What follows belongs to an exercise in optimizing a design on an open flow for small area; a production flow would make more cautious choices. RTL that was checked went through simulation tests only; none was proved equivalent to the original. The series may have gaps, and a smaller design here may also do less where the tests do not look. Only the layout flow was run in run 4; the RTL was not checked for function there. No activity file was given, so power comes from the tool's default toggle rates.

## flow/design.v

```verilog
module Processing_Element #(
    parameter integer DATA_WIDTH=8,
    parameter integer ACCUMULATOR_DATA_WIDTH=32
) (
    input  wire                                     CLK,
    input  wire                                     ASYNC_RST,
    input  wire                                     SYNC_RST,
    input  wire                                     EN,
    input  wire                                     LOAD,
    input  wire signed [DATA_WIDTH-1:0]             Input,
    input  wire signed [ACCUMULATOR_DATA_WIDTH-1:0] PsumIn,
    output reg  signed [DATA_WIDTH-1:0]             ToRight,
    output reg  signed [ACCUMULATOR_DATA_WIDTH-1:0] PsumOut
);
    reg signed [DATA_WIDTH-1:0] registered_weight;
    reg signed [DATA_WIDTH-1:0] WeightToRight;
    reg signed [DATA_WIDTH-1:0] InputToRight;
    always @(*) begin
        if (LOAD) begin
            ToRight = WeightToRight;
        end
        else begin
            ToRight = InputToRight;
        end
    end
    always @(posedge CLK or negedge ASYNC_RST) begin
        if (~ASYNC_RST) begin
            registered_weight <= 'd0;
            WeightToRight     <= 'd0;
            InputToRight      <= 'd0;
            PsumOut           <= 'd0;
        end
        else if (EN) begin
            if (SYNC_RST) begin
                registered_weight <= 'd0;
                WeightToRight     <= 'd0;
                InputToRight      <= 'd0;
                PsumOut           <= 'd0;
            end
            else if (LOAD) begin
                registered_weight <= Input;
                WeightToRight     <= Input;
            end
            else begin
                PsumOut      <= (Input * registered_weight) + PsumIn;
                InputToRight <= Input;
            end
        end
    end
endmodule
module Matrix_Multiply_Unit #(
    parameter integer DATA_WIDTH=8,
    parameter integer ACCUMULATOR_DATA_WIDTH=19,
    parameter integer SA_LENGTH=6
) (
    input  wire                                               CLK,
    input  wire                                               ASYNC_RST,
    input  wire                                               SYNC_RST,
    input  wire                                               EN,
    input  wire                                               LOAD,
    input  wire [SA_LENGTH*DATA_WIDTH-1:0]                    Inputs,
    output wire [SA_LENGTH*ACCUMULATOR_DATA_WIDTH-1:0]        Result
);
    genvar row;
    genvar col;
    wire [SA_LENGTH*SA_LENGTH*DATA_WIDTH-1:0]             ToRight;
    wire [SA_LENGTH*SA_LENGTH*ACCUMULATOR_DATA_WIDTH-1:0] Psum;
    generate
        for (col = 0; col < SA_LENGTH; col = col + 1) begin : gen_result
            assign Result[col*ACCUMULATOR_DATA_WIDTH+:ACCUMULATOR_DATA_WIDTH] =
                Psum[((SA_LENGTH-1)*SA_LENGTH+col)*ACCUMULATOR_DATA_WIDTH+:ACCUMULATOR_DATA_WIDTH];
        end
    endgenerate
    generate
        for (row = 0; row < SA_LENGTH; row = row + 1) begin : gen_row
            for (col = 0; col < SA_LENGTH; col = col + 1) begin : gen_col
                wire signed [DATA_WIDTH-1:0]             pe_input;
                wire signed [ACCUMULATOR_DATA_WIDTH-1:0] pe_psum_in;
                if (col == 0) begin : gen_first_col
                    assign pe_input = Inputs[row*DATA_WIDTH+:DATA_WIDTH];
                end
                else begin : gen_other_col
                    assign pe_input = ToRight[(row*SA_LENGTH+col-1)*DATA_WIDTH+:DATA_WIDTH];
                end
                if (row == 0) begin : gen_first_row
                    assign pe_psum_in = {ACCUMULATOR_DATA_WIDTH{1'b0}};
                end
                else begin : gen_other_row
                    assign pe_psum_in = Psum[((row-1)*SA_LENGTH+col)*ACCUMULATOR_DATA_WIDTH+:ACCUMULATOR_DATA_WIDTH];
                end
                Processing_Element #(
                    .DATA_WIDTH(DATA_WIDTH),
                    .ACCUMULATOR_DATA_WIDTH(ACCUMULATOR_DATA_WIDTH)
                ) PE (
                    .CLK(CLK),
                    .ASYNC_RST(ASYNC_RST),
                    .SYNC_RST(SYNC_RST),
                    .EN(EN),
                    .LOAD(LOAD),
                    .Input(pe_input),
                    .PsumIn(pe_psum_in),
                    .ToRight(ToRight[(row*SA_LENGTH+col)*DATA_WIDTH+:DATA_WIDTH]),
                    .PsumOut(Psum[(row*SA_LENGTH+col)*ACCUMULATOR_DATA_WIDTH+:ACCUMULATOR_DATA_WIDTH])
                );
            end
        end
    endgenerate
endmodule
module Shift_Register #(
    parameter integer LENGTH=1,
    parameter integer DATA_WIDTH=32
) (
    input  wire                         CLK,
    input  wire                         ASYNC_RST,
    input  wire                         SYNC_RST,
    input  wire                         EN,
    input  wire signed [DATA_WIDTH-1:0] In,
    output wire signed [DATA_WIDTH-1:0] Out
);
    reg [LENGTH*DATA_WIDTH-1:0] regs;
    genvar i;
    always @(posedge CLK or negedge ASYNC_RST) begin
        if (~ASYNC_RST) begin
            regs[0+:DATA_WIDTH] <= 'd0;
        end
        else if (EN) begin
            if (SYNC_RST) begin
                regs[0+:DATA_WIDTH] <= 'd0;
            end
            else begin
                regs[0+:DATA_WIDTH] <= In;
            end
        end
    end
    generate
        for (i = 1; i < LENGTH; i = i + 1) begin : gen_reg
            always @(posedge CLK or negedge ASYNC_RST) begin
                if (~ASYNC_RST) begin
                    regs[i*DATA_WIDTH+:DATA_WIDTH] <= 'd0;
                end
                else if (EN) begin
                    if (SYNC_RST) begin
                        regs[i*DATA_WIDTH+:DATA_WIDTH] <= 'd0;
                    end
                    else begin
                        regs[i*DATA_WIDTH+:DATA_WIDTH] <= regs[(i-1)*DATA_WIDTH+:DATA_WIDTH];
                    end
                end
            end
        end
    endgenerate
    assign Out = regs[(LENGTH-1)*DATA_WIDTH+:DATA_WIDTH];
endmodule
module Systolic_Data_Setup #(
    parameter integer DATA_WIDTH=8,
    parameter integer SA_LENGTH=6,
    parameter integer REVERSE=0
) (
    input  wire                              CLK,
    input  wire                              ASYNC_RST,
    input  wire                              SYNC_RST,
    input  wire                              EN,
    input  wire [SA_LENGTH*DATA_WIDTH-1:0]   Inputs,
    output wire [SA_LENGTH*DATA_WIDTH-1:0]   Outputs
);
    genvar i;
    generate
        for (i = 0; i < SA_LENGTH; i = i + 1) begin : gen_shift_register
            localparam integer Lane = REVERSE ? SA_LENGTH - 1 - i : i;
            Shift_Register #(
                .LENGTH(i + 1),
                .DATA_WIDTH(DATA_WIDTH)
            ) shift_reg (
                .CLK(CLK),
                .SYNC_RST(SYNC_RST),
                .ASYNC_RST(ASYNC_RST),
                .EN(EN),
                .In(Inputs[Lane*DATA_WIDTH+:DATA_WIDTH]),
                .Out(Outputs[Lane*DATA_WIDTH+:DATA_WIDTH])
            );
        end
    endgenerate
endmodule
module Normalization #(
    parameter integer IN_WIDTH=19,
    parameter integer OUT_WIDTH=8,
    parameter integer SA_LENGTH=6
) (
    input  wire signed [7:0]                ShiftAmmount,
    input  wire signed [7:0]                Z,
    input  wire [SA_LENGTH*IN_WIDTH-1:0]    In,
    output reg  [SA_LENGTH*OUT_WIDTH-1:0]   Out
);
    localparam signed [IN_WIDTH-1:0] MAX_VALUE = (1 <<< (OUT_WIDTH-1)) - 1;
    localparam signed [IN_WIDTH-1:0] MIN_VALUE = -(1 <<< (OUT_WIDTH-1));
    integer i;
    reg signed [IN_WIDTH-1:0] in_value;
    reg signed [IN_WIDTH-1:0] shifted_value;
    always @(*) begin
        for (i = 0; i < SA_LENGTH; i = i + 1) begin
            in_value = In[i*IN_WIDTH+:IN_WIDTH];
            if (ShiftAmmount > 0) begin
                shifted_value = in_value <<< ShiftAmmount;
            end
            else begin
                shifted_value = in_value >>> (-ShiftAmmount);
            end
            shifted_value = shifted_value + Z;
            if (shifted_value > MAX_VALUE) begin
                Out[i*OUT_WIDTH+:OUT_WIDTH] = MAX_VALUE[OUT_WIDTH-1:0];
            end
            else if (shifted_value < MIN_VALUE) begin
                Out[i*OUT_WIDTH+:OUT_WIDTH] = MIN_VALUE[OUT_WIDTH-1:0];
            end
            else begin
                Out[i*OUT_WIDTH+:OUT_WIDTH] = shifted_value[OUT_WIDTH-1:0];
            end
        end
    end
endmodule
module Systolic_MMU_Top #(
    parameter  integer SA_LENGTH=6,
    parameter  integer DATA_WIDTH=8,
    localparam integer AccumulatorDataWidth=16+$clog2(SA_LENGTH)
) (
    input  wire                             CLK,
    input  wire                             ASYNC_RST,
    input  wire                             SYNC_RST,
    input  wire                             EN,
    input  wire                             LOAD,
    input  wire [SA_LENGTH*DATA_WIDTH-1:0]  Inputs,
    input  wire [7:0]                       ShiftAmmount,
    input  wire [7:0]                       Z,
    output wire [SA_LENGTH*DATA_WIDTH-1:0]  Out
);
    wire [SA_LENGTH*DATA_WIDTH-1:0]           data_setup_outputs;
    wire [SA_LENGTH*DATA_WIDTH-1:0]           mmu_inputs;
    wire [SA_LENGTH*AccumulatorDataWidth-1:0] mmu_outputs;
    wire [SA_LENGTH*AccumulatorDataWidth-1:0] deskew_outputs;
    assign mmu_inputs = LOAD ? Inputs : data_setup_outputs;
    Systolic_Data_Setup #(
        .DATA_WIDTH(DATA_WIDTH),
        .SA_LENGTH(SA_LENGTH),
        .REVERSE(0)
    ) data_setup (
        .CLK(CLK),
        .ASYNC_RST(ASYNC_RST),
        .SYNC_RST(SYNC_RST),
        .EN(EN),
        .Inputs(Inputs),
        .Outputs(data_setup_outputs)
    );
    Matrix_Multiply_Unit #(
        .DATA_WIDTH(DATA_WIDTH),
        .ACCUMULATOR_DATA_WIDTH(AccumulatorDataWidth),
        .SA_LENGTH(SA_LENGTH)
    ) mmu (
        .CLK(CLK),
        .ASYNC_RST(ASYNC_RST),
        .SYNC_RST(SYNC_RST),
        .EN(EN),
        .LOAD(LOAD),
        .Inputs(mmu_inputs),
        .Result(mmu_outputs)
    );
    Systolic_Data_Setup #(
        .DATA_WIDTH(AccumulatorDataWidth),
        .SA_LENGTH(SA_LENGTH),
        .REVERSE(1)
    ) data_deskew (
        .CLK(CLK),
        .ASYNC_RST(ASYNC_RST),
        .SYNC_RST(SYNC_RST),
        .EN(EN),
        .Inputs(mmu_outputs),
        .Outputs(deskew_outputs)
    );
    Normalization #(
        .IN_WIDTH(AccumulatorDataWidth),
        .OUT_WIDTH(DATA_WIDTH),
        .SA_LENGTH(SA_LENGTH)
    ) norm (
        .ShiftAmmount(ShiftAmmount),
        .Z(Z),
        .In(deskew_outputs),
        .Out(Out)
    );
endmodule
```

## flow/run.sh

```bash
#!/bin/bash
# synth_recipe.tcl (not shown) runs the flow's synth.tcl, then flattens the netlist and writes it again
# the make line also repeats each setting of config.mk as NAME=value (left out here)
make -C /OpenROAD-flow-scripts/flow DESIGN_CONFIG=/design/flow/config.mk WORK_HOME=/design/flow/orfs CLKGATE_MAP_FILE= SYNTH_SCRIPT=/design/flow/synth_recipe.tcl finish
```

## flow/config.mk

```make
export PLATFORM = sky130hd
export DESIGN_NAME = Systolic_MMU_Top
export DESIGN_NICKNAME = Systolic_MMU_Top
export VERILOG_FILES = /design/flow/design.v
export SDC_FILE = /design/flow/constraint.sdc
export NUM_CORES = 4
export LEC_CHECK = 0
export CAP_MARGIN = 20
export CORE_MARGIN = 2
export CORE_UTILIZATION = 40
export SLEW_MARGIN = 20
```

## flow/constraint.sdc

```tcl
create_clock -name core_clock -period 12.0 [get_ports {CLK}]
set_input_delay 2.4000 -clock core_clock [delete_from_list [all_inputs] [get_ports {CLK}]]
set_output_delay 2.4000 -clock core_clock [all_outputs]
set_load 0.01 [all_outputs]
```

==> run notes, run 1 <==
setup TNS 0 ns; Cells after Synth around 21000; status finished clean; DRC viols 0; Crit-path slowest cell clkdlybuf4s50_1; Synth area leaders fa_1 (28%), dfrtp_1 (22%), ha_1 (9.9%); CTS Buf Count 216; P&R area growth vs syn 8.135%; vias in the first global route 147400; first-pass GRT wire length roughly 870000 um; Tot GR Track Use about 21%; fmax around 85 MHz; Avg Vias per Cell 5.109; total die area between 0.5 and 0.6 mm^2; Post-Place Worst Slack between 0.2 and 0.25 ns; final hold violation count 0; Max H-tree Level 4; WL/cell around 20 um; crit path max fanout 22; period utilization a little over nine tenths; setup violators final 0; MaxCap Viol Count 0; register area 0.04407 mm^2; PnR worst setup slack between 0.2 and 0.3 ns; Nets ~25000; post-layout util a little over two fifths; type of origin of the critical path input port; insertion delay to the later sink of the worst-skew pair roughly 0.97 ns; Worst EP arrival 9.30 ns; Final Max Tran Viols 0; CP most frequent cell buf_4; Leak between 100 and 150 nW; Max clock buf depth 4; DR vias roughly 140k; post-synthesis sequential area ratio a little over a fifth; Tmin final between 10 and 15 ns; core footprint around 0.5 mm^2; nature of the critical path endpoint output pin; Post-synth EDFFs 0; # IOs approximately 120; Yosys cell types 91; most frequent cells in the layout inv_1 (4293), fa_1 (2832), nand2_1 (2114); PwrDens 78.40 mW/mm^2; area of the multi-input gates roughly 0.14 mm^2; largest net degree at the start of global routing ~260; hold_ws about 0.46 ns; share of cells above drive strength 1 a little under 6%; Initial DRC Count about 8400; IO buf count 116; Synth Net Count ~26000; largest area contributor in the netlist fa_1; Row Count 260; Root Driver clkbuf_16; filler instances slightly below 50000; top_reg_cell synth dfrtp_1; CTS tree built; initial antenna violation count 11; Final HPWL DP about 430000 um; Max-slew headroom around 25%; Worst path max stage delay ~0.60 ns; CP top delay family compound AO/OA/AOI/OAI gates; RSZ-0062 raised after global routing false; Worst Path Required ~9.6 ns; Initial DRT Pass Iterations 6; Final GP Congestion a little over 0.9; Initial Utilization between 40% and 50%; buffer and inverter count on the worst path 8; Min-Delay Path Class reg2reg; Clock Skew between 0.09 and 0.1 ns; CP Class in2out; synthesized area 0.2008 mm^2; Die X-Extent 712.5 um; synth warn 14; VDD IR-drop max ~0.13 mV; Clock Pin Slew Worst Setup and Hold Paths 0.07 ns; Syn Area/Cell ~9.5 um^2; Die H between 700 and 800 um; Post-synth ARST share 100.0%; most common cell after layout, fill and taps aside inv_1; Synth top area share 28.24%; worst slew pin tran about 1.1 ns; synthesized flop and latch total 1761; total gr overflow 0; final WL between 500000 and 600000 um; Routed Antenna Nets 0; # clock sinks between 1500 and 2000
[run 1: registers in the layout (all words and copies together) (netlist names)]
register	cells
mmu.gen_row.gen_col.PE.WeightToRight	24
mmu.gen_row.gen_col.PE.InputToRight	240
data_setup.gen_shift_register.shift_reg.regs	168
data_deskew.gen_shift_register.shift_reg.regs	399
mmu.gen_row.gen_col.PE.PsumOut	666
mmu.gen_row.gen_col.PE.registered_weight	264
[run 1: Yosys cell counts (12+ instances only)]
| cell | n |
|---|---|
| inv_1 | 4293 |
| fa_1 | 2832 |
| nand2_1 | 2117 |
| dfrtp_1 | 1761 |
| ha_1 | 1591 |
| o21ai_0 | 1440 |
| clkbuf_1 | 836 |
| and2_1 | 750 |
| a22o_1 | 662 |
| nand3b_1 | 522 |
| xnor2_1 | 502 |
| a21oi_1 | 500 |
| nor2_1 | 410 |
| nor2b_1 | 334 |
| or2_2 | 223 |
| xor2_1 | 218 |
| mux2_2 | 206 |
| mux2i_1 | 166 |
| a21o_1 | 164 |
| nor3_1 | 150 |
| o21ai_1 | 142 |
| nand3_1 | 135 |
| a31oi_1 | 129 |
| o211ai_1 | 99 |
| nand2b_1 | 94 |
| buf_1 | 67 |
| o22ai_1 | 67 |
| mux4_2 | 66 |
| o31ai_1 | 62 |
| a211oi_1 | 59 |
| a21boi_0 | 50 |
| o21bai_1 | 50 |
| buf_2 | 49 |
| a32o_1 | 39 |
| and3_1 | 39 |
| o2111ai_1 | 37 |
| a211o_1 | 34 |
| or3_1 | 34 |
| a31o_2 | 23 |
| a41oi_1 | 22 |
| o21a_1 | 18 |
| a221oi_1 | 17 |
| nand4_1 | 15 |
| o221ai_1 | 14 |
| a22oi_1 | 12 |
[run 1: worst paths after layout]
check | startpoint | endpoint | slack [ns] | depth (start not counted)
setup / recovery | ShiftAmmount[5] | Out[12] | 0.30 | 26
hold / removal | register | register | 0.46 | 2
setup reg to reg | register | mmu.gen_row[3].gen_col[0].PE.PsumOut[17] | 5.35 | 19
hold reg to reg | register | register | 0.46 | 2
max in group asynchronous | ASYNC_RST | asynchronous set/reset pin | 8.22 | 3
min in group asynchronous | ASYNC_RST | mmu.gen_row[1].gen_col[2].PE.InputToRight[2] | 1.43 | 1
[run 1: cell type report]
cell class / count / area share (%)
inverter: 4297 / 7.429
tap: 6681 / 3.850
clock buffer: 295 / 2.826
antenna: 2 / 0.002305
timing repair buffer: 442 / 1.887
sequential: 1761 / 20.30
clock inverter: 97 / 0.5936
multi-input combinational: 14190 / 63.11
[run 1: per-layer routing]
| layer | vias to the layer above | global-route usage (%) | routed length (um) |
|---|---|---|---|
| met5 | - | 0 | 16 |
| met3 | 599 | 1.624 | 15770 |
| met1 | 72010 | 29.35 | 247300 |
| li1 | 67030 | - | - |
| met2 | 2184 | 36.88 | 265200 |
| met4 | 2 | 5.170 | 14340 |
[run 1: logic make-up (layout without fill, tap and decap cells)]
kind of cell | Yosys count | after routing | synth area share (%)
other | 0 | 2 | 0
adders and majority gates | 4423 | 4423 | 38.15
and+or+nand+nor | 4858 | 4858 | 12.15
xor gates and xnor gates | 722 | 722 | 3.157
muxes | 438 | 438 | 2.723
DFF | 1761 | 1761 | 21.95
buffers and inverters | 5259 | 5131 | 9.889
AOI/OAI and AO/OA | 3745 | 3745 | 11.98
[run 1: stage by stage]
stage / cell area (um^2) / total power (W) / cells
6_report: 217100 / 0.01702 / 27760
3_3_place_gp: 209600 / 0.01020 / 27370
4_1_cts: 217100 / 0.01729 / 27760
5_1_grt: 217100 / 0.01801 / 27760
2_1_floorplan: 200800 / 0.009005 / 21210
3_5_place_dp: 209600 / 0.01025 / 27370
[run 1: tightest hold or removal path: stages (launching register included)]
cell and delay, ns:
dfrtp_1 0.35, nand3b_1 0.07, o21ai_0 0.08
[run 1: what timing repair did]
item	in CTS	in global routing
setup buffers	0	0
resized for setup	0	8
setup endpoints to repair	0	32
hold endpoints to repair	0	0
hold buffers	0	0
[run 1: power by group]
part | switching (W) | internal (W)
Combinational | 0.00234 | 0.00143
Clock | 0.00284 | 0.00408
Sequential | 0.000189 | 0.00614
Total | 0.00537 | 0.0117
**Run 1: routed metal, one color a layer**

Bar = 200 um. Two of the layers only.
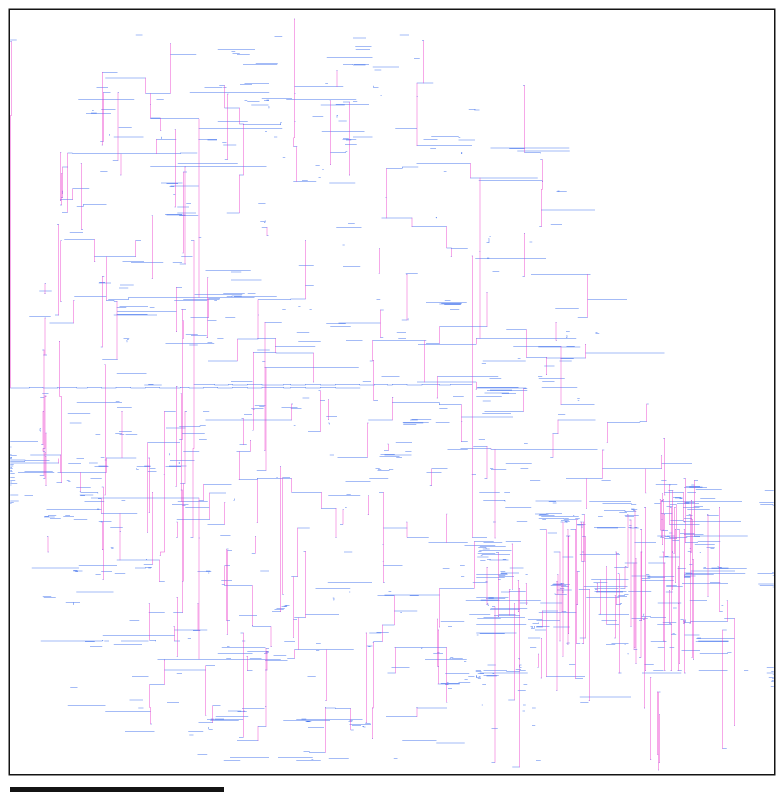
[M4] magenta | wire length: 14300 um
[M3] blue | wire length: 15800 um

**Run 1: ports around the boundary**

Pins as bars across the die edge, other pins in gray.
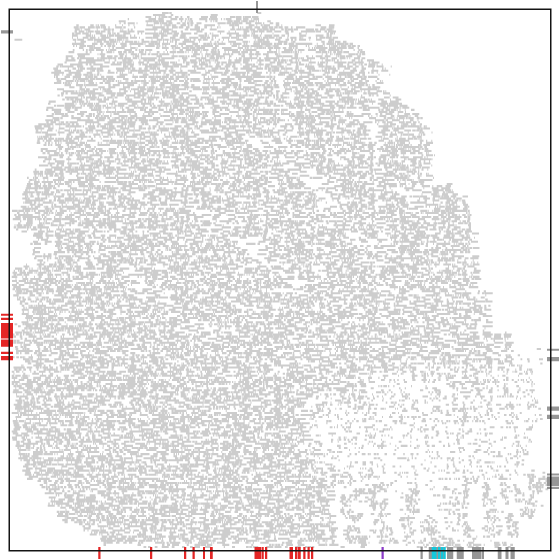
[Z] cyan | pins: 8 | direction: input | edge: south
[SYNC_RST] purple | pins: 1 | direction: input | edge: south
[Inputs] red | pins: 48 | direction: input | edge: 25 west, 23 south
all pins by edge: 71 south, 27 west, 18 east, 1 north

**Run 1: cell outlines without signal wires**

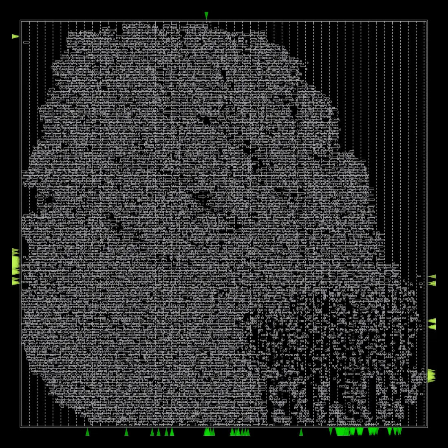
Non-Filler Instances: 27760
FF+latch count: 1761

**Run 1: M3 wires**

Bar = 200 um.
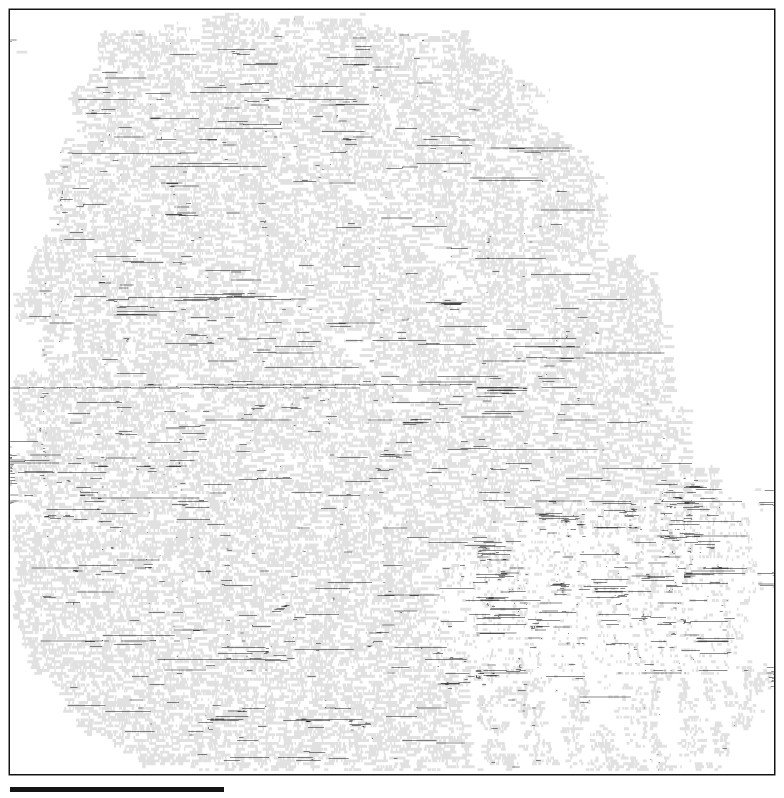

--- run 2: outline of the changes from run 1 ---
flow/design.v: 288 -> 1953 lines; modules unchanged: 0
  Processing_Element_R0: new, 132 lines
  Processing_Element_R1: new, 150 lines
  Processing_Element_R2: new, 151 lines
  Processing_Element_R3: new, 153 lines
  Processing_Element_R4: new, 154 lines
  Processing_Element_R5: new, 154 lines
  FA: new, 4 lines
  HA: new, 4 lines
  Gate_AND2: new, 3 lines
  Gate_NAND2: new, 3 lines
  Gate_INV: new, 3 lines
  Gate_XOR2: new, 3 lines
  Gate_XOR3: new, 3 lines
  Hold_Mux: new, 3 lines
  Normalization: edited, 37 -> 25 lines
  Shift_Decode: new, 10 lines
  Systolic_MMU_Top: edited, 68 -> 998 lines
  removed: Processing_Element, Matrix_Multiply_Unit, Shift_Register, Systolic_Data_Setup
==> module Gate_INV as of run 2 <==
module Gate_INV (input wire a, output wire y);
    assign y = ~a;
endmodule
==> module Processing_Element_R1 as of run 2 <==
module Processing_Element_R1 (input wire [7:0] x, input wire [7:0] w, input wire [15:0] pin, output wire [16:0] y);
    wire n1, n2, n3, n4, n5, n6, n7, n8, n9, n10, n11, n12, n13, n14, n15, n16, n17, n18, n19, n20, n21, n22, n23, n24, n25, n26, n27, n28, n29, n30, n31, n32, n33, n34, n35, n36, n37, n38, n39, n40, n41, n42, n43, n44, n45, n46, n47, n48, n49, n50, n51, n52, n53, n54, n55, n56, n57, n58, n59, n60, n61, n62, n63, n64, n65, n67, n68, n69, n71, n72, n73, n74, n75, n77, n78, n79, n80, n81, n82, n83, n85, n86, n87, n88, n89, n90, n91, n92, n93, n95, n96, n97, n98, n99, n100, n101, n102, n103, n104, n105, n107, n108, n109, n110, n111, n112, n113, n114, n115, n116, n117, n118, n119, n121, n122, n123, n124, n125, n126, n127, n128, n129, n130, n131, n132, n133, n134, n135, n137, n138, n139, n140, n141, n142, n143, n144, n145, n146, n147, n148, n149, n150, n151, n152, n154, n155, n156, n157, n158, n159, n160, n161, n162, n163, n164, n165, n166, n167, n168, n170, n171, n172, n173, n174, n175, n176, n177, n178, n179, n180, n181, n182, n184, n185, n186, n187, n188, n189, n190, n191, n192, n193, n194, n196, n197, n198, n199, n200, n201, n202, n203, n204, n206, n207, n208, n209, n210, n211, n212, n214, n215, n216, n217, n218, n220, n221, n222, n224, n225;
    Gate_AND2 gn1 (.a(x[0]), .b(w[0]), .y(n1));
    Gate_AND2 gn2 (.a(x[0]), .b(w[1]), .y(n2));
    Gate_AND2 gn3 (.a(x[0]), .b(w[2]), .y(n3));
    Gate_AND2 gn4 (.a(x[0]), .b(w[3]), .y(n4));
    Gate_AND2 gn5 (.a(x[0]), .b(w[4]), .y(n5));
    Gate_AND2 gn6 (.a(x[0]), .b(w[5]), .y(n6));
    Gate_AND2 gn7 (.a(x[0]), .b(w[6]), .y(n7));
    Gate_NAND2 gn8 (.a(x[0]), .b(w[7]), .y(n8));
    Gate_AND2 gn9 (.a(x[1]), .b(w[0]), .y(n9));
    Gate_AND2 gn10 (.a(x[1]), .b(w[1]), .y(n10));
    Gate_AND2 gn11 (.a(x[1]), .b(w[2]), .y(n11));
    Gate_AND2 gn12 (.a(x[1]), .b(w[3]), .y(n12));
    Gate_AND2 gn13 (.a(x[1]), .b(w[4]), .y(n13));
    Gate_AND2 gn14 (.a(x[1]), .b(w[5]), .y(n14));
    Gate_AND2 gn15 (.a(x[1]), .b(w[6]), .y(n15));
    Gate_NAND2 gn16 (.a(x[1]), .b(w[7]), .y(n16));
    Gate_AND2 gn17 (.a(x[2]), .b(w[0]), .y(n17));
    Gate_AND2 gn18 (.a(x[2]), .b(w[1]), .y(n18));
    Gate_AND2 gn19 (.a(x[2]), .b(w[2]), .y(n19));
    Gate_AND2 gn20 (.a(x[2]), .b(w[3]), .y(n20));
    Gate_AND2 gn21 (.a(x[2]), .b(w[4]), .y(n21));
    Gate_AND2 gn22 (.a(x[2]), .b(w[5]), .y(n22));
    Gate_AND2 gn23 (.a(x[2]), .b(w[6]), .y(n23));
    Gate_NAND2 gn24 (.a(x[2]), .b(w[7]), .y(n24));
    Gate_AND2 gn25 (.a(x[3]), .b(w[0]), .y(n25));
    Gate_AND2 gn26 (.a(x[3]), .b(w[1]), .y(n26));
    Gate_AND2 gn27 (.a(x[3]), .b(w[2]), .y(n27));
    Gate_AND2 gn28 (.a(x[3]), .b(w[3]), .y(n28));
    Gate_AND2 gn29 (.a(x[3]), .b(w[4]), .y(n29));
    Gate_AND2 gn30 (.a(x[3]), .b(w[5]), .y(n30));
    Gate_AND2 gn31 (.a(x[3]), .b(w[6]), .y(n31));
    Gate_NAND2 gn32 (.a(x[3]), .b(w[7]), .y(n32));
    Gate_AND2 gn33 (.a(x[4]), .b(w[0]), .y(n33));
    Gate_AND2 gn34 (.a(x[4]), .b(w[1]), .y(n34));
    Gate_AND2 gn35 (.a(x[4]), .b(w[2]), .y(n35));
    Gate_AND2 gn36 (.a(x[4]), .b(w[3]), .y(n36));
    Gate_AND2 gn37 (.a(x[4]), .b(w[4]), .y(n37));
    Gate_AND2 gn38 (.a(x[4]), .b(w[5]), .y(n38));
    Gate_AND2 gn39 (.a(x[4]), .b(w[6]), .y(n39));
    Gate_NAND2 gn40 (.a(x[4]), .b(w[7]), .y(n40));
    Gate_AND2 gn41 (.a(x[5]), .b(w[0]), .y(n41));
    Gate_AND2 gn42 (.a(x[5]), .b(w[1]), .y(n42));
    Gate_AND2 gn43 (.a(x[5]), .b(w[2]), .y(n43));
    Gate_AND2 gn44 (.a(x[5]), .b(w[3]), .y(n44));
    Gate_AND2 gn45 (.a(x[5]), .b(w[4]), .y(n45));
    Gate_AND2 gn46 (.a(x[5]), .b(w[5]), .y(n46));
    Gate_AND2 gn47 (.a(x[5]), .b(w[6]), .y(n47));
    Gate_NAND2 gn48 (.a(x[5]), .b(w[7]), .y(n48));
    Gate_AND2 gn49 (.a(x[6]), .b(w[0]), .y(n49));
    Gate_AND2 gn50 (.a(x[6]), .b(w[1]), .y(n50));
    Gate_AND2 gn51 (.a(x[6]), .b(w[2]), .y(n51));
    Gate_AND2 gn52 (.a(x[6]), .b(w[3]), .y(n52));
    Gate_AND2 gn53 (.a(x[6]), .b(w[4]), .y(n53));
    Gate_AND2 gn54 (.a(x[6]), .b(w[5]), .y(n54));
    Gate_AND2 gn55 (.a(x[6]), .b(w[6]), .y(n55));
    Gate_NAND2 gn56 (.a(x[6]), .b(w[7]), .y(n56));
    Gate_NAND2 gn57 (.a(x[7]), .b(w[0]), .y(n57));
    Gate_NAND2 gn58 (.a(x[7]), .b(w[1]), .y(n58));
    Gate_NAND2 gn59 (.a(x[7]), .b(w[2]), .y(n59));
    Gate_NAND2 gn60 (.a(x[7]), .b(w[3]), .y(n60));
    Gate_NAND2 gn61 (.a(x[7]), .b(w[4]), .y(n61));
    Gate_NAND2 gn62 (.a(x[7]), .b(w[5]), .y(n62));
    Gate_NAND2 gn63 (.a(x[7]), .b(w[6]), .y(n63));
    Gate_AND2 gn64 (.a(x[7]), .b(w[7]), .y(n64));
    Gate_INV gn65 (.a(pin[15]), .y(n65));
    HA gn66 (.a(pin[0]), .b(n1), .s(y[0]), .co(n67));
    FA gn68 (.a(pin[1]), .b(n2), .c(n9), .s(n68), .co(n69));
    HA gn70 (.a(n67), .b(n68), .s(y[1]), .co(n71));
    FA gn72 (.a(pin[2]), .b(n3), .c(n10), .s(n72), .co(n73));
    FA gn74 (.a(n17), .b(n69), .c(n72), .s(n74), .co(n75));
    HA gn76 (.a(n71), .b(n74), .s(y[2]), .co(n77));
    FA gn78 (.a(pin[3]), .b(n4), .c(n11), .s(n78), .co(n79));
    FA gn80 (.a(n18), .b(n25), .c(n73), .s(n80), .co(n81));
    FA gn82 (.a(n78), .b(n75), .c(n80), .s(n82), .co(n83));
    HA gn84 (.a(n77), .b(n82), .s(y[3]), .co(n85));
    FA gn86 (.a(pin[4]), .b(n5), .c(n12), .s(n86), .co(n87));
    FA gn88 (.a(n19), .b(n26), .c(n33), .s(n88), .co(n89));
    FA gn90 (.a(n79), .b(n86), .c(n88), .s(n90), .co(n91));
    FA gn92 (.a(n81), .b(n90), .c(n83), .s(n92), .co(n93));
    HA gn94 (.a(n85), .b(n92), .s(y[4]), .co(n95));
    FA gn96 (.a(pin[5]), .b(n6), .c(n13), .s(n96), .co(n97));
    FA gn98 (.a(n20), .b(n27), .c(n34), .s(n98), .co(n99));
    FA gn100 (.a(n41), .b(n87), .c(n89), .s(n100), .co(n101));
    FA gn102 (.a(n96), .b(n98), .c(n91), .s(n102), .co(n103));
    FA gn104 (.a(n100), .b(n102), .c(n93), .s(n104), .co(n105));
    HA gn106 (.a(n95), .b(n104), .s(y[5]), .co(n107));
    FA gn108 (.a(pin[6]), .b(n7), .c(n14), .s(n108), .co(n109));
    FA gn110 (.a(n21), .b(n28), .c(n35), .s(n110), .co(n111));
    FA gn112 (.a(n42), .b(n49), .c(n97), .s(n112), .co(n113));
    FA gn114 (.a(n99), .b(n108), .c(n110), .s(n114), .co(n115));
    FA gn116 (.a(n101), .b(n112), .c(n114), .s(n116), .co(n117));
    FA gn118 (.a(n103), .b(n116), .c(n105), .s(n118), .co(n119));
    HA gn120 (.a(n107), .b(n118), .s(y[6]), .co(n121));
    FA gn122 (.a(pin[7]), .b(n8), .c(n15), .s(n122), .co(n123));
    FA gn124 (.a(n22), .b(n29), .c(n36), .s(n124), .co(n125));
    FA gn126 (.a(n43), .b(n50), .c(n57), .s(n126), .co(n127));
    FA gn128 (.a(n109), .b(n111), .c(n122), .s(n128), .co(n129));
    FA gn130 (.a(n124), .b(n126), .c(n113), .s(n130), .co(n131));
    FA gn132 (.a(n115), .b(n128), .c(n130), .s(n132), .co(n133));
    FA gn134 (.a(n117), .b(n132), .c(n119), .s(n134), .co(n135));
    HA gn136 (.a(n121), .b(n134), .s(y[7]), .co(n137));
    Gate_INV gn138 (.a(pin[8]), .y(n138));
    FA gn139 (.a(n138), .b(n16), .c(n23), .s(n139), .co(n140));
    FA gn141 (.a(n30), .b(n37), .c(n44), .s(n141), .co(n142));
    FA gn143 (.a(n51), .b(n58), .c(n123), .s(n143), .co(n144));
    FA gn145 (.a(n125), .b(n127), .c(n139), .s(n145), .co(n146));
    FA gn147 (.a(n141), .b(n129), .c(n143), .s(n147), .co(n148));
    FA gn149 (.a(n145), .b(n131), .c(n147), .s(n149), .co(n150));
    FA gn151 (.a(n133), .b(n149), .c(n135), .s(n151), .co(n152));
    HA gn153 (.a(n137), .b(n151), .s(y[8]), .co(n154));
    FA gn155 (.a(pin[9]), .b(pin[8]), .c(n24), .s(n155), .co(n156));
    FA gn157 (.a(n31), .b(n38), .c(n45), .s(n157), .co(n158));
    FA gn159 (.a(n52), .b(n59), .c(n140), .s(n159), .co(n160));
    FA gn161 (.a(n142), .b(n155), .c(n157), .s(n161), .co(n162));
    FA gn163 (.a(n144), .b(n146), .c(n159), .s(n163), .co(n164));
    FA gn165 (.a(n161), .b(n148), .c(n163), .s(n165), .co(n166));
    FA gn167 (.a(n150), .b(n165), .c(n152), .s(n167), .co(n168));
    HA gn169 (.a(n154), .b(n167), .s(y[9]), .co(n170));
    FA gn171 (.a(pin[10]), .b(n32), .c(n39), .s(n171), .co(n172));
    FA gn173 (.a(n46), .b(n53), .c(n60), .s(n173), .co(n174));
    FA gn175 (.a(n156), .b(n158), .c(n171), .s(n175), .co(n176));
    FA gn177 (.a(n173), .b(n160), .c(n162), .s(n177), .co(n178));
    FA gn179 (.a(n175), .b(n164), .c(n177), .s(n179), .co(n180));
    FA gn181 (.a(n166), .b(n179), .c(n168), .s(n181), .co(n182));
    HA gn183 (.a(n170), .b(n181), .s(y[10]), .co(n184));
    FA gn185 (.a(pin[11]), .b(n40), .c(n47), .s(n185), .co(n186));
    FA gn187 (.a(n54), .b(n61), .c(n172), .s(n187), .co(n188));
    FA gn189 (.a(n174), .b(n185), .c(n176), .s(n189), .co(n190));
    FA gn191 (.a(n187), .b(n178), .c(n189), .s(n191), .co(n192));
    FA gn193 (.a(n180), .b(n191), .c(n182), .s(n193), .co(n194));
    HA gn195 (.a(n184), .b(n193), .s(y[11]), .co(n196));
    FA gn197 (.a(pin[12]), .b(n48), .c(n55), .s(n197), .co(n198));
    FA gn199 (.a(n62), .b(n186), .c(n197), .s(n199), .co(n200));
    FA gn201 (.a(n188), .b(n199), .c(n190), .s(n201), .co(n202));
    FA gn203 (.a(n192), .b(n201), .c(n194), .s(n203), .co(n204));
    HA gn205 (.a(n196), .b(n203), .s(y[12]), .co(n206));
    FA gn207 (.a(pin[13]), .b(n56), .c(n63), .s(n207), .co(n208));
    FA gn209 (.a(n198), .b(n207), .c(n200), .s(n209), .co(n210));
    FA gn211 (.a(n209), .b(n202), .c(n204), .s(n211), .co(n212));
    HA gn213 (.a(n206), .b(n211), .s(y[13]), .co(n214));
    FA gn215 (.a(pin[14]), .b(n64), .c(n208), .s(n215), .co(n216));
    FA gn217 (.a(n215), .b(n210), .c(n212), .s(n217), .co(n218));
    HA gn219 (.a(n214), .b(n217), .s(y[14]), .co(n220));
    FA gn221 (.a(n65), .b(n216), .c(n218), .s(n221), .co(n222));
    HA gn223 (.a(n220), .b(n221), .s(y[15]), .co(n224));
    Gate_INV gn225 (.a(n222), .y(n225));
    Gate_XOR2 gn226 (.a(n225), .b(n224), .y(y[16]));
endmodule
==> module Gate_AND2 as of run 2 <==
module Gate_AND2 (input wire a, input wire b, output wire y);
    assign y = a & b;
endmodule
==> module Gate_XOR3 as of run 2 <==
module Gate_XOR3 (input wire a, input wire b, input wire c, output wire y);
    assign y = a ^ b ^ c;
endmodule
==> module HA as of run 2 <==
module HA (input wire a, input wire b, output wire s, output wire co);
    assign s  = a ^ b;
    assign co = a & b;
endmodule
==> module Normalization as of run 2 <==
module Normalization (
    input  wire [17:0] In,       
    input  wire [5:0]  K,        
    input  wire [7:0]  Z,
    output wire [7:0]  Out
);
    wire [55:0] v = {{19{In[17]}}, In, 19'd0};
    wire [18:0] t = v >> K;
    wire z10 = ~|t[17:8];
    wire o10 = &t[17:8];
    wire t18 = t[18];
    wire t7  = t[7];
    wire [7:0] lo = {1'b0, t[6:0]} + {1'b0, Z[6:0]};
    wire c7  = lo[7];
    wire u7  = t7 ^ Z[7] ^ c7;
    wire d_zero = (Z[7] == c7);
    wire d_plus = c7 & ~Z[7];
    wire d_minus = Z[7] & ~c7;
    wire in_range = (d_zero  & ((z10 & ~t18 & ~t7) | (o10 & t18 & t7))) |
                    (d_plus  & o10 & t18) |
                    (d_minus & z10 & ~t18);
    wire wrap = (d_plus & ~t18 & o10 & t7) | (d_minus & t18 & z10 & ~t7);
    wire neg = t18 ^ wrap;
    assign Out = in_range ? {u7, lo[6:0]} : (neg ? 8'h80 : 8'h7f);
endmodule
==> module FA as of run 2 <==
module FA (input wire a, input wire b, input wire c, output wire s, output wire co);
    assign s  = a ^ b ^ c;
    assign co = (a & b) | (a & c) | (b & c);
endmodule
==> module Hold_Mux as of run 2 <==
module Hold_Mux (input wire q, input wire d, input wire h, input wire l, output wire y);
    assign y = (q & h) | (d & l);
endmodule
==> module Shift_Decode as of run 2 <==
module Shift_Decode (
    input  wire [7:0] ShiftAmmount,
    output wire [5:0] K
);
    wire       left = ~ShiftAmmount[7] & (|ShiftAmmount[6:0]);
    wire [7:0] n    = -ShiftAmmount;                      
    wire [5:0] kl   = (ShiftAmmount[6:0] >= 7'd19) ? 6'd0 : 6'd19 - {1'b0, ShiftAmmount[4:0]};
    wire [5:0] kr   = (n >= 8'd18) ? 6'd37 : 6'd19 + {1'b0, n[4:0]};
    assign K = left ? kl : kr;
endmodule
==> module Gate_NAND2 as of run 2 <==
module Gate_NAND2 (input wire a, input wire b, output wire y);
    assign y = ~(a & b);
endmodule
==> module Gate_XOR2 as of run 2 <==
module Gate_XOR2 (input wire a, input wire b, output wire y);
    assign y = a ^ b;
endmodule
--- a/flow/config.mk
+++ b/flow/config.mk
@@ -10,2 +10,3 @@
 export CORE_UTILIZATION = 40
 export SLEW_MARGIN = 20
+export SYNTH_HIERARCHICAL = 1
**Run 2: M3 wires**

Bar = 200 um.
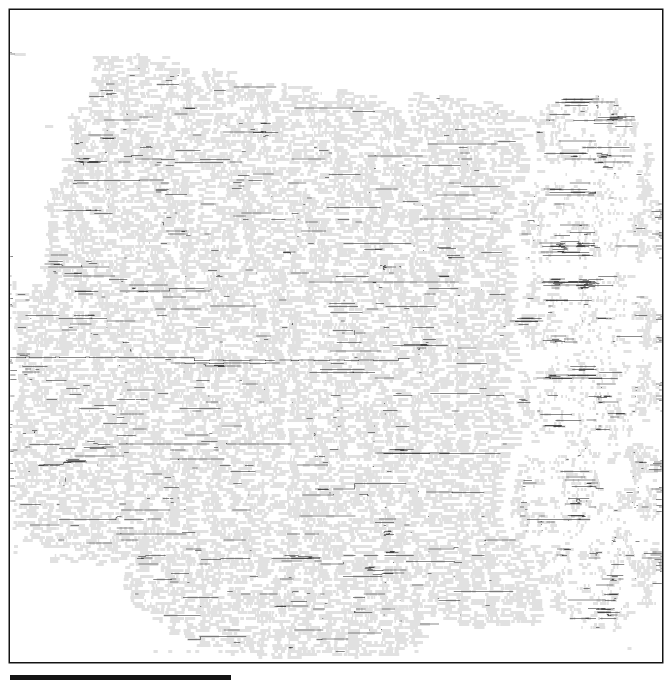
nets with wire on the layer: 608
main direction: horizontal
wire length on this layer: 10900 um
share of all routed wire: 3.2%

==> run notes, run 2 <==
status finished clean; MaxCap Viol Count 0; Initial DRC Count between 5000 and 6000; RSZ-0062 raised after global routing false; CP Class in2out; Synth Area in Compound Gates about 15%; Tmin final ~12 ns; final hold violation count 0; DRC viols 0; DR vias 88080; VDD IR-drop max around 0.11 mV; CP most frequent cell a21oi_1; top_reg_cell synth dfrtp_1; Worst path max stage delay 0.53 ns; nature of the critical path endpoint output pin; Avg Vias per Cell ~5.6; PwrDens around 110 mW/mm^2; Max clock buf depth 4; # IOs ~120; Post-synth ARST share 100.0%; xor/xnor cell area share of the yosys netlist less than 1%; # clock sinks around 1700; total die area between 0.3 and 0.4 mm^2; Synth area leaders fa_1 (32%), dfrtp_1 (31%), a22o_1 (11%); Leak between 70 and 80 nW; post-layout util 44.52%; Initial Utilization ~40%; total gr overflow 0; Yosys cell types 84; Worst EP arrival ~9.1 ns; type of origin of the critical path input port; post-synthesis sequential area ratio a little under a third; Max-slew headroom 29.13%; CTS Buf Count roughly 190; Routed Antenna Nets 0; initial antenna violation count 1; Syn Area/Cell approximately 13 um^2; most frequent cells in the layout fa_1 (2202), and2_1 (1818), a22o_1 (1698), dfrtp_1 (1698), nand2_1 (662); synthesized area 0.1379 mm^2; first-pass GRT wire length 564100 um; largest area contributor in the netlist fa_1; Final HPWL DP about 250000 um; Synth Net Count about 14000; Root Driver clkbuf_16; share of cells above drive strength 1 under 10%; dpl cells approximately 15000; Clock Pin Slew Worst Setup and Hold Paths 0.07 ns; vias in the first global route about 97000; Final Max Tran Viols 0; Die X-Extent 591.1 um; IO buf count roughly 120; Nets about 14000; Clock Skew 0.06794 ns; Synth top area share 31.97%; CTS tree built; synth warn 7; insertion delay to the later sink of the worst-skew pair roughly 0.9 ns; setup TNS 0 ns; simple-gate share of the synthesized area 11.91%; buffer and inverter count on the worst path 6; Post-synth EDFFs 0; most common cell after layout, fill and taps aside fa_1; fmax about 87 MHz; period utilization 95.98%; adder-cell area share of the yosys netlist a little under two fifths; setup violators final 0; final WL around 340000 um; synthesized flop and latch total ~1700; P&R area growth vs syn 10.74%; combinational family with the most area after synthesis adder cells; Min-Delay Path Class reg2reg; crit path max fanout 24; Crit-path slowest cell clkdlybuf4s50_1; Final GP Congestion ~0.85; Tot GR Track Use a little under 20%; Worst Path Required around 9.6 ns; largest net degree at the start of global routing between 150 and 200; Tot Pwr approximately 0.017 W; Max H-tree Level 4; WL/cell ~22 um; CP top delay family compound AO/OA/AOI/OAI gates; most frequent cell after synthesis fa_1; Cells after Synth around 11000; Row Count around 220; Die H just under 600 um; commonest cells in the netlist fa_1 (2202), and2_1 (1818), a22o_1 (1698), dfrtp_1 (1698), nand2_1 (662); Initial DRT Pass Iterations 8; post-synthesis mux area share 2.617%; worst slew pin tran around 1.1 ns
**Run 2: cell outlines without signal wires**

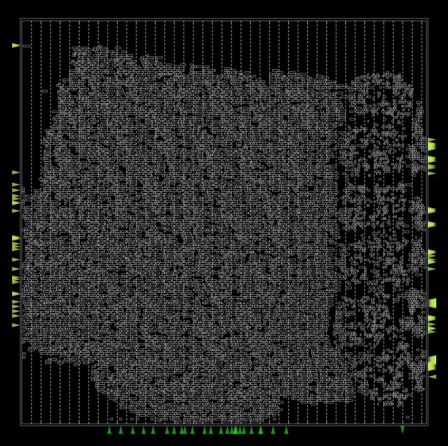
Non-Filler Instances: 15700
core footprint: 0.3430 mm^2

==> run 2: cell types whose count changed after synthesis, moves of 406 or more <==
| cell | previous run | this run |
|---|---|---|
| a21oi_1 | 500 | 94 |
| and2_1 | 750 | 1818 |
| a22o_1 | 662 | 1698 |
| ha_1 | 1591 | 640 |
| o21ai_0 | 1440 | 122 |
| nand2_1 | 2117 | 662 |
| fa_1 | 2832 | 2202 |
| nand3b_1 | 522 | 6 |
| inv_1 | 4293 | 172 |
| clkbuf_1 | 836 | 72 |
| xnor2_1 | 502 | 35 |
==> run 2: per-stage QoR <==
| step | hold WS, ns | cell area [um^2] | setup slack [ns] |
|---|---|---|---|
| after floorplan | 0.4671 | 137900 | -36.85 |
| after global placement | 0.4783 | 146000 | 0.2511 |
| after detailed placement | 0.4787 | 146000 | 0.2084 |
| after CTS | 0.4579 | 152600 | 0.1876 |
| after global routing | 0.4796 | 152700 | 0.03820 |
| final | 0.4643 | 152700 | 0.4823 |
==> run 2: power breakdown <==
group | internal, W | total (W) | leakage [nW] | switching [W]
Clock | 0.00374 | 0.00617 | 3.22 | 0.00243
Combinational | 0.00205 | 0.00447 | 45.5 | 0.00242
Sequential | 0.00598 | 0.00630 | 23.5 | 0.000312
==> run 2: cell families (layout without fill, tap and decap cells) <==
group,count (synthesis),after routing
xor gates and xnor gates,102,102
DFF,1698,1698
adders and majority gates,2842,2842
buffers and inverters,375,866
and+or+nand+nor,2908,2908
muxes,260,260
other,0,1
AOI/OAI and AO/OA,2461,2461
==> run 2: repair_timing <==
item | CTS | global route
endpoints found under the setup margin | 0 | 48
buffers inserted | 0 | 6
gates resized for setup | 0 | 2
hold buffers | 0 | 0
==> run 2: path summary, 6_finish.rpt <==
check | start | end | cells after the start | slack [ns]
max in group asynchronous | ASYNC_RST | w_2_0[4] | 3 | 8.31
hold reg to reg | sk_2_1[6] | sk_2_2[6] | 1 | 0.46
hold / removal | sk_2_1[6] | sk_2_2[6] | 1 | 0.46
min in group asynchronous | ASYNC_RST | w_0_5[3] | 1 | 1.51
setup / recovery | ShiftAmmount[0] | Out[26] | 27 | 0.48
setup reg to reg | a_5_2[0] | p_5_3[17] | 20 | 3.96
==> run 2: layer usage <==
metal,GRT usage [%],up-vias,share of wire (%)
li1,-,38980,-
met2,33.48,1652,49
met4,4.210,0,1.8
met5,0,-,0
met3,1.606,387,3.2
met1,28.11,47050,46
==> run 2: worst reg2reg max path, delay by kind of cell (launching register included) <==
family                     cells  cell delay, ns
adders and majority gates     17            6.78
DFF                            1            0.53
and+or+nand+nor                1            0.26
xor gates and xnor gates       1            0.14
AOI/OAI and AO/OA              1            0.19
==> run 2: modules after synthesis, one instance, submodules excluded, excerpt <==
module,copies in the design,cells inside
Gate_INV,120,1
Normalization,6,321
Gate_XOR2,36,1
Hold_Mux,1698,1
HA,582,1
Gate_AND2,1800,1
FA,2196,1
Gate_NAND2,504,1
Gate_XOR3,18,1
Shift_Decode,1,61
Systolic_MMU_Top,1,1705
==> run 2: cell type report <==
cell class	count	area (um^2)
Multi-Input combinational cell	8573	93790
Antenna cell	1	2.502
Inverter	180	701.9
Fill cell	31080	190300
Tap cell	4557	5702
Sequential cell	1698	42490
Clock buffer	267	5451
Clock inverter	77	1167
Timing Repair Buffer	342	3381
**Run 2: routed metal, one color a layer**

Bar = 200 um. Two of the layers only.
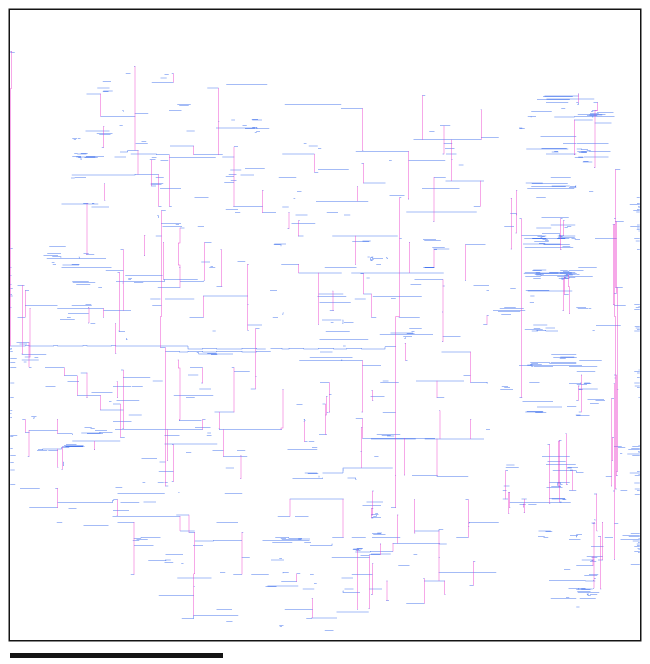

==> run 3, diff against run 2 <==
--- a/flow/design.v
+++ b/flow/design.v
@@ -921,4 +921,8 @@
 module Normalization (
-    input  wire [17:0] In,       
-    input  wire [5:0]  K,        
+    input  wire [17:0] In,        
+    input  wire [4:0]  J,         
+    input  wire        T_zero,    
+    input  wire [17:0] M,         
+    input  wire        M_full,    
+    input  wire [17:0] H,         
     input  wire [7:0]  Z,
@@ -926,13 +930,14 @@
 );
-    wire [55:0] v = {{19{In[17]}}, In, 19'd0};
-    wire [18:0] t = v >> K;
-    wire z10 = ~|t[17:8];
-    wire o10 = &t[17:8];
-    wire t18 = t[18];
-    wire t7  = t[7];
-    wire [7:0] lo = {1'b0, t[6:0]} + {1'b0, Z[6:0]};
+    wire [32:0] u   = {{8{In[17]}}, In, 7'd0};
+    wire [32:0] us  = u >> J;
+    wire [7:0]  tl  = T_zero ? 8'd0 : us[7:0];
+    wire z10 = ~|(In & M);
+    wire o10 = M_full & (&(In | ~M));
+    wire t18 = |(In & H);
+    wire t7  = tl[7];
+    wire [7:0] lo = {1'b0, tl[6:0]} + {1'b0, Z[6:0]};
     wire c7  = lo[7];
     wire u7  = t7 ^ Z[7] ^ c7;
-    wire d_zero = (Z[7] == c7);
-    wire d_plus = c7 & ~Z[7];
+    wire d_zero  = (Z[7] == c7);
+    wire d_plus  = c7 & ~Z[7];
     wire d_minus = Z[7] & ~c7;
@@ -946,10 +951,23 @@
 module Shift_Decode (
-    input  wire [7:0] ShiftAmmount,
-    output wire [5:0] K
+    input  wire [7:0]  ShiftAmmount,
+    output wire [4:0]  J,
+    output wire        T_zero,
+    output wire [17:0] M,
+    output wire        M_full,
+    output wire [17:0] H
 );
-    wire       left = ~ShiftAmmount[7] & (|ShiftAmmount[6:0]);
-    wire [7:0] n    = -ShiftAmmount;                      
-    wire [5:0] kl   = (ShiftAmmount[6:0] >= 7'd19) ? 6'd0 : 6'd19 - {1'b0, ShiftAmmount[4:0]};
-    wire [5:0] kr   = (n >= 8'd18) ? 6'd37 : 6'd19 + {1'b0, n[4:0]};
-    assign K = left ? kl : kr;
+    wire signed [7:0] s = ShiftAmmount;
+    wire [7:0] j7 = 8'd7 - ShiftAmmount;
+    assign T_zero = (s >= 8'sd8);
+    assign J      = (s <= -8'sd18) ? 5'd25 : j7[4:0];
+    assign M_full = (s <= 8'sd8);
+    genvar m;
+    generate
+        for (m = 0; m < 17; m = m + 1) begin : g_mask
+            assign M[m] = (s <= 17 - m) && (s >= 8 - m);
+            assign H[m] = (s == 18 - m);
+        end
+    endgenerate
+    assign M[17] = (s <= 8'sd0);
+    assign H[17] = (s <= 8'sd1);
 endmodule
@@ -972,4 +990,6 @@
     wire load_c = EN & ~SYNC_RST & ~LOAD;
-    wire [5:0] shift_k;
-    Shift_Decode shift_decode (.ShiftAmmount(ShiftAmmount), .K(shift_k));
+    wire [4:0]  nj;
+    wire        nt_zero, nm_full;
+    wire [17:0] nm, nh;
+    Shift_Decode shift_decode (.ShiftAmmount(ShiftAmmount), .J(nj), .T_zero(nt_zero), .M(nm), .M_full(nm_full), .H(nh));
     reg  [7:0] sk_0_0;
@@ -1856,3 +1876,3 @@
         else d_0_5 <= d_0_5_d;
-    Normalization norm_0 (.In(d_0_5), .K(shift_k), .Z(Z), .Out(Out[7:0]));
+    Normalization norm_0 (.In(d_0_5), .J(nj), .T_zero(nt_zero), .M(nm), .M_full(nm_full), .H(nh), .Z(Z), .Out(Out[7:0]));
     reg  [17:0] d_1_0;
@@ -1887,3 +1907,3 @@
         else d_1_4 <= d_1_4_d;
-    Normalization norm_1 (.In(d_1_4), .K(shift_k), .Z(Z), .Out(Out[15:8]));
+    Normalization norm_1 (.In(d_1_4), .J(nj), .T_zero(nt_zero), .M(nm), .M_full(nm_full), .H(nh), .Z(Z), .Out(Out[15:8]));
     reg  [17:0] d_2_0;
@@ -1912,3 +1932,3 @@
         else d_2_3 <= d_2_3_d;
-    Normalization norm_2 (.In(d_2_3), .K(shift_k), .Z(Z), .Out(Out[23:16]));
+    Normalization norm_2 (.In(d_2_3), .J(nj), .T_zero(nt_zero), .M(nm), .M_full(nm_full), .H(nh), .Z(Z), .Out(Out[23:16]));
     reg  [17:0] d_3_0;
@@ -1931,3 +1951,3 @@
         else d_3_2 <= d_3_2_d;
-    Normalization norm_3 (.In(d_3_2), .K(shift_k), .Z(Z), .Out(Out[31:24]));
+    Normalization norm_3 (.In(d_3_2), .J(nj), .T_zero(nt_zero), .M(nm), .M_full(nm_full), .H(nh), .Z(Z), .Out(Out[31:24]));
     reg  [17:0] d_4_0;
@@ -1944,3 +1964,3 @@
         else d_4_1 <= d_4_1_d;
-    Normalization norm_4 (.In(d_4_1), .K(shift_k), .Z(Z), .Out(Out[39:32]));
+    Normalization norm_4 (.In(d_4_1), .J(nj), .T_zero(nt_zero), .M(nm), .M_full(nm_full), .H(nh), .Z(Z), .Out(Out[39:32]));
     reg  [17:0] d_5_0;
@@ -1951,3 +1971,3 @@
         else d_5_0 <= d_5_0_d;
-    Normalization norm_5 (.In(d_5_0), .K(shift_k), .Z(Z), .Out(Out[47:40]));
+    Normalization norm_5 (.In(d_5_0), .J(nj), .T_zero(nt_zero), .M(nm), .M_full(nm_full), .H(nh), .Z(Z), .Out(Out[47:40]));
 endmodule
--- a/flow/config.mk
+++ b/flow/config.mk
@@ -9,3 +9,4 @@
 export CORE_MARGIN = 2
-export CORE_UTILIZATION = 40
+export CORE_UTILIZATION = 55
+export CTS_BUF_LIST = sky130_fd_sc_hd__clkbuf_4
 export SLEW_MARGIN = 20
**Run 3: routed metal, one color a layer**

Bar = 100 um. Two of the layers only.
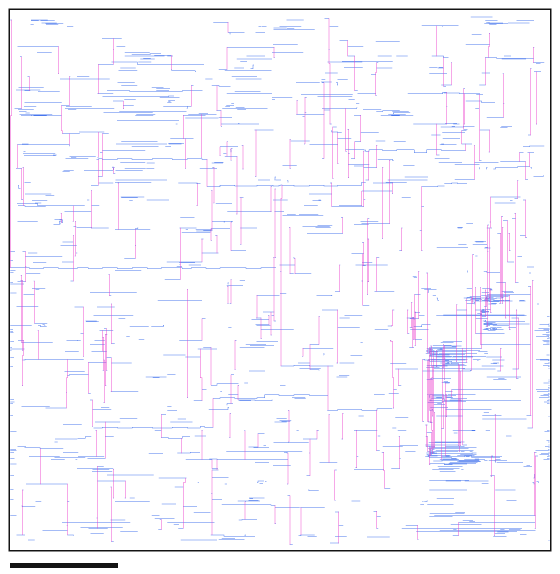
[M4] magenta | wire length: 9080 um
[M3] blue | wire length: 14900 um

**Run 3: ports around the boundary**

Pins as bars across the die edge, other pins in gray.
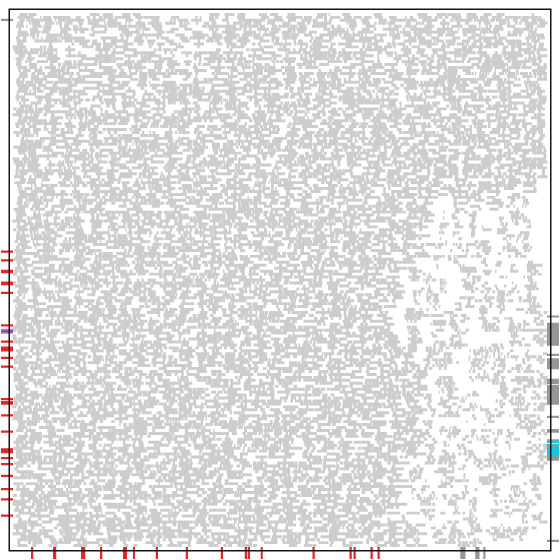
[SYNC_RST] purple | pins: 1 | direction: input | edge: west
[Inputs] red | pins: 48 | direction: input | edge: 28 west, 20 south
[Z] cyan | pins: 8 | direction: input | edge: east

==> run notes, run 3 <==
status finished clean; hold path start sk_5_2[1]; setup TNS 0 ns; nature of the critical path endpoint output pin; VDD IR-drop max approximately 0.14 mV; vias in the first global route just under 100k; CP Class in2out; most common cell after layout, fill and taps aside fa_1; WL/cell ~24 um; IO buf count approximately 120; Non-Filler Instances between 10000 and 15000; hold_ws between 0.4 and 0.5 ns; synthesized flop and latch total about 1700; R2R Path End p_5_0[17]; synthesized area approximately 0.13 mm^2; most frequent cell after synthesis fa_1; CP most frequent cell ha_1; fmax 86.91 MHz; Post-synth ARST share 100.0%; Cells after Synth just over 10000; Leak 70.96 nW; CTS Buf Count 469; Crit-path slowest cell clkdlybuf4s50_1; Final GP Congestion approximately 0.9; insertion delay to the later sink of the worst-skew pair between 1 and 1.5 ns; Worst path max stage delay about 0.54 ns; Post-CTS Setup Inserts 0; Max clock buf depth 4; largest net degree at the start of global routing ~200; Worst Path Required 9.60 ns; Tmin final 11.51 ns; Post-synth EDFFs 0; Min-Delay Path Class reg2reg; final hold violation count 0; post-layout util between 60% and 70%; setup violators final 0; crit path max fanout 32; filler instances between 15000 and 20000; top_reg_cell synth dfrtp_1; type of origin of the critical path input port; # clock sinks between 1500 and 2000; Tot Pwr 0.01539 W; RSZ-0062 raised after global routing false; Syn Area/Cell 13.15 um^2; Avg Vias per Cell between 6 and 7; # IOs 117; CTS resizes 0; cts hold-fix bufs 0; worst flop-to-flop path startpoint sk_5_5[1]; hold path depth 1; period utilization 95.88%; Die X-Extent between 400 and 500 um; Worst EP arrival slightly above 9 ns; worst slew pin tran 1.141 ns; CTS tree built; MaxCap Viol Count 0; CP top delay family compound AO/OA/AOI/OAI gates; share of cells above drive strength 1 roughly 8.6%; Die H approximately 500 um; core footprint 0.2428 mm^2; Root Driver clkbuf_4; commonest cells in the netlist fa_1 (2202), and2_1 (1808), a22o_1 (1734); Max H-tree Level 5; P&R area growth vs syn 8.677%; FF-to-FF setup slack roughly 3.9 ns; Synth top area share roughly a third; Tot GR Track Use roughly 28%; Initial Utilization a little under three fifths; Initial DRC Count approximately 5400; Row Count ~180; Nets 13700; largest area contributor in the netlist fa_1; Max-slew headroom a little under a quarter; DR vias around 87000; Yosys cell types 71; Hold EP sk_5_3[1]; Final Max Tran Viols 0; first-pass GRT wire length 555500 um; most frequent cells in the layout fa_1 (2202), and2_1 (1808), a22o_1 (1734); Final HPWL DP about 250000 um; dpl cells 13520; total die area about 0.25 mm^2; initial antenna violation count 3; post-synthesis sequential area ratio 31.69%; Synth area leaders fa_1 (33%), dfrtp_1 (32%), a22o_1 (11%); buffer and inverter count on the worst path 5; Synth Net Count approximately 13000; total gr overflow 0; Initial DRT Pass Iterations 6; Clock Skew 0.1317 ns; Clock Pin Slew Worst Setup and Hold Paths 0.06 ns; DRC viols 0; final WL 340200 um; r2r worst-path depth 20; synth warn 7
run 3: cell types whose count changed after synthesis, sizes merged, moves of 40 or more:
cell and delta:
o22ai -41, buf -79, nand2 -50, mux2 -78, a31oi -40, nand2b +57
run 3: cell type report:
| type | instances | area, um^2 | share of cell area (%) |
|---|---|---|---|
| well taps | 3202 | 4006 | 2.749 |
| inverters | 199 | 773.2 | 0.5306 |
| flip-flops and latches | 1698 | 42490 | 29.16 |
| clock inverters | 117 | 635.6 | 0.4362 |
| clock buffers | 658 | 4940 | 3.390 |
| diodes | 12 | 30.03 | 0.02061 |
| repair buffers | 222 | 2326 | 1.596 |
| multi-input cells | 8202 | 90530 | 62.12 |
run 3: logic make-up (layout without fill, tap and decap cells):
| group | after synthesis | count (layout) | synth area share (%) |
|---|---|---|---|
| adders and majority gates | 2842 | 2842 | 38.85 |
| and+or+nand+nor | 2831 | 2831 | 11.91 |
| muxes | 162 | 162 | 1.691 |
| xor gates and xnor gates | 96 | 96 | 0.8286 |
| other | 0 | 12 | 0 |
| buffers and inverters | 301 | 1196 | 0.9051 |
| AOI/OAI and AO/OA | 2271 | 2271 | 14.14 |
| DFF | 1698 | 1698 | 31.69 |
run 3: report_power, final:
group          switching, W  internal (W)  total (W)
Combinational       0.00216       0.00188    0.00404
Clock               0.00242       0.00262    0.00504
Sequential         0.000328       0.00598    0.00631
Total               0.00491        0.0105     0.0154
run 3: per-stage QoR:
step	setup WS, ns	instance area (um^2)
floorplan	-36.85	134100
global route	0.02176	145700
CTS	0.5352	145600
finish	0.4938	145700
detailed placement	0.5801	140100
global placement	0.6319	140100
run 3: routing by layer:
| metal | GRT usage [%] | vias up | part of all wire [%] |
|---|---|---|---|
| li1 | - | 37850 | - |
| met1 | 40.05 | 46160 | 44 |
| met2 | 45.57 | 2125 | 48 |
| met3 | 3.879 | 605 | 4.4 |
| met4 | 8.275 | 0 | 2.7 |
| met5 | 0 | - | 0 |
run 3: worst max path at each step:
stage               startpoint       end  slack [ns]  cells after the start
3_3_place_gp   ShiftAmmount[4]   Out[40]        0.63                     24
3_5_place_dp   ShiftAmmount[4]   Out[44]        0.58                     24
4_1_cts        ShiftAmmount[4]   Out[44]        0.54                     24
6_report       ShiftAmmount[4]   Out[44]        0.49                     24
5_1_grt        ShiftAmmount[4]   Out[41]        0.02                     24
2_1_floorplan             LOAD  a_0_0[0]      -36.85                      2
run 3: modules after synthesis (local to each module, per instance), a selection:
| module | cell area (um^2) | cells | flops+latches | copies in the design |
|---|---|---|---|---|
| Systolic_MMU_Top | 42520 | 1705 | 1698 | 1 |
| Shift_Decode | 750.7 | 120 | 0 | 1 |
| FA | 20.02 | 1 | 0 | 2196 |
| Gate_XOR2 | 8.758 | 1 | 0 | 36 |
| Gate_AND2 | 6.256 | 1 | 0 | 1800 |
| Gate_NAND2 | 3.754 | 1 | 0 | 504 |
run 3: worst register-to-register path, stage by stage (launching register included):
cell and delay [ns]:
dfrtp_1 0.52, and2_1 0.25, fa_1 0.45, fa_1 0.40, fa_1 0.42, fa_1 0.40, fa_1 0.39, fa_1 0.39
fa_1 0.39, fa_1 0.39, fa_1 0.39, fa_1 0.39, fa_1 0.39, fa_1 0.41, fa_1 0.39, fa_1 0.40
fa_1 0.40, fa_1 0.55, ha_1 0.24, xor2_1 0.14, a22o_1 0.20
**Run 3: cell outlines without signal wires**

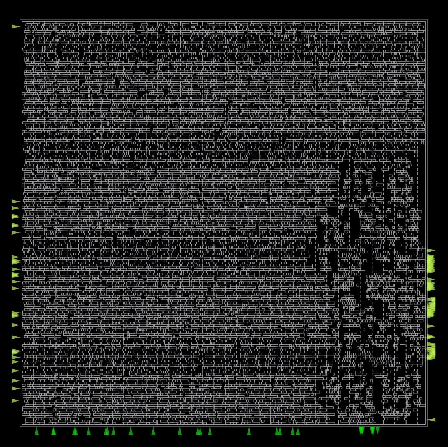

==> run 4: too many edits to list; what changed since run 3 <==
flow/design.v: 1973 -> 1968 lines; modules unchanged: 10
  Processing_Element_R0: edited, 132 -> 131 lines
  Processing_Element_R1: edited, 150 -> 149 lines
  Processing_Element_R2: edited, 151 -> 149 lines
  Processing_Element_R3: edited, 153 -> 150 lines
  Processing_Element_R4: edited, 154 -> 151 lines
  Processing_Element_R5: edited, 154 -> 151 lines
  Hold_Mux_N: new, 3 lines
  Hold_Mux_I: new, 3 lines
  Systolic_MMU_Top: edited, 1000 -> 1002 lines
==> module Processing_Element_R4 as of run 4 <==
module Processing_Element_R4 (input wire [7:0] x, input wire [7:0] w, input wire [16:0] pin_n, output wire [17:0] y_n);
    wire n1, n2, n3, n4, n5, n6, n7, n8, n9, n10, n11, n12, n13, n14, n15, n16, n17, n18, n19, n20, n21, n22, n23, n24, n25, n26, n27, n28, n29, n30, n31, n32, n33, n34, n35, n36, n37, n38, n39, n40, n41, n42, n43, n44, n45, n46, n47, n48, n49, n50, n51, n52, n53, n54, n55, n56, n57, n58, n59, n60, n61, n62, n63, n64, n65, n66, n68, n69, n70, n71, n73, n74, n75, n76, n77, n78, n80, n81, n82, n83, n84, n85, n86, n87, n89, n90, n91, n92, n93, n94, n95, n96, n97, n98, n100, n101, n102, n103, n104, n105, n106, n107, n108, n109, n110, n111, n113, n114, n115, n116, n117, n118, n119, n120, n121, n122, n123, n124, n125, n126, n128, n129, n130, n131, n132, n133, n134, n135, n136, n137, n138, n139, n140, n141, n142, n143, n145, n146, n147, n148, n149, n150, n151, n152, n153, n154, n155, n156, n157, n158, n159, n161, n162, n163, n164, n165, n166, n167, n168, n169, n170, n171, n172, n173, n175, n176, n177, n178, n179, n180, n181, n182, n183, n184, n185, n187, n188, n189, n190, n191, n192, n193, n194, n195, n197, n198, n199, n200, n201, n202, n203, n205, n206, n207, n208, n209, n211, n212, n213, n215, n216, n218, n220;
    Gate_NAND2 gn1 (.a(x[0]), .b(w[0]), .y(n1));
    Gate_NAND2 gn2 (.a(x[0]), .b(w[1]), .y(n2));
    Gate_NAND2 gn3 (.a(x[0]), .b(w[2]), .y(n3));
    Gate_NAND2 gn4 (.a(x[0]), .b(w[3]), .y(n4));
    Gate_NAND2 gn5 (.a(x[0]), .b(w[4]), .y(n5));
    Gate_NAND2 gn6 (.a(x[0]), .b(w[5]), .y(n6));
    Gate_NAND2 gn7 (.a(x[0]), .b(w[6]), .y(n7));
    Gate_AND2 gn8 (.a(x[0]), .b(w[7]), .y(n8));
    Gate_NAND2 gn9 (.a(x[1]), .b(w[0]), .y(n9));
    Gate_NAND2 gn10 (.a(x[1]), .b(w[1]), .y(n10));
    Gate_NAND2 gn11 (.a(x[1]), .b(w[2]), .y(n11));
    Gate_NAND2 gn12 (.a(x[1]), .b(w[3]), .y(n12));
    Gate_NAND2 gn13 (.a(x[1]), .b(w[4]), .y(n13));
    Gate_NAND2 gn14 (.a(x[1]), .b(w[5]), .y(n14));
    Gate_NAND2 gn15 (.a(x[1]), .b(w[6]), .y(n15));
    Gate_AND2 gn16 (.a(x[1]), .b(w[7]), .y(n16));
    Gate_NAND2 gn17 (.a(x[2]), .b(w[0]), .y(n17));
    Gate_NAND2 gn18 (.a(x[2]), .b(w[1]), .y(n18));
    Gate_NAND2 gn19 (.a(x[2]), .b(w[2]), .y(n19));
    Gate_NAND2 gn20 (.a(x[2]), .b(w[3]), .y(n20));
    Gate_NAND2 gn21 (.a(x[2]), .b(w[4]), .y(n21));
    Gate_NAND2 gn22 (.a(x[2]), .b(w[5]), .y(n22));
    Gate_NAND2 gn23 (.a(x[2]), .b(w[6]), .y(n23));
    Gate_AND2 gn24 (.a(x[2]), .b(w[7]), .y(n24));
    Gate_NAND2 gn25 (.a(x[3]), .b(w[0]), .y(n25));
    Gate_NAND2 gn26 (.a(x[3]), .b(w[1]), .y(n26));
    Gate_NAND2 gn27 (.a(x[3]), .b(w[2]), .y(n27));
    Gate_NAND2 gn28 (.a(x[3]), .b(w[3]), .y(n28));
    Gate_NAND2 gn29 (.a(x[3]), .b(w[4]), .y(n29));
    Gate_NAND2 gn30 (.a(x[3]), .b(w[5]), .y(n30));
    Gate_NAND2 gn31 (.a(x[3]), .b(w[6]), .y(n31));
    Gate_AND2 gn32 (.a(x[3]), .b(w[7]), .y(n32));
    Gate_NAND2 gn33 (.a(x[4]), .b(w[0]), .y(n33));
    Gate_NAND2 gn34 (.a(x[4]), .b(w[1]), .y(n34));
    Gate_NAND2 gn35 (.a(x[4]), .b(w[2]), .y(n35));
    Gate_NAND2 gn36 (.a(x[4]), .b(w[3]), .y(n36));
    Gate_NAND2 gn37 (.a(x[4]), .b(w[4]), .y(n37));
    Gate_NAND2 gn38 (.a(x[4]), .b(w[5]), .y(n38));
    Gate_NAND2 gn39 (.a(x[4]), .b(w[6]), .y(n39));
    Gate_AND2 gn40 (.a(x[4]), .b(w[7]), .y(n40));
    Gate_NAND2 gn41 (.a(x[5]), .b(w[0]), .y(n41));
    Gate_NAND2 gn42 (.a(x[5]), .b(w[1]), .y(n42));
    Gate_NAND2 gn43 (.a(x[5]), .b(w[2]), .y(n43));
    Gate_NAND2 gn44 (.a(x[5]), .b(w[3]), .y(n44));
    Gate_NAND2 gn45 (.a(x[5]), .b(w[4]), .y(n45));
    Gate_NAND2 gn46 (.a(x[5]), .b(w[5]), .y(n46));
    Gate_NAND2 gn47 (.a(x[5]), .b(w[6]), .y(n47));
    Gate_AND2 gn48 (.a(x[5]), .b(w[7]), .y(n48));
    Gate_NAND2 gn49 (.a(x[6]), .b(w[0]), .y(n49));
    Gate_NAND2 gn50 (.a(x[6]), .b(w[1]), .y(n50));
    Gate_NAND2 gn51 (.a(x[6]), .b(w[2]), .y(n51));
    Gate_NAND2 gn52 (.a(x[6]), .b(w[3]), .y(n52));
    Gate_NAND2 gn53 (.a(x[6]), .b(w[4]), .y(n53));
    Gate_NAND2 gn54 (.a(x[6]), .b(w[5]), .y(n54));
    Gate_NAND2 gn55 (.a(x[6]), .b(w[6]), .y(n55));
    Gate_AND2 gn56 (.a(x[6]), .b(w[7]), .y(n56));
    Gate_AND2 gn57 (.a(x[7]), .b(w[0]), .y(n57));
    Gate_AND2 gn58 (.a(x[7]), .b(w[1]), .y(n58));
    Gate_AND2 gn59 (.a(x[7]), .b(w[2]), .y(n59));
    Gate_AND2 gn60 (.a(x[7]), .b(w[3]), .y(n60));
    Gate_AND2 gn61 (.a(x[7]), .b(w[4]), .y(n61));
    Gate_AND2 gn62 (.a(x[7]), .b(w[5]), .y(n62));
    Gate_AND2 gn63 (.a(x[7]), .b(w[6]), .y(n63));
    Gate_NAND2 gn64 (.a(x[7]), .b(w[7]), .y(n64));
    Gate_INV gn65 (.a(pin_n[16]), .y(n65));
    Gate_INV gn66 (.a(pin_n[0]), .y(n66));
    HA gn67 (.a(n66), .b(n1), .s(y_n[0]), .co(n68));
    Gate_INV gn69 (.a(pin_n[1]), .y(n69));
    FA gn70 (.a(pin_n[0]), .b(n69), .c(n2), .s(n70), .co(n71));
    FA gn72 (.a(n9), .b(n68), .c(n70), .s(y_n[1]), .co(n73));
    Gate_INV gn74 (.a(pin_n[2]), .y(n74));
    FA gn75 (.a(pin_n[1]), .b(n74), .c(n3), .s(n75), .co(n76));
    FA gn77 (.a(n10), .b(n17), .c(n71), .s(n77), .co(n78));
    FA gn79 (.a(n75), .b(n73), .c(n77), .s(y_n[2]), .co(n80));
    Gate_INV gn81 (.a(pin_n[3]), .y(n81));
    FA gn82 (.a(pin_n[2]), .b(n81), .c(n4), .s(n82), .co(n83));
    FA gn84 (.a(n11), .b(n18), .c(n25), .s(n84), .co(n85));
    FA gn86 (.a(n76), .b(n82), .c(n84), .s(n86), .co(n87));
    FA gn88 (.a(n78), .b(n86), .c(n80), .s(y_n[3]), .co(n89));
    Gate_INV gn90 (.a(pin_n[4]), .y(n90));
    FA gn91 (.a(pin_n[3]), .b(n90), .c(n5), .s(n91), .co(n92));
    FA gn93 (.a(n12), .b(n19), .c(n26), .s(n93), .co(n94));
    FA gn95 (.a(n33), .b(n83), .c(n85), .s(n95), .co(n96));
    FA gn97 (.a(n91), .b(n93), .c(n87), .s(n97), .co(n98));
    FA gn99 (.a(n95), .b(n97), .c(n89), .s(y_n[4]), .co(n100));
    Gate_INV gn101 (.a(pin_n[5]), .y(n101));
    FA gn102 (.a(pin_n[4]), .b(n101), .c(n6), .s(n102), .co(n103));
    FA gn104 (.a(n13), .b(n20), .c(n27), .s(n104), .co(n105));
    FA gn106 (.a(n34), .b(n41), .c(n92), .s(n106), .co(n107));
    FA gn108 (.a(n94), .b(n102), .c(n104), .s(n108), .co(n109));
    FA gn110 (.a(n96), .b(n106), .c(n108), .s(n110), .co(n111));
    FA gn112 (.a(n98), .b(n110), .c(n100), .s(y_n[5]), .co(n113));
    Gate_INV gn114 (.a(pin_n[6]), .y(n114));
    FA gn115 (.a(pin_n[5]), .b(n114), .c(n7), .s(n115), .co(n116));
    FA gn117 (.a(n14), .b(n21), .c(n28), .s(n117), .co(n118));
    FA gn119 (.a(n35), .b(n42), .c(n49), .s(n119), .co(n120));
    FA gn121 (.a(n103), .b(n105), .c(n115), .s(n121), .co(n122));
    FA gn123 (.a(n117), .b(n119), .c(n107), .s(n123), .co(n124));
    FA gn125 (.a(n109), .b(n121), .c(n123), .s(n125), .co(n126));
    FA gn127 (.a(n111), .b(n125), .c(n113), .s(y_n[6]), .co(n128));
    Gate_INV gn129 (.a(pin_n[7]), .y(n129));
    FA gn130 (.a(pin_n[6]), .b(n129), .c(n8), .s(n130), .co(n131));
    FA gn132 (.a(n15), .b(n22), .c(n29), .s(n132), .co(n133));
    FA gn134 (.a(n36), .b(n43), .c(n50), .s(n134), .co(n135));
    FA gn136 (.a(n57), .b(n116), .c(n118), .s(n136), .co(n137));
    FA gn138 (.a(n120), .b(n130), .c(n132), .s(n138), .co(n139));
    FA gn140 (.a(n134), .b(n122), .c(n136), .s(n140), .co(n141));
    FA gn142 (.a(n138), .b(n124), .c(n140), .s(n142), .co(n143));
    FA gn144 (.a(n126), .b(n142), .c(n128), .s(y_n[7]), .co(n145));
    FA gn146 (.a(pin_n[8]), .b(pin_n[7]), .c(n16), .s(n146), .co(n147));
    FA gn148 (.a(n23), .b(n30), .c(n37), .s(n148), .co(n149));
    FA gn150 (.a(n44), .b(n51), .c(n58), .s(n150), .co(n151));
    FA gn152 (.a(n131), .b(n133), .c(n135), .s(n152), .co(n153));
    FA gn154 (.a(n146), .b(n148), .c(n150), .s(n154), .co(n155));
    FA gn156 (.a(n137), .b(n139), .c(n152), .s(n156), .co(n157));
    FA gn158 (.a(n154), .b(n141), .c(n156), .s(n158), .co(n159));
    FA gn160 (.a(n143), .b(n158), .c(n145), .s(y_n[8]), .co(n161));
    FA gn162 (.a(pin_n[9]), .b(n24), .c(n31), .s(n162), .co(n163));
    FA gn164 (.a(n38), .b(n45), .c(n52), .s(n164), .co(n165));
    FA gn166 (.a(n59), .b(n147), .c(n149), .s(n166), .co(n167));
    FA gn168 (.a(n151), .b(n162), .c(n164), .s(n168), .co(n169));
    FA gn170 (.a(n153), .b(n155), .c(n166), .s(n170), .co(n171));
    FA gn172 (.a(n168), .b(n157), .c(n170), .s(n172), .co(n173));
    FA gn174 (.a(n159), .b(n172), .c(n161), .s(y_n[9]), .co(n175));
    FA gn176 (.a(pin_n[10]), .b(n32), .c(n39), .s(n176), .co(n177));
    FA gn178 (.a(n46), .b(n53), .c(n60), .s(n178), .co(n179));
    FA gn180 (.a(n163), .b(n165), .c(n176), .s(n180), .co(n181));
    FA gn182 (.a(n178), .b(n167), .c(n169), .s(n182), .co(n183));
    FA gn184 (.a(n180), .b(n171), .c(n182), .s(n184), .co(n185));
    FA gn186 (.a(n173), .b(n184), .c(n175), .s(y_n[10]), .co(n187));
    FA gn188 (.a(pin_n[11]), .b(n40), .c(n47), .s(n188), .co(n189));
    FA gn190 (.a(n54), .b(n61), .c(n177), .s(n190), .co(n191));
    FA gn192 (.a(n179), .b(n188), .c(n181), .s(n192), .co(n193));
    FA gn194 (.a(n190), .b(n183), .c(n192), .s(n194), .co(n195));
    FA gn196 (.a(n185), .b(n194), .c(n187), .s(y_n[11]), .co(n197));
    FA gn198 (.a(pin_n[12]), .b(n48), .c(n55), .s(n198), .co(n199));
    FA gn200 (.a(n62), .b(n189), .c(n198), .s(n200), .co(n201));
    FA gn202 (.a(n191), .b(n200), .c(n193), .s(n202), .co(n203));
    FA gn204 (.a(n195), .b(n202), .c(n197), .s(y_n[12]), .co(n205));
    FA gn206 (.a(pin_n[13]), .b(n56), .c(n63), .s(n206), .co(n207));
    FA gn208 (.a(n199), .b(n206), .c(n201), .s(n208), .co(n209));
    FA gn210 (.a(n208), .b(n203), .c(n205), .s(y_n[13]), .co(n211));
    FA gn212 (.a(pin_n[14]), .b(n64), .c(n207), .s(n212), .co(n213));
    FA gn214 (.a(n212), .b(n209), .c(n211), .s(y_n[14]), .co(n215));
    Gate_INV gn216 (.a(pin_n[15]), .y(n216));
    FA gn217 (.a(n216), .b(n213), .c(n215), .s(y_n[15]), .co(n218));
    FA gn219 (.a(pin_n[15]), .b(n65), .c(n218), .s(y_n[16]), .co(n220));
    Gate_INV gn221 (.a(n220), .y(y_n[17]));
endmodule
==> module Hold_Mux_N as of run 4 <==
module Hold_Mux_N (input wire q, input wire d, input wire h_n, input wire l_n, output wire y);
    assign y = (q | h_n) & (d | l_n);
endmodule
==> module Hold_Mux_I as of run 4 <==
module Hold_Mux_I (input wire q, input wire d_n, input wire h, input wire l, output wire y);
    assign y = (q & h) | (~d_n & l);
endmodule
--- a/flow/config.mk
+++ b/flow/config.mk
@@ -9,5 +9,7 @@
 export CORE_MARGIN = 2
 export CORE_UTILIZATION = 55
-export CTS_BUF_LIST = sky130_fd_sc_hd__clkbuf_4
+export CTS_BUF_LIST = sky130_fd_sc_hd__clkbuf_16
+export CTS_CLUSTER_DIAMETER = 100
+export CTS_CLUSTER_SIZE = 30
 export SLEW_MARGIN = 20
 export SYNTH_HIERARCHICAL = 1
**Run 4: cell outlines without signal wires**

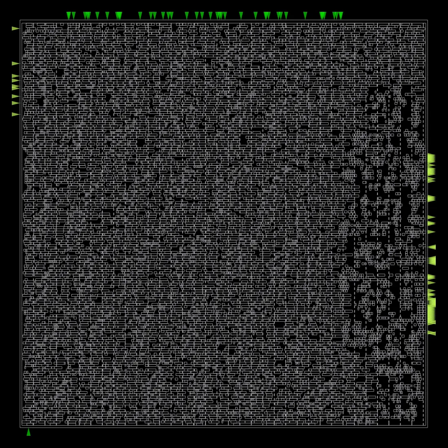
register share of the cell area: 30.36%
# Taps: 3150
Non-Filler Instances: 13700
Row Count: 178
post-layout util: 59.02%

**Run 4: clock network drawn from the DEF**

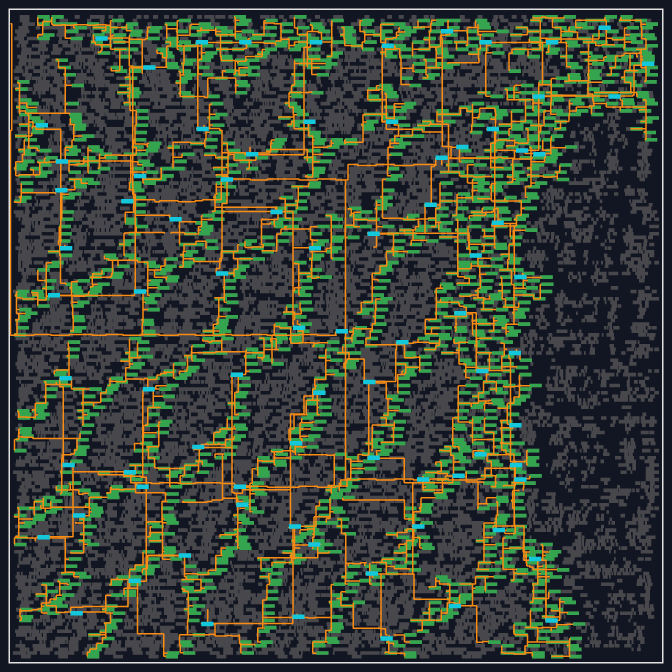
[flip-flops] green | count: 1680
[clock-net drivers] cyan | count: 81
[clock wires] orange | length: 19200 um
flops lie: spread over the die

==> run notes, run 4 <==
setup violators final 0; Worst EP arrival between 9 and 10 ns; Max clock buf depth 3; Final HPWL DP around 230000 um; PwrDens 108.1 mW/mm^2; Post-synth EDFFs 0; CP Class in2out; DRC viols 0; Synth top area share between 30% and 40%; Cells after Synth between 10000 and 15000; Avg Vias per Cell a little over 6; setup TNS 0 ns; Initial DRC Count 5507; Routed Antenna Nets 0; Post-CTS Setup Inserts 0; Final GP Congestion approximately 0.9; crit path max fanout 32; largest net degree at the start of global routing about 240; FF-to-FF setup slack approximately 3.5 ns; CTS resizes 0; Leak ~53 nW; vias in the first global route ~90000; Clock Skew between 0.03 and 0.04 ns; Final Max Tran Viols 0; Min-Delay Path Class reg2reg; final WL approximately 310000 um; Max H-tree Level 3; synth warn 7; area of the multi-input gates roughly 0.086 mm^2; Tot GR Track Use 26.51%; worst slew pin tran around 1.3 ns; top_reg_cell synth dfrtp_1; P&R area growth vs syn 6.646%; type of origin of the critical path input port; largest area contributor in the netlist fa_1; core footprint approximately 0.24 mm^2; Yosys cell types 73; # clock sinks ~1700; total die area 0.2408 mm^2; WL/cell around 23 um; Nets approximately 13000; most frequent cell after synthesis fa_1; VDD IR-drop max approximately 0.16 mV; Post-synth ARST share 100.0%; Initial DRT Pass Iterations 8; CTS Buf Count between 80 and 90; first-pass GRT wire length just over 500000 um; register area 0.04218 mm^2; Syn Area/Cell about 13 um^2; commonest cells in the netlist fa_1 (2490), nand2_1 (2016), dfrtp_1 (1572); cts hold-fix bufs 0; Synth Net Count around 13000; most common cell after layout, fill and taps aside fa_1; status finished clean; synthesized area around 0.13 mm^2; Die H about 490 um; MaxCap Viol Count 0; Max-slew headroom around 16%; post-synthesis sequential area ratio between 30% and 40%; filler instances approximately 19000; period utilization 95.22%; fmax 87.51 MHz; nature of the critical path endpoint output pin; synthesized flop and latch total roughly 1700; most frequent cells in the layout fa_1 (2490), nand2_1 (2014), dfrtp_1 (1572); Die X-Extent ~490 um; initial antenna violation count 1; insertion delay to the later sink of the worst-skew pair roughly 0.77 ns; Worst Path Required around 9.6 ns; hold_ws about 0.48 ns; IO buf count approximately 120; DR vias between 80000 and 90000; Synth area leaders fa_1 (38%), dfrtp_1 (30%), a22o_1 (10%); Tmin final between 10 and 15 ns; share of cells above drive strength 1 approximately 5.6%; CTS tree built; final hold violation count 0; # IOs between 100 and 150; total gr overflow 0; Root Driver clkbuf_16; Initial Utilization between 50% and 60%; RSZ-0062 raised after global routing false; Clock Pin Slew Worst Setup and Hold Paths approximately 0.1 ns
-- run 4: metal layers --
| layer | vias up | global-route usage, % | part of all wire [%] |
|---|---|---|---|
| li1 | 35910 | - | - |
| met5 | - | 0 | 0 |
| met4 | 0 | 7.077 | 2.7 |
| met1 | 44400 | 37.49 | 44 |
| met2 | 1992 | 44.33 | 49 |
| met3 | 435 | 2.642 | 3.7 |
-- run 4: final cells by class --
cell class	count	area share, %
Tap cell	3150	2.837
Clock buffer	84	1.513
Timing Repair Buffer	206	1.587
Antenna cell	1	0.001801
Sequential cell	1680	30.36
Inverter	541	1.464
Clock inverter	56	0.5043
Multi-Input combinational cell	7982	61.74
-- run 4: logic make-up after synthesis --
group           count (synthesis)  synth area share (%)
buf+inv                       643                 1.917
flops                        1680                 32.37
xor+xnor                       42                0.2824
simple gates                 2940                 10.09
mux                           162                 1.740
fa+ha+maj                    2584                 39.17
compound gates               2254                 14.43
-- run 4: report_power, final --
group	switching (W)	leakage (nW)	internal, W
combinational	0.00273	28.9	0.00238
clock	0.00204	1.39	0.00142
sequential	0.000414	22.9	0.00603
total	0.00518	53.2	0.00984
-- run 4: stage by stage --
stage	area (um^2)	setup WS, ns	utilization (%)	total power (W)	std cells
2_1_floorplan	130300	-40.44	-	0.009782	10310
3_3_place_gp	136100	0.6674	57.83	0.01154	13560
3_5_place_dp	136100	0.5680	57.83	0.01170	13560
4_1_cts	138900	0.5287	59.02	0.01518	13700
5_1_grt	138900	0.05609	59.02	0.01601	13700
6_report	138900	0.5731	59.02	0.01502	13700
-- run 4: worst paths after layout --
check	startpoint	to	depth (start not counted)
max in group asynchronous	ASYNC_RST	d_0_2[10]	3
worst max register to register	sk_5_5[0]	pn_5_0[17]	20
min in group asynchronous	ASYNC_RST	pn_0_5[11]	1
worst max-delay path	ShiftAmmount[4]	Out[18]	23
worst min register to register	pn_5_1[1]	d_1_0[1]	1
worst min-delay path	pn_5_1[1]	d_1_0[1]	1
-- run 4: worst max-delay path: stages --
cell and delay (ns):
clkdlybuf4s50_1 0.42, inv_1 0.11, ha_1 0.32, nand4b_1 0.16, a41o_1 0.33, nand2_4 0.52, buf_4 0.41, mux2i_1 0.14
o31ai_1 0.36, a221oi_1 0.16, a211oi_1 0.50, ha_1 0.34, a21o_1 0.18, a21oi_1 0.20, o21bai_1 0.11, a2111oi_0 0.40
nor2_1 0.13, ha_1 0.33, nor3b_1 0.26, o2111ai_2 0.17, mux2i_4 0.32, a21o_1 0.17, clkdlybuf4s50_1 0.54
-- run 4: modules after synthesis, one instance, submodules excluded, excerpt --
module / cells inside / copies in the design / flip-flops and latches / area [um^2]
Systolic_MMU_Top: 1689 / 1 / 1680 / 42220
Normalization: 237 / 6 / 0 / 1727
Shift_Decode: 120 / 1 / 0 / 750.7
FA: 1 / 2484 / 0 / 20.02
Hold_Mux_I: 3 / 108 / 0 / 16.27
HA: 1 / 36 / 0 / 12.51
Hold_Mux: 1 / 1464 / 0 / 8.758
Hold_Mux_N: 1 / 108 / 0 / 8.758
Gate_AND2: 1 / 504 / 0 / 6.256
Gate_INV: 1 / 354 / 0 / 3.754
Gate_NAND2: 1 / 1800 / 0 / 3.754

==> port drivers added, routing unchanged <==
No port has a modelled driver above. Below, the same layouts with a new extraction and two added sets of constraints.
Step 1, drivers: a clkbuf_16 drives CLK and a buf_2 each remaining input, both assumed.
Step 2 times the ports against the registers' clock, not the clock port: input delays grow and output delays shrink by t, the midpoint of the rising clock arrivals with the driver on.
Three values: ideal ports, drivers, drivers and shift; two values: the first two.
run	shift t [ns]	setup slack, ns	worst hold slack (ns)	slew at the worst register clock pin (ns)	worst slew at a driven data input, ns
run 1	1.026	0.300 / 0.272 / 0.272	0.460 / 0.460 / 0.460	0.07 / 0.07	0.19
run 2	0.944	0.482 / 0.457 / 0.457	0.464 / 0.464 / 0.464	0.07 / 0.07	0.08
run 3	1.451	0.494 / 0.464 / 0.464	0.425 / 0.425 / 0.425	0.08 / 0.08	0.15
run 4	0.833	0.573 / 0.549 / 0.549	0.481 / 0.481 / 0.481	0.11 / 0.11	0.08
After both steps setup and hold are still met in every run listed. The setup slack of run 3, which loses most, moves by -0.030 ns with the drivers and by -0.030 ns with both steps.
